This design comes from an exercise in tuning for small area on the open sky130 flow, not from production work. In this exercise RTL edits were held to simulation tests only and were not proved equivalent to the original. Power and IR drop assume default switching activity.

--- design/flow/config.mk ---
export PLATFORM = sky130hd
export DESIGN_NAME = rs_decoder
export DESIGN_NICKNAME = rs_decoder
export VERILOG_FILES = /design/flow/design.v
export SDC_FILE = /design/flow/constraint.sdc
export NUM_CORES = 8
export LEC_CHECK = 0
export CAP_MARGIN = 20
export CORE_MARGIN = 2
export CORE_UTILIZATION = 30
export PLACE_DENSITY = 0.5
export SLEW_MARGIN = 20
--- design/flow/constraint.sdc ---
create_clock -name core_clock -period 12.0 [get_ports {clk}]
set_input_delay 2.4000 -clock core_clock [delete_from_list [all_inputs] [get_ports {clk}]]
set_output_delay 2.4000 -clock core_clock [all_outputs]
set_load 0.01 [all_outputs]
--- design/flow/design.v ---
`timescale 1ns / 1ps
module gf2m8_multi (
    input  wire [7:0] x,
    input  wire [7:0] y,
    output wire [7:0] z
);
    assign z[0] = ^{y[0] & x[0], 
                    y[1] & x[7], y[2] & x[6], y[3] & x[5], y[4] & x[4], y[5] & x[3], y[6] & x[2], y[7] & x[1],  
                    y[5] & x[7], y[6] & x[6], y[7] & x[5],   
                    y[6] & x[7], y[7] & x[6],   
                    y[7] & x[7]};   
    assign z[1] = ^{y[0] & x[1], y[1] & x[0], 
                    y[2] & x[7], y[3] & x[6], y[4] & x[5], y[5] & x[4], y[6] & x[3], y[7] & x[2],  
                    y[6] & x[7], y[7] & x[6],   
                    y[7] & x[7]};   
    assign z[2] = ^{y[0] & x[2], y[1] & x[1], y[2] & x[0], 
                    y[1] & x[7], y[2] & x[6], y[3] & x[5], y[4] & x[4], y[5] & x[3], y[6] & x[2], y[7] & x[1],  
                    y[3] & x[7], y[4] & x[6], y[5] & x[5], y[6] & x[4], y[7] & x[3],   
                    y[5] & x[7], y[6] & x[6], y[7] & x[5],   
                    y[6] & x[7], y[7] & x[6]};   
    assign z[3] = ^{y[0] & x[3], y[1] & x[2], y[2] & x[1], y[3] & x[0], 
                    y[1] & x[7], y[2] & x[6], y[3] & x[5], y[4] & x[4], y[5] & x[3], y[6] & x[2], y[7] & x[1],  
                    y[2] & x[7], y[3] & x[6], y[4] & x[5], y[5] & x[4], y[6] & x[3], y[7] & x[2],   
                    y[4] & x[7], y[5] & x[6], y[6] & x[5], y[7] & x[4],   
                    y[5] & x[7], y[6] & x[6], y[7] & x[5]};   
    assign z[4] = ^{y[0] & x[4], y[1] & x[3], y[2] & x[2], y[3] & x[1], y[4] & x[0], 
                    y[1] & x[7], y[2] & x[6], y[3] & x[5], y[4] & x[4], y[5] & x[3], y[6] & x[2], y[7] & x[1],  
                    y[2] & x[7], y[3] & x[6], y[4] & x[5], y[5] & x[4], y[6] & x[3], y[7] & x[2],   
                    y[3] & x[7], y[4] & x[6], y[5] & x[5], y[6] & x[4], y[7] & x[3],   
                    y[7] & x[7]};   
    assign z[5] = ^{y[0] & x[5], y[1] & x[4], y[2] & x[3], y[3] & x[2], y[4] & x[1], y[5] & x[0], 
                    y[2] & x[7], y[3] & x[6], y[4] & x[5], y[5] & x[4], y[6] & x[3], y[7] & x[2],  
                    y[3] & x[7], y[4] & x[6], y[5] & x[5], y[6] & x[4], y[7] & x[3],   
                    y[4] & x[7], y[5] & x[6], y[6] & x[5], y[7] & x[4]};   
    assign z[6] = ^{y[0] & x[6], y[1] & x[5], y[2] & x[4], y[3] & x[3], y[4] & x[2], y[5] & x[1], y[6] & x[0], 
                    y[3] & x[7], y[4] & x[6], y[5] & x[5], y[6] & x[4], y[7] & x[3],  
                    y[4] & x[7], y[5] & x[6], y[6] & x[5], y[7] & x[4],   
                    y[5] & x[7], y[6] & x[6], y[7] & x[5]};   
    assign z[7] = ^{y[0] & x[7], y[1] & x[6], y[2] & x[5], y[3] & x[4], y[4] & x[3], y[5] & x[2], y[6] & x[1], y[7] & x[0], 
                    y[4] & x[7], y[5] & x[6], y[6] & x[5], y[7] & x[4],  
                    y[5] & x[7], y[6] & x[6], y[7] & x[5],   
                    y[6] & x[7], y[7] & x[6]};   
endmodule
module gf2m8_inverse (
    input  wire [7:0] b,
    output reg  [7:0] b_inv
);
    always @(*) begin
        case (b)
            8'd1:    b_inv = 8'd1;   
            8'd2:    b_inv = 8'd142;   
            8'd4:    b_inv = 8'd71;   
            8'd8:    b_inv = 8'd173;   
            8'd16:   b_inv = 8'd216;   
            8'd32:   b_inv = 8'd108;   
            8'd64:   b_inv = 8'd54;   
            8'd128:  b_inv = 8'd27;   
            8'd29:   b_inv = 8'd131;   
            8'd58:   b_inv = 8'd207;   
            8'd116:  b_inv = 8'd233;   
            8'd232:  b_inv = 8'd250;   
            8'd205:  b_inv = 8'd125;   
            8'd135:  b_inv = 8'd176;   
            8'd19:   b_inv = 8'd88;   
            8'd38:   b_inv = 8'd44;   
            8'd76:   b_inv = 8'd22;   
            8'd152:  b_inv = 8'd11;   
            8'd45:   b_inv = 8'd139;   
            8'd90:   b_inv = 8'd203;   
            8'd180:  b_inv = 8'd235;   
            8'd117:  b_inv = 8'd251;   
            8'd234:  b_inv = 8'd243;   
            8'd201:  b_inv = 8'd247;   
            8'd143:  b_inv = 8'd245;   
            8'd3:    b_inv = 8'd244;   
            8'd6:    b_inv = 8'd122;   
            8'd12:   b_inv = 8'd61;   
            8'd24:   b_inv = 8'd144;   
            8'd48:   b_inv = 8'd72;   
            8'd96:   b_inv = 8'd36;   
            8'd192:  b_inv = 8'd18;   
            8'd157:  b_inv = 8'd9;   
            8'd39:   b_inv = 8'd138;   
            8'd78:   b_inv = 8'd69;   
            8'd156:  b_inv = 8'd172;   
            8'd37:   b_inv = 8'd86;   
            8'd74:   b_inv = 8'd43;   
            8'd148:  b_inv = 8'd155;   
            8'd53:   b_inv = 8'd195;   
            8'd106:  b_inv = 8'd239;   
            8'd212:  b_inv = 8'd249;   
            8'd181:  b_inv = 8'd242;   
            8'd119:  b_inv = 8'd121;   
            8'd238:  b_inv = 8'd178;   
            8'd193:  b_inv = 8'd89;   
            8'd159:  b_inv = 8'd162;   
            8'd35:   b_inv = 8'd81;   
            8'd70:   b_inv = 8'd166;   
            8'd140:  b_inv = 8'd83;   
            8'd5:    b_inv = 8'd167;   
            8'd10:   b_inv = 8'd221;   
            8'd20:   b_inv = 8'd224;   
            8'd40:   b_inv = 8'd112;   
            8'd80:   b_inv = 8'd56;   
            8'd160:  b_inv = 8'd28;   
            8'd93:   b_inv = 8'd14;   
            8'd186:  b_inv = 8'd7;   
            8'd105:  b_inv = 8'd141;   
            8'd210:  b_inv = 8'd200;   
            8'd185:  b_inv = 8'd100;   
            8'd111:  b_inv = 8'd50;   
            8'd222:  b_inv = 8'd25;   
            8'd161:  b_inv = 8'd130;   
            8'd95:   b_inv = 8'd65;   
            8'd190:  b_inv = 8'd174;   
            8'd97:   b_inv = 8'd87;   
            8'd194:  b_inv = 8'd165;   
            8'd153:  b_inv = 8'd220;   
            8'd47:   b_inv = 8'd110;   
            8'd94:   b_inv = 8'd55;   
            8'd188:  b_inv = 8'd149;   
            8'd101:  b_inv = 8'd196;   
            8'd202:  b_inv = 8'd98;   
            8'd137:  b_inv = 8'd49;   
            8'd15:   b_inv = 8'd150;   
            8'd30:   b_inv = 8'd75;   
            8'd60:   b_inv = 8'd171;   
            8'd120:  b_inv = 8'd219;   
            8'd240:  b_inv = 8'd227;   
            8'd253:  b_inv = 8'd255;   
            8'd231:  b_inv = 8'd241;   
            8'd211:  b_inv = 8'd246;   
            8'd187:  b_inv = 8'd123;   
            8'd107:  b_inv = 8'd179;   
            8'd214:  b_inv = 8'd215;   
            8'd177:  b_inv = 8'd229;   
            8'd127:  b_inv = 8'd252;   
            8'd254:  b_inv = 8'd126;   
            8'd225:  b_inv = 8'd63;   
            8'd223:  b_inv = 8'd145;   
            8'd163:  b_inv = 8'd198;   
            8'd91:   b_inv = 8'd99;   
            8'd182:  b_inv = 8'd191;   
            8'd113:  b_inv = 8'd209;   
            8'd226:  b_inv = 8'd230;   
            8'd217:  b_inv = 8'd115;   
            8'd175:  b_inv = 8'd183;   
            8'd67:   b_inv = 8'd213;   
            8'd134:  b_inv = 8'd228;   
            8'd17:   b_inv = 8'd114;   
            8'd34:   b_inv = 8'd57;   
            8'd68:   b_inv = 8'd146;   
            8'd136:  b_inv = 8'd73;   
            8'd13:   b_inv = 8'd170;   
            8'd26:   b_inv = 8'd85;   
            8'd52:   b_inv = 8'd164;   
            8'd104:  b_inv = 8'd82;   
            8'd208:  b_inv = 8'd41;   
            8'd189:  b_inv = 8'd154;   
            8'd103:  b_inv = 8'd77;   
            8'd206:  b_inv = 8'd168;   
            8'd129:  b_inv = 8'd84;   
            8'd31:   b_inv = 8'd42;   
            8'd62:   b_inv = 8'd21;   
            8'd124:  b_inv = 8'd132;   
            8'd248:  b_inv = 8'd66;   
            8'd237:  b_inv = 8'd33;   
            8'd199:  b_inv = 8'd158;   
            8'd147:  b_inv = 8'd79;   
            8'd59:   b_inv = 8'd169;   
            8'd118:  b_inv = 8'd218;   
            8'd236:  b_inv = 8'd109;   
            8'd197:  b_inv = 8'd184;   
            8'd151:  b_inv = 8'd92;   
            8'd51:   b_inv = 8'd46;   
            8'd102:  b_inv = 8'd23;   
            8'd204:  b_inv = 8'd133;   
            8'd133:  b_inv = 8'd204;   
            8'd23:   b_inv = 8'd102;   
            8'd46:   b_inv = 8'd51;   
            8'd92:   b_inv = 8'd151;   
            8'd184:  b_inv = 8'd197;   
            8'd109:  b_inv = 8'd236;   
            8'd218:  b_inv = 8'd118;   
            8'd169:  b_inv = 8'd59;   
            8'd79:   b_inv = 8'd147;   
            8'd158:  b_inv = 8'd199;   
            8'd33:   b_inv = 8'd237;   
            8'd66:   b_inv = 8'd248;   
            8'd132:  b_inv = 8'd124;   
            8'd21:   b_inv = 8'd62;   
            8'd42:   b_inv = 8'd31;   
            8'd84:   b_inv = 8'd129;   
            8'd168:  b_inv = 8'd206;   
            8'd77:   b_inv = 8'd103;   
            8'd154:  b_inv = 8'd189;   
            8'd41:   b_inv = 8'd208;   
            8'd82:   b_inv = 8'd104;   
            8'd164:  b_inv = 8'd52;   
            8'd85:   b_inv = 8'd26;   
            8'd170:  b_inv = 8'd13;   
            8'd73:   b_inv = 8'd136;   
            8'd146:  b_inv = 8'd68;   
            8'd57:   b_inv = 8'd34;   
            8'd114:  b_inv = 8'd17;   
            8'd228:  b_inv = 8'd134;   
            8'd213:  b_inv = 8'd67;   
            8'd183:  b_inv = 8'd175;   
            8'd115:  b_inv = 8'd217;   
            8'd230:  b_inv = 8'd226;   
            8'd209:  b_inv = 8'd113;   
            8'd191:  b_inv = 8'd182;   
            8'd99:   b_inv = 8'd91;   
            8'd198:  b_inv = 8'd163;   
            8'd145:  b_inv = 8'd223;   
            8'd63:   b_inv = 8'd225;   
            8'd126:  b_inv = 8'd254;   
            8'd252:  b_inv = 8'd127;   
            8'd229:  b_inv = 8'd177;   
            8'd215:  b_inv = 8'd214;   
            8'd179:  b_inv = 8'd107;   
            8'd123:  b_inv = 8'd187;   
            8'd246:  b_inv = 8'd211;   
            8'd241:  b_inv = 8'd231;   
            8'd255:  b_inv = 8'd253;   
            8'd227:  b_inv = 8'd240;   
            8'd219:  b_inv = 8'd120;   
            8'd171:  b_inv = 8'd60;   
            8'd75:   b_inv = 8'd30;   
            8'd150:  b_inv = 8'd15;   
            8'd49:   b_inv = 8'd137;   
            8'd98:   b_inv = 8'd202;   
            8'd196:  b_inv = 8'd101;   
            8'd149:  b_inv = 8'd188;   
            8'd55:   b_inv = 8'd94;   
            8'd110:  b_inv = 8'd47;   
            8'd220:  b_inv = 8'd153;   
            8'd165:  b_inv = 8'd194;   
            8'd87:   b_inv = 8'd97;   
            8'd174:  b_inv = 8'd190;   
            8'd65:   b_inv = 8'd95;   
            8'd130:  b_inv = 8'd161;   
            8'd25:   b_inv = 8'd222;   
            8'd50:   b_inv = 8'd111;   
            8'd100:  b_inv = 8'd185;   
            8'd200:  b_inv = 8'd210;   
            8'd141:  b_inv = 8'd105;   
            8'd7:    b_inv = 8'd186;   
            8'd14:   b_inv = 8'd93;   
            8'd28:   b_inv = 8'd160;   
            8'd56:   b_inv = 8'd80;   
            8'd112:  b_inv = 8'd40;   
            8'd224:  b_inv = 8'd20;   
            8'd221:  b_inv = 8'd10;   
            8'd167:  b_inv = 8'd5;   
            8'd83:   b_inv = 8'd140;   
            8'd166:  b_inv = 8'd70;   
            8'd81:   b_inv = 8'd35;   
            8'd162:  b_inv = 8'd159;   
            8'd89:   b_inv = 8'd193;   
            8'd178:  b_inv = 8'd238;   
            8'd121:  b_inv = 8'd119;   
            8'd242:  b_inv = 8'd181;   
            8'd249:  b_inv = 8'd212;   
            8'd239:  b_inv = 8'd106;   
            8'd195:  b_inv = 8'd53;   
            8'd155:  b_inv = 8'd148;   
            8'd43:   b_inv = 8'd74;   
            8'd86:   b_inv = 8'd37;   
            8'd172:  b_inv = 8'd156;   
            8'd69:   b_inv = 8'd78;   
            8'd138:  b_inv = 8'd39;   
            8'd9:    b_inv = 8'd157;   
            8'd18:   b_inv = 8'd192;   
            8'd36:   b_inv = 8'd96;   
            8'd72:   b_inv = 8'd48;   
            8'd144:  b_inv = 8'd24;   
            8'd61:   b_inv = 8'd12;   
            8'd122:  b_inv = 8'd6;   
            8'd244:  b_inv = 8'd3;   
            8'd245:  b_inv = 8'd143;   
            8'd247:  b_inv = 8'd201;   
            8'd243:  b_inv = 8'd234;   
            8'd251:  b_inv = 8'd117;   
            8'd235:  b_inv = 8'd180;   
            8'd203:  b_inv = 8'd90;   
            8'd139:  b_inv = 8'd45;   
            8'd11:   b_inv = 8'd152;   
            8'd22:   b_inv = 8'd76;   
            8'd44:   b_inv = 8'd38;   
            8'd88:   b_inv = 8'd19;   
            8'd176:  b_inv = 8'd135;   
            8'd125:  b_inv = 8'd205;   
            8'd250:  b_inv = 8'd232;   
            8'd233:  b_inv = 8'd116;   
            8'd207:  b_inv = 8'd58;   
            8'd131:  b_inv = 8'd29;   
            8'd27:   b_inv = 8'd128;   
            8'd54:   b_inv = 8'd64;   
            8'd108:  b_inv = 8'd32;   
            8'd216:  b_inv = 8'd16;   
            8'd173:  b_inv = 8'd8;   
            8'd71:   b_inv = 8'd4;   
            8'd142:  b_inv = 8'd2;   
            default: b_inv = 8'd0;
        endcase
    end
endmodule
`timescale 1ns / 1ps
module s1_syncal(
    input wire        clk,
    input wire        rstn,
    input wire        rs_ena,
    input wire        data_vld,
    input wire [63:0] syn_data0,
    input wire [63:0] syn_data1,
    input wire        data_init,
    input wire        data_last0,
    input wire        data_last1,
    output reg [ 7:0] rs_syn0,
    output reg [ 7:0] rs_syn1,
    output reg [ 7:0] rs_syn2,
    output reg [ 7:0] rs_syn3,
    output reg        syn_error,
    output reg        syn_nerror,
    output reg        syn_done
);
    localparam ALPHA01 = 8'd2,    ALPHA02 = 8'd4,   ALPHA03 = 8'd8,   ALPHA04 = 8'd16,  ALPHA05 = 8'd32,  ALPHA06 = 8'd64;
    localparam ALPHA07 = 8'd128,  ALPHA08 = 8'd29,  ALPHA09 = 8'd58,  ALPHA10 = 8'd116, ALPHA11 = 8'd232, ALPHA12 = 8'd205;
    localparam ALPHA13 = 8'd135,  ALPHA14 = 8'd19,  ALPHA15 = 8'd38,  ALPHA16 = 8'd76,  ALPHA17 = 8'd152, ALPHA18 = 8'd45;
    localparam ALPHA19 = 8'd90,   ALPHA20 = 8'd180, ALPHA21 = 8'd117, ALPHA22 = 8'd234, ALPHA23 = 8'd201, ALPHA24 = 8'd143;
    localparam ITERATION='d25;
    reg [ 4:0] counter_it;
    reg [63:0] syn_data0_1t;
    reg [ 7:0] syn0_temp;
    reg [ 7:0] syn1_temp;
    reg [ 7:0] syn2_temp;
    reg [ 7:0] syn3_temp;
    wire[ 7:0] syn0_next;
    wire[ 7:0] syn1_next;
    wire[ 7:0] syn2_next;
    wire[ 7:0] syn3_next;
    wire[ 7:0] data0_0;
    wire[ 7:0] data0_1;
    wire[ 7:0] data0_2;
    wire[ 7:0] data0_3;
    wire[ 7:0] data0_4;
    wire[ 7:0] data0_5;
    wire[ 7:0] data0_6;
    wire[ 7:0] data0_7;
    wire[ 7:0] data0_1_multi_alpha01;
    wire[ 7:0] data0_2_multi_alpha02;
    wire[ 7:0] data0_3_multi_alpha03;
    wire[ 7:0] data0_4_multi_alpha04;
    wire[ 7:0] data0_5_multi_alpha05;
    wire[ 7:0] data0_6_multi_alpha06;
    wire[ 7:0] data0_7_multi_alpha07;
    wire[ 7:0] data0_1_multi_alpha02;
    wire[ 7:0] data0_2_multi_alpha04;
    wire[ 7:0] data0_3_multi_alpha06;
    wire[ 7:0] data0_4_multi_alpha08;
    wire[ 7:0] data0_5_multi_alpha10;
    wire[ 7:0] data0_6_multi_alpha12;
    wire[ 7:0] data0_7_multi_alpha14;
    wire[ 7:0] data0_1_multi_alpha03;
    wire[ 7:0] data0_2_multi_alpha06;
    wire[ 7:0] data0_3_multi_alpha09;
    wire[ 7:0] data0_4_multi_alpha12;
    wire[ 7:0] data0_5_multi_alpha15;
    wire[ 7:0] data0_6_multi_alpha18;
    wire[ 7:0] data0_7_multi_alpha21;
    wire[ 7:0] sum_data0_multi_x0;
    wire[ 7:0] sum_data0_multi_x1;
    wire[ 7:0] sum_data0_multi_x2;
    wire[ 7:0] sum_data0_multi_x3;
    assign data0_0 = syn_data0[23:16];
    assign data0_1 = syn_data0[31:24];
    assign data0_2 = syn_data0[39:32];
    assign data0_3 = syn_data0[47:40];
    assign data0_4 = syn_data0[55:48];
    assign data0_5 = syn_data0[63:56];
    assign data0_6 = data_init ? 8'h00 : syn_data0_1t[ 7: 0];
    assign data0_7 = data_init ? 8'h00 : syn_data0_1t[15: 8];
    gf2m8_multi u_gf2m8_multi_011(.x(data0_1), .y(ALPHA01),  .z(data0_1_multi_alpha01));
    gf2m8_multi u_gf2m8_multi_012(.x(data0_2), .y(ALPHA02),  .z(data0_2_multi_alpha02));
    gf2m8_multi u_gf2m8_multi_013(.x(data0_3), .y(ALPHA03),  .z(data0_3_multi_alpha03));
    gf2m8_multi u_gf2m8_multi_014(.x(data0_4), .y(ALPHA04),  .z(data0_4_multi_alpha04));
    gf2m8_multi u_gf2m8_multi_015(.x(data0_5), .y(ALPHA05),  .z(data0_5_multi_alpha05));
    gf2m8_multi u_gf2m8_multi_016(.x(data0_6), .y(ALPHA06),  .z(data0_6_multi_alpha06));
    gf2m8_multi u_gf2m8_multi_017(.x(data0_7), .y(ALPHA07),  .z(data0_7_multi_alpha07));
    gf2m8_multi u_gf2m8_multi_021(.x(data0_1), .y(ALPHA02),  .z(data0_1_multi_alpha02));
    gf2m8_multi u_gf2m8_multi_022(.x(data0_2), .y(ALPHA04),  .z(data0_2_multi_alpha04));
    gf2m8_multi u_gf2m8_multi_023(.x(data0_3), .y(ALPHA06),  .z(data0_3_multi_alpha06));
    gf2m8_multi u_gf2m8_multi_024(.x(data0_4), .y(ALPHA08),  .z(data0_4_multi_alpha08));
    gf2m8_multi u_gf2m8_multi_025(.x(data0_5), .y(ALPHA10),  .z(data0_5_multi_alpha10));
    gf2m8_multi u_gf2m8_multi_026(.x(data0_6), .y(ALPHA12),  .z(data0_6_multi_alpha12));
    gf2m8_multi u_gf2m8_multi_027(.x(data0_7), .y(ALPHA14),  .z(data0_7_multi_alpha14));
    gf2m8_multi u_gf2m8_multi_031(.x(data0_1), .y(ALPHA03),  .z(data0_1_multi_alpha03));
    gf2m8_multi u_gf2m8_multi_032(.x(data0_2), .y(ALPHA06),  .z(data0_2_multi_alpha06));
    gf2m8_multi u_gf2m8_multi_033(.x(data0_3), .y(ALPHA09),  .z(data0_3_multi_alpha09));
    gf2m8_multi u_gf2m8_multi_034(.x(data0_4), .y(ALPHA12),  .z(data0_4_multi_alpha12));
    gf2m8_multi u_gf2m8_multi_035(.x(data0_5), .y(ALPHA15),  .z(data0_5_multi_alpha15));
    gf2m8_multi u_gf2m8_multi_036(.x(data0_6), .y(ALPHA18),  .z(data0_6_multi_alpha18));
    gf2m8_multi u_gf2m8_multi_037(.x(data0_7), .y(ALPHA21),  .z(data0_7_multi_alpha21));
    assign sum_data0_multi_x0 = data0_0 ^ data0_1 ^ data0_2 ^ data0_3 ^ data0_4 ^ data0_5 ^ data0_6 ^ data0_7;
    assign sum_data0_multi_x1 = data0_0 ^ data0_1_multi_alpha01 ^ data0_2_multi_alpha02 ^ data0_3_multi_alpha03 ^ 
                                data0_4_multi_alpha04 ^ data0_5_multi_alpha05 ^ data0_6_multi_alpha06 ^ data0_7_multi_alpha07;
    assign sum_data0_multi_x2 = data0_0 ^ data0_1_multi_alpha02 ^ data0_2_multi_alpha04 ^ data0_3_multi_alpha06 ^ 
                                data0_4_multi_alpha08 ^ data0_5_multi_alpha10 ^ data0_6_multi_alpha12 ^ data0_7_multi_alpha14;
    assign sum_data0_multi_x3 = data0_0 ^ data0_1_multi_alpha03 ^ data0_2_multi_alpha06 ^ data0_3_multi_alpha09 ^ 
                                data0_4_multi_alpha12 ^ data0_5_multi_alpha15 ^ data0_6_multi_alpha18 ^ data0_7_multi_alpha21;
    wire[ 7:0] data1_0;
    wire[ 7:0] data1_1;
    wire[ 7:0] data1_2;
    wire[ 7:0] data1_3;
    wire[ 7:0] data1_4;
    wire[ 7:0] data1_5;
    wire[ 7:0] data1_6;
    wire[ 7:0] data1_7;
    wire[ 7:0] data1_1_multi_alpha01;
    wire[ 7:0] data1_2_multi_alpha02;
    wire[ 7:0] data1_3_multi_alpha03;
    wire[ 7:0] data1_4_multi_alpha04;
    wire[ 7:0] data1_5_multi_alpha05;
    wire[ 7:0] data1_6_multi_alpha06;
    wire[ 7:0] data1_7_multi_alpha07;
    wire[ 7:0] data1_1_multi_alpha02;
    wire[ 7:0] data1_2_multi_alpha04;
    wire[ 7:0] data1_3_multi_alpha06;
    wire[ 7:0] data1_4_multi_alpha08;
    wire[ 7:0] data1_5_multi_alpha10;
    wire[ 7:0] data1_6_multi_alpha12;
    wire[ 7:0] data1_7_multi_alpha14;
    wire[ 7:0] data1_1_multi_alpha03;
    wire[ 7:0] data1_2_multi_alpha06;
    wire[ 7:0] data1_3_multi_alpha09;
    wire[ 7:0] data1_4_multi_alpha12;
    wire[ 7:0] data1_5_multi_alpha15;
    wire[ 7:0] data1_6_multi_alpha18;
    wire[ 7:0] data1_7_multi_alpha21;
    wire[ 7:0] sum_data1_multi_x0;
    wire[ 7:0] sum_data1_multi_x1;
    wire[ 7:0] sum_data1_multi_x2;
    wire[ 7:0] sum_data1_multi_x3;
    assign data1_0 = syn_data1[23:16];
    assign data1_1 = syn_data1[31:24];
    assign data1_2 = syn_data1[39:32];
    assign data1_3 = syn_data1[47:40];
    assign data1_4 = syn_data1[55:48];
    assign data1_5 = syn_data1[63:56];
    assign data1_6 = syn_data0[ 7: 0];
    assign data1_7 = syn_data0[15: 8];
    gf2m8_multi u_gf2m8_multi_111(.x(data1_1), .y(ALPHA01),  .z(data1_1_multi_alpha01));
    gf2m8_multi u_gf2m8_multi_112(.x(data1_2), .y(ALPHA02),  .z(data1_2_multi_alpha02));
    gf2m8_multi u_gf2m8_multi_113(.x(data1_3), .y(ALPHA03),  .z(data1_3_multi_alpha03));
    gf2m8_multi u_gf2m8_multi_114(.x(data1_4), .y(ALPHA04),  .z(data1_4_multi_alpha04));
    gf2m8_multi u_gf2m8_multi_115(.x(data1_5), .y(ALPHA05),  .z(data1_5_multi_alpha05));
    gf2m8_multi u_gf2m8_multi_116(.x(data1_6), .y(ALPHA06),  .z(data1_6_multi_alpha06));
    gf2m8_multi u_gf2m8_multi_117(.x(data1_7), .y(ALPHA07),  .z(data1_7_multi_alpha07));
    gf2m8_multi u_gf2m8_multi_121(.x(data1_1), .y(ALPHA02),  .z(data1_1_multi_alpha02));
    gf2m8_multi u_gf2m8_multi_122(.x(data1_2), .y(ALPHA04),  .z(data1_2_multi_alpha04));
    gf2m8_multi u_gf2m8_multi_123(.x(data1_3), .y(ALPHA06),  .z(data1_3_multi_alpha06));
    gf2m8_multi u_gf2m8_multi_124(.x(data1_4), .y(ALPHA08),  .z(data1_4_multi_alpha08));
    gf2m8_multi u_gf2m8_multi_125(.x(data1_5), .y(ALPHA10),  .z(data1_5_multi_alpha10));
    gf2m8_multi u_gf2m8_multi_126(.x(data1_6), .y(ALPHA12),  .z(data1_6_multi_alpha12));
    gf2m8_multi u_gf2m8_multi_127(.x(data1_7), .y(ALPHA14),  .z(data1_7_multi_alpha14));
    gf2m8_multi u_gf2m8_multi_131(.x(data1_1), .y(ALPHA03),  .z(data1_1_multi_alpha03));
    gf2m8_multi u_gf2m8_multi_132(.x(data1_2), .y(ALPHA06),  .z(data1_2_multi_alpha06));
    gf2m8_multi u_gf2m8_multi_133(.x(data1_3), .y(ALPHA09),  .z(data1_3_multi_alpha09));
    gf2m8_multi u_gf2m8_multi_134(.x(data1_4), .y(ALPHA12),  .z(data1_4_multi_alpha12));
    gf2m8_multi u_gf2m8_multi_135(.x(data1_5), .y(ALPHA15),  .z(data1_5_multi_alpha15));
    gf2m8_multi u_gf2m8_multi_136(.x(data1_6), .y(ALPHA18),  .z(data1_6_multi_alpha18));
    gf2m8_multi u_gf2m8_multi_137(.x(data1_7), .y(ALPHA21),  .z(data1_7_multi_alpha21));
    assign sum_data1_multi_x0 = data1_0 ^ data1_1 ^ data1_2 ^ data1_3 ^ data1_4 ^ data1_5 ^ data1_6 ^ data1_7;
    assign sum_data1_multi_x1 = data1_0 ^ data1_1_multi_alpha01 ^ data1_2_multi_alpha02 ^ data1_3_multi_alpha03 ^ 
                                data1_4_multi_alpha04 ^ data1_5_multi_alpha05 ^ data1_6_multi_alpha06 ^ data1_7_multi_alpha07;
    assign sum_data1_multi_x2 = data1_0 ^ data1_1_multi_alpha02 ^ data1_2_multi_alpha04 ^ data1_3_multi_alpha06 ^ 
                                data1_4_multi_alpha08 ^ data1_5_multi_alpha10 ^ data1_6_multi_alpha12 ^ data1_7_multi_alpha14;
    assign sum_data1_multi_x3 = data1_0 ^ data1_1_multi_alpha03 ^ data1_2_multi_alpha06 ^ data1_3_multi_alpha09 ^ 
                                data1_4_multi_alpha12 ^ data1_5_multi_alpha15 ^ data1_6_multi_alpha18 ^ data1_7_multi_alpha21;
    wire[ 7:0] syn1_multi_alpha08;
    wire[ 7:0] syn2_multi_alpha16;
    wire[ 7:0] syn3_multi_alpha24;
    wire[ 7:0] syn0_next_op1;
    wire[ 7:0] syn1_next_op1;
    wire[ 7:0] syn2_next_op1;
    wire[ 7:0] syn3_next_op1;
    wire[ 7:0] syn1_next_op1_multi_alpha08;
    wire[ 7:0] syn2_next_op1_multi_alpha16;
    wire[ 7:0] syn3_next_op1_multi_alpha24;
    wire[ 7:0] syn0_next_op2;
    wire[ 7:0] syn1_next_op2;
    wire[ 7:0] syn2_next_op2;
    wire[ 7:0] syn3_next_op2;
    gf2m8_multi u_gf2m8_multi_s1(.x(syn1_temp ), .y(ALPHA08),  .z(syn1_multi_alpha08));
    gf2m8_multi u_gf2m8_multi_s2(.x(syn2_temp ), .y(ALPHA16),  .z(syn2_multi_alpha16));
    gf2m8_multi u_gf2m8_multi_s3(.x(syn3_temp ), .y(ALPHA24),  .z(syn3_multi_alpha24));
    gf2m8_multi u_gf2m8_multi_s5(.x(syn1_next_op1), .y(ALPHA08),  .z(syn1_next_op1_multi_alpha08));
    gf2m8_multi u_gf2m8_multi_s6(.x(syn2_next_op1), .y(ALPHA16),  .z(syn2_next_op1_multi_alpha16));
    gf2m8_multi u_gf2m8_multi_s7(.x(syn3_next_op1), .y(ALPHA24),  .z(syn3_next_op1_multi_alpha24));
    assign syn0_next_op1 = sum_data0_multi_x0 ^ syn0_temp         ;
    assign syn1_next_op1 = sum_data0_multi_x1 ^ syn1_multi_alpha08;
    assign syn2_next_op1 = sum_data0_multi_x2 ^ syn2_multi_alpha16;
    assign syn3_next_op1 = sum_data0_multi_x3 ^ syn3_multi_alpha24;
    assign syn0_next_op2 = sum_data1_multi_x0 ^ syn0_next_op1              ;
    assign syn1_next_op2 = sum_data1_multi_x1 ^ syn1_next_op1_multi_alpha08;
    assign syn2_next_op2 = sum_data1_multi_x2 ^ syn2_next_op1_multi_alpha16;
    assign syn3_next_op2 = sum_data1_multi_x3 ^ syn3_next_op1_multi_alpha24;
    assign syn0_next = data_init ? sum_data0_multi_x0 : data_last1 ? syn0_next_op2 : syn0_next_op1; 
    assign syn1_next = data_init ? sum_data0_multi_x1 : data_last1 ? syn1_next_op2 : syn1_next_op1;
    assign syn2_next = data_init ? sum_data0_multi_x2 : data_last1 ? syn2_next_op2 : syn2_next_op1;
    assign syn3_next = data_init ? sum_data0_multi_x3 : data_last1 ? syn3_next_op2 : syn3_next_op1;
    always @(posedge clk or negedge rstn) begin
        if(!rstn) begin
            syn_data0_1t <= 'b0;
        end else if(rs_ena & data_vld) begin
            syn_data0_1t <= syn_data0;
        end
    end
    always @(posedge clk or negedge rstn) begin
        if(!rstn) begin
            counter_it <= 'd0;
        end else if(rs_ena & data_vld) begin
            if(counter_it=='d0 && data_init) begin
                counter_it <= 'd1;
            end else if((counter_it==ITERATION-1 && data_last0) || (counter_it==ITERATION-2 && data_last1)) begin
                counter_it <= 'd0;
            end else if(counter_it) begin
                counter_it <= counter_it + 'd1;
            end else begin
                counter_it <= counter_it;
            end
        end
    end
    wire syn_temp_clk_ena = rs_ena & data_vld;
    always @(posedge clk or negedge rstn) begin
        if(!rstn) begin
            syn0_temp <= 'b0;
            syn1_temp <= 'b0;
            syn2_temp <= 'b0;
            syn3_temp <= 'b0;
        end else if (syn_temp_clk_ena) begin
            syn0_temp <= syn0_next;
            syn1_temp <= syn1_next;
            syn2_temp <= syn2_next;
            syn3_temp <= syn3_next;
        end
    end
    wire rs_syn_clk_ena = rs_ena && data_vld && (data_last0 || data_last1);
    always @(posedge clk or negedge rstn) begin
        if(!rstn) begin
            rs_syn0 <= 'b0;
            rs_syn1 <= 'b0;
            rs_syn2 <= 'b0;
            rs_syn3 <= 'b0;
        end else if (rs_syn_clk_ena) begin
            rs_syn0 <= syn0_next;
            rs_syn1 <= syn1_next;
            rs_syn2 <= syn2_next;
            rs_syn3 <= syn3_next;
        end
    end
    always @(posedge clk or negedge rstn) begin
        if(!rstn) begin
            syn_error  <= 'b0;
            syn_nerror <= 'b0;
            syn_done   <= 'b0;
        end else if(rs_ena && (data_last0 || data_last1) && data_vld) begin
            syn_error  <= {syn0_next,syn1_next,syn2_next,syn3_next} != 'b0;
            syn_nerror <= {syn0_next,syn1_next,syn2_next,syn3_next} == 'b0;
            syn_done   <= 'b1;
        end else begin
            syn_error  <= 'b0;
            syn_nerror <= 'b0;
            syn_done   <= 'b0;
        end
    end
endmodule
`timescale 1ns / 1ps
module s2_kes(
    input wire       clk,
    input wire       rstn,
    input wire       kes_ena,
    input wire [7:0] rs_syn0,
    input wire [7:0] rs_syn1,
    input wire [7:0] rs_syn2,
    input wire [7:0] rs_syn3,
    output reg [7:0] rs_lambda0,
    output reg [7:0] rs_lambda1,
    output reg [7:0] rs_lambda2,
    output reg [7:0] rs_omega0,
    output reg [7:0] rs_omega1,
    output reg       kes_done
);
    localparam S0='b0001, S1='b0010, S2='b0100, S3='b1000;
    reg  kes_ena_1t;
    wire kes_init;
    reg [3:0] dcme_state;
    reg [3:0] dcme_state_next;
    wire dcme_idle;
    wire dcme_done;
    wire dcme_abort;
    reg [2:0] deg_R;
    reg [2:0] deg_Q;
    reg [7:0] reg_R0;
    reg [7:0] reg_R1;
    reg [7:0] reg_R2;
    reg [7:0] reg_R3;
    reg [7:0] reg_R4;
    reg [7:0] reg_R5;
    reg [7:0] reg_R6;
    reg [7:0] reg_Q0;
    reg [7:0] reg_Q1;
    reg [7:0] reg_Q2;
    reg [7:0] reg_Q3;
    reg [7:0] reg_Q4;
    reg [7:0] reg_Q5;
    reg [7:0] reg_Q6;
    reg [2:0] deg_R_next;
    reg [2:0] deg_Q_next;
    reg [7:0] reg_R0_next;
    reg [7:0] reg_R1_next;
    reg [7:0] reg_R2_next;
    reg [7:0] reg_R3_next;
    reg [7:0] reg_R4_next;
    reg [7:0] reg_R5_next;
    reg [7:0] reg_R6_next;
    reg [7:0] reg_Q0_next;
    reg [7:0] reg_Q1_next;
    reg [7:0] reg_Q2_next;
    reg [7:0] reg_Q3_next;
    reg [7:0] reg_Q4_next;
    reg [7:0] reg_Q5_next;
    reg [7:0] reg_Q6_next;
    reg [7:0] msb_R;
    reg [7:0] msb_Q;
    reg [7:0] mux_R0;
    reg [7:0] mux_R1;
    reg [7:0] mux_R2;
    reg [7:0] mux_R3;
    reg [7:0] mux_R4;
    reg [7:0] mux_R5;
    reg [7:0] mux_Q0;
    reg [7:0] mux_Q1;
    reg [7:0] mux_Q2;
    reg [7:0] mux_Q3;
    reg [7:0] mux_Q4;
    reg [7:0] mux_Q5;
    wire [7:0] msb_R_multi_Q0;
    wire [7:0] msb_R_multi_Q1;
    wire [7:0] msb_R_multi_Q2;
    wire [7:0] msb_R_multi_Q3;
    wire [7:0] msb_R_multi_Q4;
    wire [7:0] msb_R_multi_Q5;
    wire [7:0] msb_Q_multi_R0;
    wire [7:0] msb_Q_multi_R1;
    wire [7:0] msb_Q_multi_R2;
    wire [7:0] msb_Q_multi_R3;
    wire [7:0] msb_Q_multi_R4;
    wire [7:0] msb_Q_multi_R5;
    always @(posedge clk or negedge rstn) begin
        if(!rstn) begin
            kes_ena_1t <= 1'b0;
        end else begin
            kes_ena_1t <= kes_ena;
        end
    end
    assign kes_init = kes_ena & ~kes_ena_1t;
    always @(*) begin
        case (dcme_state)
            S0: dcme_state_next = kes_init ? S1 : dcme_state;
            S1: dcme_state_next = S2;
            S2: dcme_state_next = S3;
            S3: dcme_state_next = S0;
            default: dcme_state_next = S0;
        endcase
    end
    always @(posedge clk or negedge rstn) begin
        if(!rstn) begin
            dcme_state <= S0;
        end else begin
            dcme_state <= dcme_state_next;
        end
    end
    assign dcme_idle  = dcme_state[0];
    assign dcme_done  = dcme_state[3];
    assign dcme_abort = deg_R < 'd2;
    always @(*) begin
        if(dcme_idle) begin
            {mux_R0, mux_R1, mux_R2, mux_R3, mux_R4, mux_R5,   msb_R} = {8'h00, 8'h00, 8'h00,   8'h00,   8'h00,   8'h00,   8'h01};
            {mux_Q0, mux_Q1, mux_Q2, mux_Q3, mux_Q4, mux_Q5,   msb_Q} = {8'h01, 8'h00, 8'h00, rs_syn0, rs_syn1, rs_syn2, rs_syn3};
        end else begin
            {mux_R0, mux_R1, mux_R2, mux_R3, mux_R4, mux_R5,   msb_R} = {reg_R0, reg_R1, reg_R2, reg_R3, reg_R4, reg_R5, reg_R6};
            {mux_Q0, mux_Q1, mux_Q2, mux_Q3, mux_Q4, mux_Q5,   msb_Q} = {reg_Q0, reg_Q1, reg_Q2, reg_Q3, reg_Q4, reg_Q5, reg_Q6};
        end
    end
    gf2m8_multi u_gf2m8_multi_rq0 ( .x(msb_R), .y(mux_Q0), .z(msb_R_multi_Q0) );
    gf2m8_multi u_gf2m8_multi_rq1 ( .x(msb_R), .y(mux_Q1), .z(msb_R_multi_Q1) );
    gf2m8_multi u_gf2m8_multi_rq2 ( .x(msb_R), .y(mux_Q2), .z(msb_R_multi_Q2) );
    gf2m8_multi u_gf2m8_multi_rq3 ( .x(msb_R), .y(mux_Q3), .z(msb_R_multi_Q3) );
    gf2m8_multi u_gf2m8_multi_rq4 ( .x(msb_R), .y(mux_Q4), .z(msb_R_multi_Q4) );
    gf2m8_multi u_gf2m8_multi_rq5 ( .x(msb_R), .y(mux_Q5), .z(msb_R_multi_Q5) );
    gf2m8_multi u_gf2m8_multi_qr0 ( .x(msb_Q), .y(mux_R0), .z(msb_Q_multi_R0) );
    gf2m8_multi u_gf2m8_multi_qr1 ( .x(msb_Q), .y(mux_R1), .z(msb_Q_multi_R1) );
    gf2m8_multi u_gf2m8_multi_qr2 ( .x(msb_Q), .y(mux_R2), .z(msb_Q_multi_R2) );
    gf2m8_multi u_gf2m8_multi_qr3 ( .x(msb_Q), .y(mux_R3), .z(msb_Q_multi_R3) );
    gf2m8_multi u_gf2m8_multi_qr4 ( .x(msb_Q), .y(mux_R4), .z(msb_Q_multi_R4) );
    gf2m8_multi u_gf2m8_multi_qr5 ( .x(msb_Q), .y(mux_R5), .z(msb_Q_multi_R5) );
    wire [7:0] aqbr_0, aqbr_1, aqbr_2, aqbr_3, aqbr_4, aqbr_5;
    assign {aqbr_0, aqbr_1, aqbr_2, aqbr_3, aqbr_4, aqbr_5} = { msb_R_multi_Q0^msb_Q_multi_R0, msb_R_multi_Q1^msb_Q_multi_R1, msb_R_multi_Q2^msb_Q_multi_R2,
                                                                msb_R_multi_Q3^msb_Q_multi_R3, msb_R_multi_Q4^msb_Q_multi_R4, msb_R_multi_Q5^msb_Q_multi_R5 };
    always @(*) begin
        if(!rstn) begin
            deg_R_next = 'd0; 
            deg_Q_next = 'd0; 
            {reg_R0_next, reg_R1_next, reg_R2_next, reg_R3_next, reg_R4_next, reg_R5_next, reg_R6_next} = {8'h00, 8'h00, 8'h00, 8'h00, 8'h00, 8'h00, 8'h00};
            {reg_Q0_next, reg_Q1_next, reg_Q2_next, reg_Q3_next, reg_Q4_next, reg_Q5_next, reg_Q6_next} = {8'h00, 8'h00, 8'h00, 8'h00, 8'h00, 8'h00, 8'h00};
        end else if(dcme_idle) begin
            if(msb_Q==8'h00) begin
                deg_R_next = 'd4;
                deg_Q_next = 'd2;
                {reg_R0_next, reg_R1_next, reg_R2_next, reg_R3_next, reg_R4_next, reg_R5_next, reg_R6_next} = {8'h00, 8'h00, 8'h00, 8'h00,   8'h00,   8'h00,   8'h01};
                {reg_Q0_next, reg_Q1_next, reg_Q2_next, reg_Q3_next, reg_Q4_next, reg_Q5_next, reg_Q6_next} = {8'h00, 8'h01, 8'h00, 8'h00, rs_syn0, rs_syn1, rs_syn2};
            end else begin
                deg_R_next = 'd3;
                deg_Q_next = 'd3;
                {reg_R0_next, reg_R1_next, reg_R2_next, reg_R3_next, reg_R4_next, reg_R5_next, reg_R6_next} = {8'h00, aqbr_0, aqbr_1, aqbr_2, aqbr_3, aqbr_4, aqbr_5};
                {reg_Q0_next, reg_Q1_next, reg_Q2_next, reg_Q3_next, reg_Q4_next, reg_Q5_next, reg_Q6_next} = {8'h01, 8'h00, 8'h00, rs_syn0, rs_syn1, rs_syn2, rs_syn3};
            end
        end else if(!dcme_abort) begin
            if(msb_Q==8'h00) begin
                deg_R_next = deg_R;
                deg_Q_next = deg_Q - 'd1;
                {reg_R0_next, reg_R1_next, reg_R2_next, reg_R3_next, reg_R4_next, reg_R5_next, reg_R6_next} = {reg_R0, reg_R1, reg_R2, reg_R3, reg_R4, reg_R5, reg_R6};
                {reg_Q0_next, reg_Q1_next, reg_Q2_next, reg_Q3_next, reg_Q4_next, reg_Q5_next, reg_Q6_next} = {8'h00,  reg_Q0, reg_Q1, reg_Q2, reg_Q3, reg_Q4, reg_Q5};
            end else begin
                {reg_R0_next, reg_R1_next, reg_R2_next, reg_R3_next, reg_R4_next, reg_R5_next, reg_R6_next} = {8'h00, aqbr_0, aqbr_1, aqbr_2, aqbr_3, aqbr_4, aqbr_5};
                if(msb_Q!=8'h00 && deg_R<deg_Q) begin
                    deg_R_next = deg_Q - 'd1;
                    deg_Q_next = deg_R;
                    {reg_Q0_next, reg_Q1_next, reg_Q2_next, reg_Q3_next, reg_Q4_next, reg_Q5_next, reg_Q6_next} = {reg_R0, reg_R1, reg_R2, reg_R3, reg_R4, reg_R5, reg_R6};                    
                end else begin
                    deg_R_next = deg_R - 'd1;
                    deg_Q_next = deg_Q;
                    {reg_Q0_next, reg_Q1_next, reg_Q2_next, reg_Q3_next, reg_Q4_next, reg_Q5_next, reg_Q6_next} = {reg_Q0, reg_Q1, reg_Q2, reg_Q3, reg_Q4, reg_Q5, reg_Q6};  
                end
            end
        end else begin
            deg_R_next = deg_R;
            deg_Q_next = deg_Q;
            {reg_R0_next, reg_R1_next, reg_R2_next, reg_R3_next, reg_R4_next, reg_R5_next, reg_R6_next} = {reg_R0, reg_R1, reg_R2, reg_R3, reg_R4, reg_R5, reg_R6};
            {reg_Q0_next, reg_Q1_next, reg_Q2_next, reg_Q3_next, reg_Q4_next, reg_Q5_next, reg_Q6_next} = {reg_Q0, reg_Q1, reg_Q2, reg_Q3, reg_Q4, reg_Q5, reg_Q6};
        end
    end
    wire kes_rq_clk_ena = kes_init | ~dcme_state[0];
    always @(posedge clk or negedge rstn) begin
        if(!rstn) begin
            deg_R <= 8'h00; 
            deg_Q <= 8'h00; 
            {reg_R0, reg_R1, reg_R2, reg_R3, reg_R4, reg_R5, reg_R6} <= {8'h00, 8'h00, 8'h00, 8'h00, 8'h00, 8'h00, 8'h00};
            {reg_Q0, reg_Q1, reg_Q2, reg_Q3, reg_Q4, reg_Q5, reg_Q6} <= {8'h00, 8'h00, 8'h00, 8'h00, 8'h00, 8'h00, 8'h00};
        end else if (kes_rq_clk_ena) begin
            deg_R <= deg_R_next;
            deg_Q <= deg_Q_next;
            {reg_R0, reg_R1, reg_R2, reg_R3, reg_R4, reg_R5, reg_R6} <= {reg_R0_next, reg_R1_next, reg_R2_next, reg_R3_next, reg_R4_next, reg_R5_next, reg_R6_next};
            {reg_Q0, reg_Q1, reg_Q2, reg_Q3, reg_Q4, reg_Q5, reg_Q6} <= {reg_Q0_next, reg_Q1_next, reg_Q2_next, reg_Q3_next, reg_Q4_next, reg_Q5_next, reg_Q6_next};
        end
    end
    wire kes_lo_clk_ena = dcme_done;
    always @(posedge clk or negedge rstn) begin
        if (!rstn) begin
            rs_lambda0 <= 8'h00;
            rs_lambda1 <= 8'h00;
            rs_lambda2 <= 8'h00;
            rs_omega0  <= 8'h00;
            rs_omega1  <= 8'h00;
        end
        else if (kes_lo_clk_ena) begin
            rs_lambda0 <= reg_R2_next;
            rs_lambda1 <= reg_R3_next;
            rs_lambda2 <= reg_R4_next;
            rs_omega0  <= reg_R5_next;
            rs_omega1  <= reg_R6_next;
        end
    end
    always @(posedge clk or negedge rstn) begin
        if (!rstn) begin
            kes_done <= 0;
        end
        else if (dcme_done) begin
            kes_done <= 1;
        end
        else begin
            kes_done <= 0;
        end
    end
endmodule
`timescale 1ns / 1ps
module s3_csee(
    input  wire        clk,
    input  wire        rstn,
    input  wire        rs_ena,
    input  wire        csee_ena,
    input  wire [ 7:0] rs_lambda0,
    input  wire [ 7:0] rs_lambda1,
    input  wire [ 7:0] rs_lambda2,
    input  wire [ 7:0] rs_omega0,
    input  wire [ 7:0] rs_omega1,
    output wire        csee_ongo,
    output wire [63:0] rs_errdata,
    output wire [11:0] rs_syncbit,
    output reg         rsdec_fail
);
    localparam ALPHA1  = 8'd2,    ALPHA2  = 8'd4,    ALPHA3  = 8'd8,    ALPHA4  = 8'd16,   ALPHA5  = 8'd32,   ALPHA6  = 8'd64;
    localparam ALPHA7  = 8'd128,  ALPHA8  = 8'd29,   ALPHA10 = 8'd116,  ALPHA12 = 8'd205,  ALPHA14 = 8'd19,   ALPHA16 = 8'd76;
    localparam ALPHA58 = 8'd105,  ALPHA59 = 8'd210,  ALPHA60 = 8'd185,  ALPHA61 = 8'd111,  ALPHA62 = 8'd222,  ALPHA63 = 8'd161,  ALPHA64 =  8'd95,  ALPHA65 = 8'd190;
    localparam ALPHA116 = 8'd248, ALPHA118 = 8'd199, ALPHA120 =  8'd59, ALPHA122 = 8'd236, ALPHA124 = 8'd151, ALPHA126 = 8'd102, ALPHA128 = 8'd133, ALPHA130 =  8'd46;
    localparam ALPHA250 = 8'd108, ALPHA251 = 8'd216, ALPHA252 = 8'd173, ALPHA253 = 8'd71,  ALPHA254 = 8'd142, ALPHA255 = 8'd1;
    localparam ALPHA500 = 8'd233, ALPHA502 = 8'd131, ALPHA504 = 8'd54,  ALPHA506 = 8'd216, ALPHA508 = 8'd71,  ALPHA510 = 8'd1;
    localparam ITERATION='d24;
    localparam IDLE='b0, CYCLE='b1;
    reg [4:0] counter_it;
    reg csee_state;
    reg [7:0] counter_err;
    wire err_flag_0;
    wire err_flag_1;
    wire err_flag_2;
    wire err_flag_3;
    wire err_flag_4;
    wire err_flag_5;
    wire err_flag_6;
    wire err_flag_7;
    wire [7:0] err_data_0;
    wire [7:0] err_data_1;
    wire [7:0] err_data_2;
    wire [7:0] err_data_3;
    wire [7:0] err_data_4;
    wire [7:0] err_data_5;
    wire [7:0] err_data_6;
    wire [7:0] err_data_7;
    wire err_flag_192;
    wire err_flag_193;
    wire err_flag_194;
    wire err_flag_195;
    wire err_flag_196;
    wire err_flag_197;
    wire [7:0] err_data_192;
    wire [7:0] err_data_193;
    wire [7:0] err_data_194;
    wire [7:0] err_data_195;
    wire [7:0] err_data_196;
    wire [7:0] err_data_197;
    reg  [7:0] l1_multi_a1_x8;
    reg  [7:0] l2_multi_a2_x8;
    reg  [7:0] o1_multi_a1_x8;
    wire [7:0] l1_multi_a1_x8_next;
    wire [7:0] l2_multi_a2_x8_next;
    wire [7:0] o1_multi_a1_x8_next;
    wire [7:0] mux_lambda1;
    wire [7:0] mux_lambda2;
    wire [7:0] mux_omega1;
    wire [7:0] mux_alpha1_0;
    wire [7:0] mux_alpha1_1;
    wire [7:0] mux_alpha1_2;
    wire [7:0] mux_alpha1_3;
    wire [7:0] mux_alpha1_4;
    wire [7:0] mux_alpha1_5;
    wire [7:0] mux_alpha1_6;
    wire [7:0] mux_alpha1_7;
    wire [7:0] mux_alpha2_0;
    wire [7:0] mux_alpha2_1;
    wire [7:0] mux_alpha2_2;
    wire [7:0] mux_alpha2_3;
    wire [7:0] mux_alpha2_4;
    wire [7:0] mux_alpha2_5;
    wire [7:0] mux_alpha2_6;
    wire [7:0] mux_alpha2_7;
    wire csee_idle;
    wire csee_init;
    wire csee_cycle;
    wire csee_done;
    reg  csee_done_1t;
    reg  csee_done_2t;
    assign csee_idle  = (csee_state == IDLE  );
    assign csee_init  = (csee_idle & csee_ena);
    assign csee_cycle = (csee_state == CYCLE );
    assign csee_done  = (counter_it == ITERATION-'d1);
    assign csee_ongo = csee_init | csee_cycle;
    always @(posedge clk or negedge rstn) begin
        if(!rstn) begin
            counter_it <= 'd0;
        end else if(csee_done) begin
            counter_it <= 'd0;
        end else if(csee_ena | csee_cycle) begin
            counter_it <= counter_it + 'd1;
        end else begin
            counter_it <= counter_it;
        end
    end
    always @(posedge clk or negedge rstn) begin
        if(!rstn) begin
            csee_state <= IDLE;
        end else if(csee_init) begin  
            csee_state <= CYCLE;
        end else if(csee_done) begin  
            csee_state <= IDLE;
        end else begin
            csee_state <= csee_state;
        end
    end
    wire csee_lo_next_clk_ena = csee_ongo;
    always @(posedge clk or negedge rstn) begin
        if(!rstn) begin
            l1_multi_a1_x8 <= 'h00;
            l2_multi_a2_x8 <= 'h00;
            o1_multi_a1_x8 <= 'h00;
        end else if (csee_lo_next_clk_ena) begin
            l1_multi_a1_x8 <= l1_multi_a1_x8_next;
            l2_multi_a2_x8 <= l2_multi_a2_x8_next;
            o1_multi_a1_x8 <= o1_multi_a1_x8_next;
        end
    end
    assign mux_lambda1  = csee_init ? rs_lambda1 : (csee_cycle ? l1_multi_a1_x8 : 'h00);
    assign mux_lambda2  = csee_init ? rs_lambda2 : (csee_cycle ? l2_multi_a2_x8 : 'h00);
    assign mux_omega1   = csee_init ? rs_omega1  : (csee_cycle ? o1_multi_a1_x8 : 'h00);
    assign mux_alpha1_0 = csee_init ? ALPHA58   : ALPHA1 ;
    assign mux_alpha1_1 = csee_init ? ALPHA59   : ALPHA2 ;
    assign mux_alpha1_2 = csee_init ? ALPHA60   : ALPHA3 ;
    assign mux_alpha1_3 = csee_init ? ALPHA61   : ALPHA4 ;
    assign mux_alpha1_4 = csee_init ? ALPHA62   : ALPHA5 ;
    assign mux_alpha1_5 = csee_init ? ALPHA63   : ALPHA6 ;
    assign mux_alpha1_6 = csee_init ? ALPHA64   : ALPHA7 ;
    assign mux_alpha1_7 = csee_init ? ALPHA65   : ALPHA8 ;
    assign mux_alpha2_0 = csee_init ? ALPHA116  : ALPHA2 ;
    assign mux_alpha2_1 = csee_init ? ALPHA118  : ALPHA4 ;
    assign mux_alpha2_2 = csee_init ? ALPHA120  : ALPHA6 ;
    assign mux_alpha2_3 = csee_init ? ALPHA122  : ALPHA8 ;
    assign mux_alpha2_4 = csee_init ? ALPHA124  : ALPHA10;
    assign mux_alpha2_5 = csee_init ? ALPHA126  : ALPHA12;
    assign mux_alpha2_6 = csee_init ? ALPHA128  : ALPHA14;
    assign mux_alpha2_7 = csee_init ? ALPHA130  : ALPHA16;
    s3_csee_comp u_s3_csee_comp_0 (.comp_ena(csee_ena | csee_cycle), .alpha1(mux_alpha1_0), .alpha2(mux_alpha2_0), .rs_lambda0(rs_lambda0), .rs_lambda1(mux_lambda1), .rs_lambda2(mux_lambda2), .rs_omega0(rs_omega0), .rs_omega1(mux_omega1), .err_flag(err_flag_0), .err_data(err_data_0));
    s3_csee_comp u_s3_csee_comp_1 (.comp_ena(csee_ena | csee_cycle), .alpha1(mux_alpha1_1), .alpha2(mux_alpha2_1), .rs_lambda0(rs_lambda0), .rs_lambda1(mux_lambda1), .rs_lambda2(mux_lambda2), .rs_omega0(rs_omega0), .rs_omega1(mux_omega1), .err_flag(err_flag_1), .err_data(err_data_1));
    s3_csee_comp u_s3_csee_comp_2 (.comp_ena(csee_ena | csee_cycle), .alpha1(mux_alpha1_2), .alpha2(mux_alpha2_2), .rs_lambda0(rs_lambda0), .rs_lambda1(mux_lambda1), .rs_lambda2(mux_lambda2), .rs_omega0(rs_omega0), .rs_omega1(mux_omega1), .err_flag(err_flag_2), .err_data(err_data_2));
    s3_csee_comp u_s3_csee_comp_3 (.comp_ena(csee_ena | csee_cycle), .alpha1(mux_alpha1_3), .alpha2(mux_alpha2_3), .rs_lambda0(rs_lambda0), .rs_lambda1(mux_lambda1), .rs_lambda2(mux_lambda2), .rs_omega0(rs_omega0), .rs_omega1(mux_omega1), .err_flag(err_flag_3), .err_data(err_data_3));
    s3_csee_comp u_s3_csee_comp_4 (.comp_ena(csee_ena | csee_cycle), .alpha1(mux_alpha1_4), .alpha2(mux_alpha2_4), .rs_lambda0(rs_lambda0), .rs_lambda1(mux_lambda1), .rs_lambda2(mux_lambda2), .rs_omega0(rs_omega0), .rs_omega1(mux_omega1), .err_flag(err_flag_4), .err_data(err_data_4));
    s3_csee_comp u_s3_csee_comp_5 (.comp_ena(csee_ena | csee_cycle), .alpha1(mux_alpha1_5), .alpha2(mux_alpha2_5), .rs_lambda0(rs_lambda0), .rs_lambda1(mux_lambda1), .rs_lambda2(mux_lambda2), .rs_omega0(rs_omega0), .rs_omega1(mux_omega1), .err_flag(err_flag_5), .err_data(err_data_5));
    s3_csee_comp u_s3_csee_comp_6 (.comp_ena(csee_ena | csee_cycle), .alpha1(mux_alpha1_6), .alpha2(mux_alpha2_6), .rs_lambda0(rs_lambda0), .rs_lambda1(mux_lambda1), .rs_lambda2(mux_lambda2), .rs_omega0(rs_omega0), .rs_omega1(mux_omega1), .err_flag(err_flag_6), .err_data(err_data_6));
    s3_csee_comp u_s3_csee_comp_7 (.comp_ena(csee_ena | csee_cycle), .alpha1(mux_alpha1_7), .alpha2(mux_alpha2_7), .rs_lambda0(rs_lambda0), .rs_lambda1(mux_lambda1), .rs_lambda2(mux_lambda2), .rs_omega0(rs_omega0), .rs_omega1(mux_omega1), .err_flag(err_flag_7), .err_data(err_data_7), 
                                   .l1_multi_a1(l1_multi_a1_x8_next), .l2_multi_a2(l2_multi_a2_x8_next), .o1_multi_a1(o1_multi_a1_x8_next));
    s3_csee_comp u_s3_csee_comp_192 (.comp_ena(csee_init), .alpha1(ALPHA250), .alpha2(ALPHA500), .rs_lambda0(rs_lambda0), .rs_lambda1(rs_lambda1), .rs_lambda2(rs_lambda2), .rs_omega0(rs_omega0), .rs_omega1(rs_omega1), .err_flag(err_flag_192), .err_data(err_data_192));
    s3_csee_comp u_s3_csee_comp_193 (.comp_ena(csee_init), .alpha1(ALPHA251), .alpha2(ALPHA502), .rs_lambda0(rs_lambda0), .rs_lambda1(rs_lambda1), .rs_lambda2(rs_lambda2), .rs_omega0(rs_omega0), .rs_omega1(rs_omega1), .err_flag(err_flag_193), .err_data(err_data_193));
    s3_csee_comp u_s3_csee_comp_194 (.comp_ena(csee_init), .alpha1(ALPHA252), .alpha2(ALPHA504), .rs_lambda0(rs_lambda0), .rs_lambda1(rs_lambda1), .rs_lambda2(rs_lambda2), .rs_omega0(rs_omega0), .rs_omega1(rs_omega1), .err_flag(err_flag_194), .err_data(err_data_194));
    s3_csee_comp u_s3_csee_comp_195 (.comp_ena(csee_init), .alpha1(ALPHA253), .alpha2(ALPHA506), .rs_lambda0(rs_lambda0), .rs_lambda1(rs_lambda1), .rs_lambda2(rs_lambda2), .rs_omega0(rs_omega0), .rs_omega1(rs_omega1), .err_flag(err_flag_195), .err_data(err_data_195));
    s3_csee_comp u_s3_csee_comp_196 (.comp_ena(csee_init), .alpha1(ALPHA254), .alpha2(ALPHA508), .rs_lambda0(rs_lambda0), .rs_lambda1(rs_lambda1), .rs_lambda2(rs_lambda2), .rs_omega0(rs_omega0), .rs_omega1(rs_omega1), .err_flag(err_flag_196), .err_data(err_data_196));
    s3_csee_comp u_s3_csee_comp_197 (.comp_ena(csee_init), .alpha1(ALPHA255), .alpha2(ALPHA510), .rs_lambda0(rs_lambda0), .rs_lambda1(rs_lambda1), .rs_lambda2(rs_lambda2), .rs_omega0(rs_omega0), .rs_omega1(rs_omega1), .err_flag(err_flag_197), .err_data(err_data_197));
    assign rs_errdata = {err_data_0, err_data_1, err_data_2, err_data_3, err_data_4, err_data_5, err_data_6, err_data_7};
    assign rs_syncbit = {err_data_192[3:0], err_data_193};
    always @(posedge clk or negedge rstn) begin
        if(!rstn) begin
            csee_done_1t <= 'd0;
            csee_done_2t <= 'd0;
        end else begin
            csee_done_1t <= csee_done;
            csee_done_2t <= csee_done_1t;
        end
    end
    always @(posedge clk or negedge rstn) begin
        if(!rstn) begin
            counter_err <= 'd0;
        end else if(csee_init) begin
            counter_err <= counter_err + (((err_flag_0+err_flag_1)+(err_flag_2+err_flag_3))
                                          + ((err_flag_4+err_flag_5)+(err_flag_6+err_flag_7)))
                                          + (((err_flag_192+err_flag_193)+(err_flag_194+err_flag_195))
                                          + (err_flag_196+err_flag_197));
        end else if(csee_cycle) begin
            counter_err <= counter_err + (((err_flag_0+err_flag_1)+(err_flag_2+err_flag_3))
                                          + ((err_flag_4+err_flag_5)+(err_flag_6+err_flag_7)));
        end else if(csee_done_2t & !rsdec_fail) begin
            counter_err <= 'd0;
        end else begin
            counter_err <= counter_err;
        end
    end
    always @(posedge clk or negedge rstn) begin
        if(!rstn) begin
            rsdec_fail <= 'd0;
        end else if(!rs_ena) begin
            rsdec_fail <= 'd0;
        end else if(csee_ena | csee_cycle | csee_done_1t) begin
            rsdec_fail <= (counter_err > 'd2);
        end else begin
            rsdec_fail <= rsdec_fail;
        end
    end
endmodule
module s3_csee_comp(
    input wire       comp_ena,
    input wire [7:0] alpha1,
    input wire [7:0] alpha2,
    input wire [7:0] rs_lambda0,
    input wire [7:0] rs_lambda1,
    input wire [7:0] rs_lambda2,
    input wire [7:0] rs_omega0,
    input wire [7:0] rs_omega1,
    output wire       err_flag,
    output wire [7:0] err_data,
    output wire [7:0] l1_multi_a1,
    output wire [7:0] l2_multi_a2,
    output wire [7:0] o1_multi_a1
);
    wire [7:0] l1_x_a1;
    wire [7:0] l2_x_a2;
    wire [7:0] o1_x_a1;
    wire [7:0] l1_x_a1_inv;
    wire [7:0] err_value;
    wire       sum_check;
    gf2m8_multi u_gf2m8_multi_l1al( .x(rs_lambda1), .y(alpha1), .z(l1_x_a1) );
    gf2m8_multi u_gf2m8_multi_l2a2( .x(rs_lambda2), .y(alpha2), .z(l2_x_a2) );
    gf2m8_multi u_gf2m8_multi_o1a1( .x(rs_omega1 ), .y(alpha1), .z(o1_x_a1) );
    gf2m8_inverse u_gf2m8_inverse_l1a1i( .b(l1_x_a1), .b_inv(l1_x_a1_inv) );
    gf2m8_multi u_gf2m8_multi_errv( .x(rs_omega0 ^ o1_x_a1), .y(l1_x_a1_inv), .z(err_value) );
    assign sum_check = ( (rs_lambda0 ^ l1_x_a1 ^ l2_x_a2) == 0 );
    assign err_flag = comp_ena & sum_check;
    assign err_data = {8{err_flag}} & err_value;
    assign l1_multi_a1 = {8{comp_ena}} & l1_x_a1;
    assign l2_multi_a2 = {8{comp_ena}} & l2_x_a2;
    assign o1_multi_a1 = {8{comp_ena}} & o1_x_a1;
endmodule
`timescale 1ns / 1ps
module rs_fifo (
    input wire        clk,
    input wire        rstn,
    input wire        push_data_ena,
    input wire [63:0] rs_data0,
    input wire [63:0] rs_data1,
    input wire        data_last0,
    input wire        data_last1,
    input wire        rs_errdata_vld,
    input wire [63:0] rs_errdata,
    input wire        rs_syncbit_vld,
    input wire [11:0] rs_syncbit,
    input wire        pop_data_ena,
    output reg        rs_pop_data_vld,
    output reg [63:0] rs_pop_data,
    output reg        rs_pop_isos
);
    wire        data_last;
    wire [11:0] rs_data_syncbit;
    wire        pop_data_end;
    assign data_last       = data_last0 | data_last1;
    assign rs_data_syncbit = data_last1 ? rs_data1[59:48] : rs_data0[59:48];
    assign pop_data_end    = ~pop_data_ena & rs_pop_data_vld;
    always @(posedge clk or negedge rstn) begin
        if(!rstn) begin
            rs_pop_data_vld <= 'd0;
        end else begin
            rs_pop_data_vld <= pop_data_ena;
        end
    end
    reg     [63:0] data_ram      [0:31];
    reg     [ 5:0] data_wr_ptr;
    reg     [ 5:0] data_aw_ptr;
    reg     [ 5:0] data_rd_ptr;
    wire    [ 4:0] data_wr_addr;
    wire    [ 4:0] data_aw_addr;
    wire    [ 4:0] data_rd_addr;
    wire           data_wr_full;
    wire           data_aw_empty;
    wire           data_rd_empty;
    integer        i;  
    assign data_wr_addr  = data_wr_ptr[4:0];
    assign data_aw_addr  = data_aw_ptr[4:0];
    assign data_rd_addr  = data_rd_ptr[4:0];
    assign data_wr_full  = data_wr_ptr == {~data_rd_ptr[5], data_rd_ptr[4:0]};
    assign data_aw_empty = data_aw_ptr == data_wr_ptr;
    assign data_rd_empty = data_rd_ptr == data_wr_ptr;
    always @(posedge clk) begin
        if (!rstn) begin
            data_wr_ptr <= 'b0;
            data_aw_ptr <= 'b0;
            for (i = 0; i < 32; i = i + 1) begin : reset_data_ram
                data_ram[i] <= {64{1'b0}};
            end
        end else begin
            if (push_data_ena & !data_last0 & !data_wr_full) begin
                data_wr_ptr            <= data_wr_ptr + 'b1;
                data_ram[data_wr_addr] <= rs_data0;
            end
            if (rs_errdata_vld & !data_aw_empty) begin
                data_aw_ptr            <= data_aw_ptr + 'b1;
                data_ram[data_aw_addr] <= data_ram[data_aw_addr] ^ rs_errdata;
            end else if (pop_data_end) begin
                data_aw_ptr            <= data_rd_ptr;
            end
        end
    end
    always @(posedge clk) begin
        if (!rstn) begin
            data_rd_ptr <= 'b0;
            rs_pop_data <= {64{1'b0}};
        end else if (pop_data_ena & !data_rd_empty) begin
            data_rd_ptr <= data_rd_ptr + 'b1;
            rs_pop_data <= data_ram[data_rd_addr];
        end else begin
            data_rd_ptr <= data_rd_ptr;
            rs_pop_data <= rs_pop_data;
        end
    end
    reg  [11:0] isos_ram         [0:1];
    reg  [ 1:0] isos_wr_ptr;
    reg  [ 1:0] isos_aw_ptr;
    reg  [ 1:0] isos_rd_ptr;
    wire        isos_wr_full;
    wire        isos_aw_empty;
    wire        isos_rd_empty;
    reg  [ 4:0] counter_pop_isos;
    wire [ 3:0] sync_bit_loc;
    assign isos_wr_full  = isos_wr_ptr == {~isos_rd_ptr[1], isos_rd_ptr[0]};
    assign isos_aw_empty = isos_aw_ptr == isos_wr_ptr;
    assign isos_rd_empty = isos_rd_ptr == isos_wr_ptr;
    always @(posedge clk) begin
        if (!rstn) begin
            isos_wr_ptr <= 'b0;
            isos_aw_ptr <= 'b0;
            isos_ram[0] <= 'b0;
            isos_ram[1] <= 'b0;
        end else begin
            if (push_data_ena & data_last & !isos_wr_full) begin
                isos_wr_ptr              <= isos_wr_ptr + 'b1;
                isos_ram[isos_wr_ptr[0]] <= rs_data_syncbit;
            end
            if (rs_syncbit_vld & !isos_aw_empty) begin
                isos_aw_ptr              <= isos_aw_ptr + 'b1;
                isos_ram[isos_aw_ptr[0]] <= isos_ram[isos_aw_ptr[0]] ^ rs_syncbit;
            end else if (pop_data_end) begin
                isos_aw_ptr            <= isos_rd_ptr;
            end
        end
    end
    always @(posedge clk) begin
        if (!rstn) begin
            isos_rd_ptr      <= 'b0;
            counter_pop_isos <= 'd0;
        end else if (counter_pop_isos == 'd23) begin
            isos_rd_ptr      <= isos_rd_ptr + 'b1;
            counter_pop_isos <= 'd0;
        end else if (pop_data_ena & !isos_rd_empty) begin
            isos_rd_ptr      <= isos_rd_ptr;
            counter_pop_isos <= counter_pop_isos + 'd1;
        end else begin
            isos_rd_ptr      <= isos_rd_ptr;
            counter_pop_isos <= counter_pop_isos;
        end
    end
    assign sync_bit_loc = counter_pop_isos[4:1];
    always @(posedge clk) begin
        if (!rstn) begin
            rs_pop_isos <= 'b0;
        end else if (pop_data_ena & !isos_rd_empty) begin
            rs_pop_isos <= isos_ram[isos_rd_ptr[0]]['d11-sync_bit_loc];
        end else begin
            rs_pop_isos <= 'b0;
        end
    end
    wire [11:0] dbg_isos_ram_0  = isos_ram[0];
    wire [11:0] dbg_isos_ram_1  = isos_ram[1];
    wire [63:0] dbg_data_ram_0  = data_ram[0];
    wire [63:0] dbg_data_ram_1  = data_ram[1];
    wire [63:0] dbg_data_ram_2  = data_ram[2];
    wire [63:0] dbg_data_ram_3  = data_ram[3];
    wire [63:0] dbg_data_ram_4  = data_ram[4];
    wire [63:0] dbg_data_ram_5  = data_ram[5];
    wire [63:0] dbg_data_ram_6  = data_ram[6];
    wire [63:0] dbg_data_ram_7  = data_ram[7];
    wire [63:0] dbg_data_ram_8  = data_ram[8];
    wire [63:0] dbg_data_ram_9  = data_ram[9];
    wire [63:0] dbg_data_ram_10 = data_ram[10];
    wire [63:0] dbg_data_ram_11 = data_ram[11];
    wire [63:0] dbg_data_ram_12 = data_ram[12];
    wire [63:0] dbg_data_ram_13 = data_ram[13];
    wire [63:0] dbg_data_ram_14 = data_ram[14];
    wire [63:0] dbg_data_ram_15 = data_ram[15];
    wire [63:0] dbg_data_ram_16 = data_ram[16];
    wire [63:0] dbg_data_ram_17 = data_ram[17];
    wire [63:0] dbg_data_ram_18 = data_ram[18];
    wire [63:0] dbg_data_ram_19 = data_ram[19];
    wire [63:0] dbg_data_ram_20 = data_ram[20];
    wire [63:0] dbg_data_ram_21 = data_ram[21];
    wire [63:0] dbg_data_ram_22 = data_ram[22];
    wire [63:0] dbg_data_ram_23 = data_ram[23];
    wire [63:0] dbg_data_ram_24 = data_ram[24];
    wire [63:0] dbg_data_ram_25 = data_ram[25];
    wire [63:0] dbg_data_ram_26 = data_ram[26];
    wire [63:0] dbg_data_ram_27 = data_ram[27];
    wire [63:0] dbg_data_ram_28 = data_ram[28];
    wire [63:0] dbg_data_ram_29 = data_ram[29];
    wire [63:0] dbg_data_ram_30 = data_ram[30];
    wire [63:0] dbg_data_ram_31 = data_ram[31];
endmodule
`timescale 1ns / 1ps
module rs_decoder (
    input wire        clk,
    input wire        rstn,
    input wire        rsfec_ena,
    input wire        rx_data_vld,
    input wire [63:0] rx_data,
    output wire       dec_data_vld,
    output     [63:0] dec_data,
    output            dec_isos,
    output            rde_error
);
    reg  [63:0] rx_data_1t;
    wire [63:0] syn_data0;
    wire [63:0] syn_data1;
    reg [1:0] counter_rx_len0;
    reg [4:0] counter_rx_len1;
    wire syn_data_init;
    wire syn_data_last;
    wire syn_data_last0;
    wire syn_data_last1;
    assign syn_data_init  = (counter_rx_len1 == 'd0);
    assign syn_data_last  = syn_data_last0 | syn_data_last1;
    assign syn_data_last0 = (~&counter_rx_len0 && counter_rx_len1=='d24);
    assign syn_data_last1 = ( &counter_rx_len0 && counter_rx_len1=='d23);
    always @(posedge clk or negedge rstn) begin
        if(!rstn) begin
            counter_rx_len0 <= 'd0;
        end else if(rx_data_vld) begin
            counter_rx_len0 <= syn_data_last ? counter_rx_len0 + 'd1 : counter_rx_len0;
        end
    end
    always @(posedge clk or negedge rstn) begin
        if(!rstn) begin
            counter_rx_len1 <= 'd0;
        end else if(rx_data_vld) begin
            counter_rx_len1 <= syn_data_last ? 'd0 : counter_rx_len1 + 'd1;
        end
    end
    always @(posedge clk or negedge rstn) begin
        if(!rstn) begin
            rx_data_1t <= 'h0;
        end else begin
            rx_data_1t <= rx_data_vld ? rx_data : rx_data_1t;
        end
    end
    assign syn_data0 = (counter_rx_len0=='d0) ? (syn_data_last0 ? {rx_data   [63:16], 16'b0                } : rx_data                            ) :
                       (counter_rx_len0=='d1) ? (syn_data_last0 ? {rx_data_1t[15: 0], rx_data[63:32], 16'b0} : {rx_data_1t[15: 0], rx_data[63:16]}) :
                       (counter_rx_len0=='d2) ? (syn_data_last0 ? {rx_data_1t[31: 0], rx_data[63:48], 16'b0} : {rx_data_1t[31: 0], rx_data[63:32]}) :
                       (counter_rx_len0=='d3) ? (                                                              {rx_data_1t[47: 0], rx_data[63:48]}) : 64'b0;
    assign syn_data1 = {rx_data[47: 0], 16'b0};
    reg [4:0] counter_rd_len;
    wire syn_nerror;
    wire kes_done;
    wire dec_data_rd_init;
    wire dec_data_rd_done;
    reg  dec_data_rd_ena;
    assign dec_data_rd_init = syn_nerror || kes_done;
    assign dec_data_rd_done = counter_rd_len == 'd23;
    always @(posedge clk or negedge rstn) begin
        if(!rstn) begin
            dec_data_rd_ena <= 'b0;
        end else if(dec_data_rd_done) begin
            dec_data_rd_ena <= 'b0;
        end else if(dec_data_rd_init) begin
            dec_data_rd_ena <= 'b1;
        end else begin
            dec_data_rd_ena <= dec_data_rd_ena;
        end
    end
    always @(posedge clk or negedge rstn) begin
        if(!rstn) begin
            counter_rd_len <= 'd0;
        end else if(dec_data_rd_done) begin
            counter_rd_len <= 'd0;
        end else if(dec_data_rd_ena) begin
            counter_rd_len <= counter_rd_len + 'd1;
        end else begin
            counter_rd_len <= counter_rd_len;
        end
    end
    wire [7:0] rs_syn0;
    wire [7:0] rs_syn1;
    wire [7:0] rs_syn2;
    wire [7:0] rs_syn3;
    wire syn_error;
    wire syn_done;
    s1_syncal u_s1_syncal(
        .clk(clk),
        .rstn(rstn),
        .rs_ena(rsfec_ena),
        .data_vld(rx_data_vld),
        .syn_data0(syn_data0),
        .syn_data1(syn_data1),
        .data_init(syn_data_init),
        .data_last0(syn_data_last0),
        .data_last1(syn_data_last1),
        .rs_syn0(rs_syn0),
        .rs_syn1(rs_syn1),
        .rs_syn2(rs_syn2),
        .rs_syn3(rs_syn3),
        .syn_error(syn_error),
        .syn_nerror(syn_nerror),
        .syn_done(syn_done)
    );
    wire [7:0] rs_lambda0;
    wire [7:0] rs_lambda1;
    wire [7:0] rs_lambda2;
    wire [7:0] rs_omega0;
    wire [7:0] rs_omega1;
    s2_kes u_s2_kes(
        .clk(clk),
        .rstn(rstn),
        .kes_ena(syn_error),
        .rs_syn0(rs_syn0),
        .rs_syn1(rs_syn1),
        .rs_syn2(rs_syn2),
        .rs_syn3(rs_syn3),
        .rs_lambda0(rs_lambda0),
        .rs_lambda1(rs_lambda1),
        .rs_lambda2(rs_lambda2),
        .rs_omega0(rs_omega0),
        .rs_omega1(rs_omega1),
        .kes_done(kes_done)
    );
    wire [63:0] rs_errdata;
    wire [11:0] rs_syncbit;
    wire csee_ongo;
    wire rsdec_fail;
    s3_csee u_s3_csee(
        .clk(clk),
        .rstn(rstn),
        .rs_ena(rsfec_ena),
        .csee_ena(kes_done),
        .rs_lambda0(rs_lambda0),
        .rs_lambda1(rs_lambda1),
        .rs_lambda2(rs_lambda2),
        .rs_omega0(rs_omega0),
        .rs_omega1(rs_omega1),
        .csee_ongo(csee_ongo),
        .rs_errdata(rs_errdata),
        .rs_syncbit(rs_syncbit),
        .rsdec_fail(rsdec_fail)
    );
    wire        rs_pop_data_vld;
    wire [63:0] rs_pop_data;
    wire        rs_pop_isos;
    rs_fifo u_rs_fifo(
        .clk(clk),
        .rstn(rstn),
        .push_data_ena(rx_data_vld),
        .rs_data0(syn_data0),
        .rs_data1(syn_data1),
        .data_last0(syn_data_last0),
        .data_last1(syn_data_last1),
        .rs_errdata_vld(csee_ongo),
        .rs_errdata(rs_errdata),
        .rs_syncbit_vld(kes_done),
        .rs_syncbit(rs_syncbit),
        .pop_data_ena(dec_data_rd_ena),
        .rs_pop_data_vld(rs_pop_data_vld),
        .rs_pop_data(rs_pop_data),
        .rs_pop_isos(rs_pop_isos)
    );
    assign dec_data_vld = rs_pop_data_vld;
    assign dec_data     = rs_pop_data;
    assign dec_isos     = rs_pop_isos;
    assign rde_error    = rsdec_fail;
endmodule
--- design/flow/run.sh ---
#!/bin/bash
# synth_recipe.tcl (not shown) runs the flow's synth.tcl, then flattens the netlist and writes it again
# the make line also repeats each setting of config.mk as NAME=value (left out here)
make -C /OpenROAD-flow-scripts/flow DESIGN_CONFIG=/design/flow/config.mk WORK_HOME=/design/flow/orfs CLKGATE_MAP_FILE= SYNTH_SCRIPT=/design/flow/synth_recipe.tcl finish
==> impl_metrics.py <==
metrics = {
    "pwr": {
        "power.share.sequential": 0.188,
        "clock_power_share": 0.169,
        "comb_power_share": 0.643,
        "leakage_nw": 75.5,
        "p_sw_mw": 26.8,
        "vdd_drop_max_v": 0.00153,
    },
    "finish": {
        "fin_cells": 29100,
        "num-clock-buffers": 414,
        "nNonClkInverters": 177,
        "area_share_clock_buf_inv": 0.0430,
        "layout.sequential_cells": 2508,
        "multi_input_comb_area_um2": 129000,
        "reg.largest.list": "u_rs_fifo.data_ram: 2048 flops, u_rs_fifo.rs_pop_data: 64 flops, rx_data_1t: 48 flops",
        "most-common-layout-cells": "2389 x sky130_fd_sc_hd__xnor2_1, 2181 x sky130_fd_sc_hd__nand2_1, 2170 x sky130_fd_sc_hd__o22ai_1",
        "flip_flop_and_latch_share_of_the_layout_cell_area": 0.314,
        "largest-register": "u_rs_fifo.data_ram",
        "area_growth_from_synthesis_to_layout_pct": 10.2,
        "num-fill-cells": 71000,
    },
    "setup_path": {
        "setup.worst_path.class": "register to register",
        "worst-r2r-setup-slack_ns": 2.33,
        "number_of_stages_on_the_worst_setup_path": 24,
        "timing.critical_path.to": "u_rs_fifo.data_ram[30][35]",
        "crit_path_leading_delay_family": "XOR/XNOR gates",
        "r2r.worst_path.cells": 24,
        "cp-start-kind": "register",
        "setup.worst_path.end_class": "register",
        "critPathLaunch": "u_s2_kes.rs_lambda1[4]",
        "cell_repeated_most_along_the_worst_path": "sky130_fd_sc_hd__buf_4",
        "worst-path-buf-inv": 5,
    },
    "route": {
        "final_antenna_net_count": 0,
        "detail_route.iter0.violations": 34000,
        "drt_first_pass_iters": 8,
        "routed.top_layer": "met5",
        "met2_wirelength_mm": 463,
        "drcViolationCount": 0,
        "avgViaCountPerCell": 6.65,
        "routed-wl-met3_mm": 140,
    },
    "job": {
        "timing.max_cap.violations": 0,
    },
    "sta": {
        "timing.hold.ws_ns": 0.386,
        "min_period_ns": 9.67,
        "timing_max_transition_violations_final": 0,
        "timing.max_slew.rel_slack": 0.109,
        "worst_slack_ns": 2.33,
        "setup_repair_after_global_routing_missed_its_margin": "no",
        "setup_total_negative_slack_ns": 0,
    },
    "placement": {
        "placed_area_um2": 221000,
        "numPlacedInstances": 28500,
        "globalplace.congestion": 0.960,
        "port_buffers": 134,
        "post-place-ws_ns": 2.54,
        "hpwl_mm": 647,
    },
    "synthesis": {
        "largest_family_of_logic_cells_by_synthesized_area": "compound AO/OA/AOI/OAI gates",
        "synth.lib_cells_used.distinct": 120,
        "leading_post_synthesis_cells_by_instance_count": "2456 x sky130_fd_sc_hd__xnor2_1, 2217 x sky130_fd_sc_hd__nand2_1, 2170 x sky130_fd_sc_hd__o22ai_1, 2072 x sky130_fd_sc_hd__edfxtp_1, 1594 x sky130_fd_sc_hd__clkbuf_1",
        "post_synth_xor_area_fraction": 0.150,
        "synth.net_count": 21200,
        "synthDominantCellAreaShare": 0.296,
        "avgSynthCellArea_um2": 10.1,
        "post_synth_and_or_nand_nor_area_fraction": 0.0965,
        "synth.cell_area_um2": 210000,
        "synth_most_common_cell": "sky130_fd_sc_hd__xnor2_1",
        "synth_compound_area_frac": 0.179,
        "synth_async_sr_flop_share": 0.134,
    },
    "clocking": {
        "clockRootBuffer": "sky130_fd_sc_hd__clkbuf_16",
        "post_cts.repair.setup_buffers": 0,
        "postCtsResizedCells": 0,
        "cts.path.max_buffers": 4,
        "clk-insertion-delay-late_ns": 1.01,
        "clk_transition_reported_paths_ns": 0.07,
        "htree_num_levels": 5,
        "cts_num_sinks": 2508,
    },
    "floorplanning": {
        "floorplan.tapcells": 9270,
        "core.rowCount": 307,
        "placeableCoreArea_um2": 698000,
        "die_w_um": 841,
        "fp.dieH_um": 841,
        "initial_core_util": 0.301,
    },
    "grt": {
        "antenna_found_initial": 33,
        "globalRoute.busiestLayer": "met2",
        "grt_util_met2": 0.436,
        "grt-ovfl-total": 0,
        "grt_pass1_vias": 182000,
        "use_met1": 0.367,
        "grt_first_pass_wirelength_mm": 1470,
        "grt_max_degree": 120,
    },
    "hold_path": {
        "timing.hold.worst.class": "register to register",
        "hold-path-endpoint": "u_s2_kes.kes_ena_1t",
    },
    "outcome": {
        "status": "complete, no violations",
    },
}
metal_stack.png
Scale bar: 200 um.
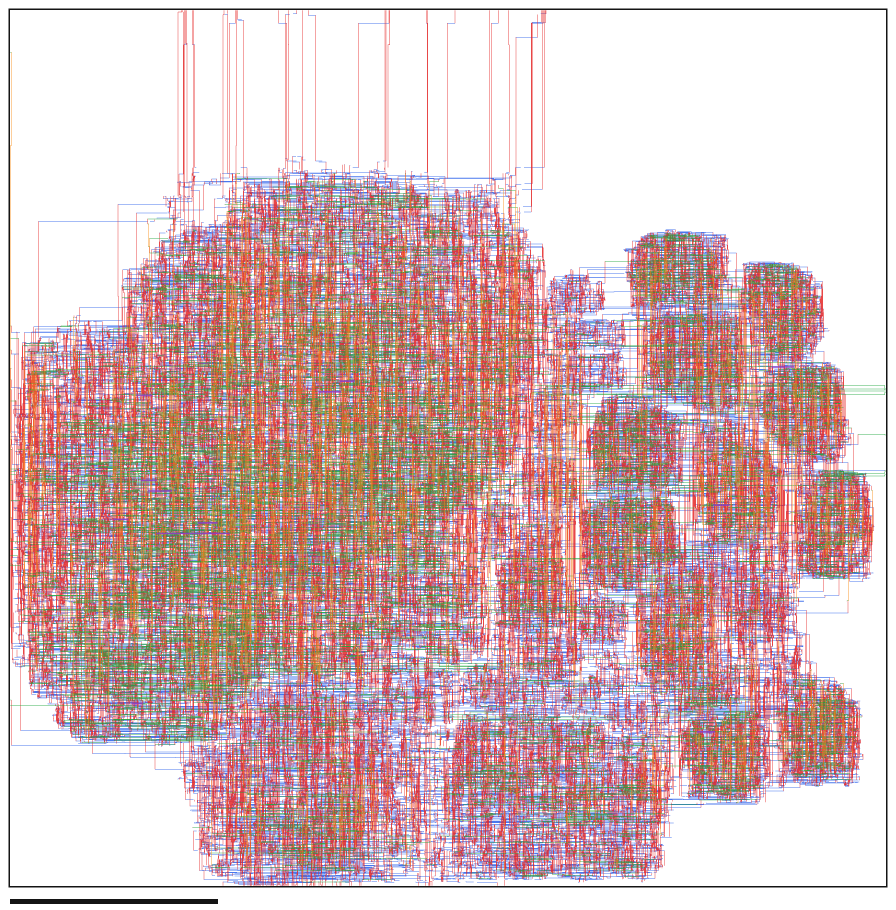
- green: met3 (wire length 140 mm)
- purple: met5 (wire length 268 um)
- orange: met4 (wire length 72.7 mm)
- blue: met1 (wire length 390 mm)
- red: met2 (wire length 463 mm)
WL/cell: 36.6 um
vias after detailed routing: 194000
Post-Route WL: 1070 mm
gr usage total: 0.287

registers.png
Scale bar: 200 um.
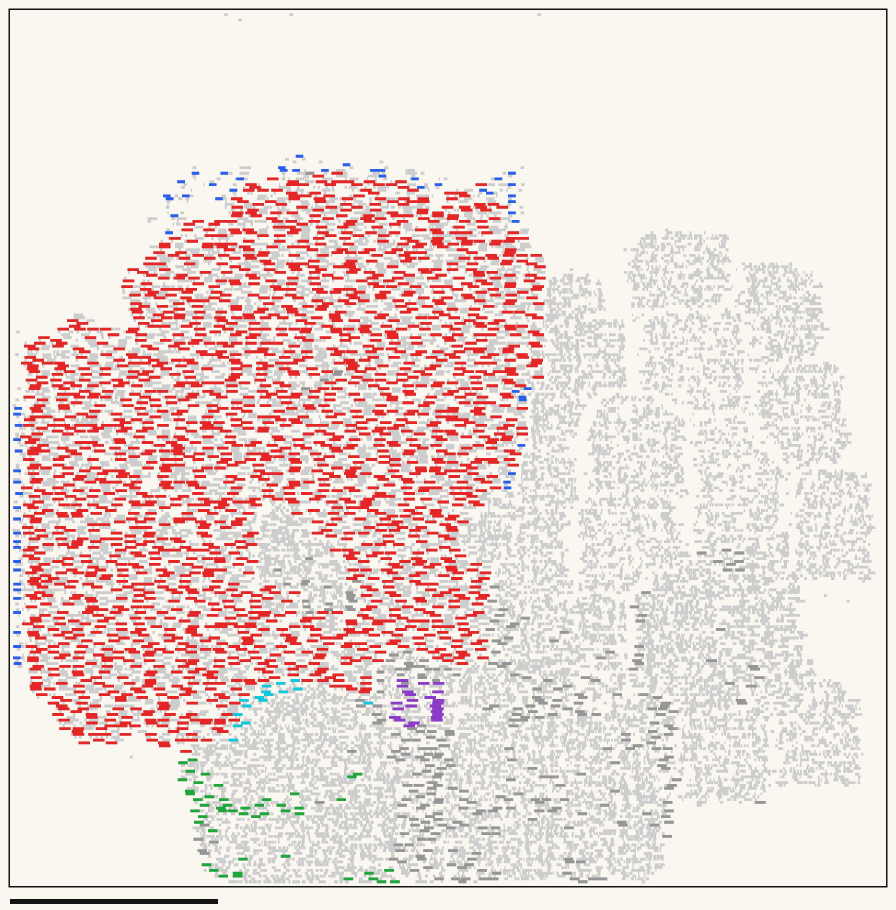
- blue: `u_rs_fifo.rs_pop_data` (flops 64)
- red: `u_rs_fifo.data_ram` (flops 2048)
- cyan: `u_s1_syncal.syn_data0_1t` (flops 16)
- green: `rx_data_1t` (flops 48; where lower left)
- purple: `u_rs_fifo.isos_ram` (flops 24; where bottom centre)
- not coloured: 308

## afterwards: timing with drivers on the ports
The results above use ideal ports. As a check the final layout listed here was re-extracted and re-timed, cells and wires unchanged.
Step 1 sets driving cells, clkbuf_16 on the clock port and buf_2 on the other inputs (assumed; they add their load-dependent delay and slew).
Step 2 times the ports against the registers' clock, not the clock port: input delays grow and output delays shrink by t, the midpoint of the rising clock arrivals with the driver on.
Three values: ideal ports, drivers, drivers and shift; two values: the first two.
shift t [ns]: 1.105
setup WS [ns]: 2.325 / 2.325 / 2.325
worst register clock-pin slew, ns: 0.07 / 0.07
After both steps this run still meets setup and hold. For this run, drivers alone change the setup slack by 0.000 ns; drivers and shift together by 0.000 ns.
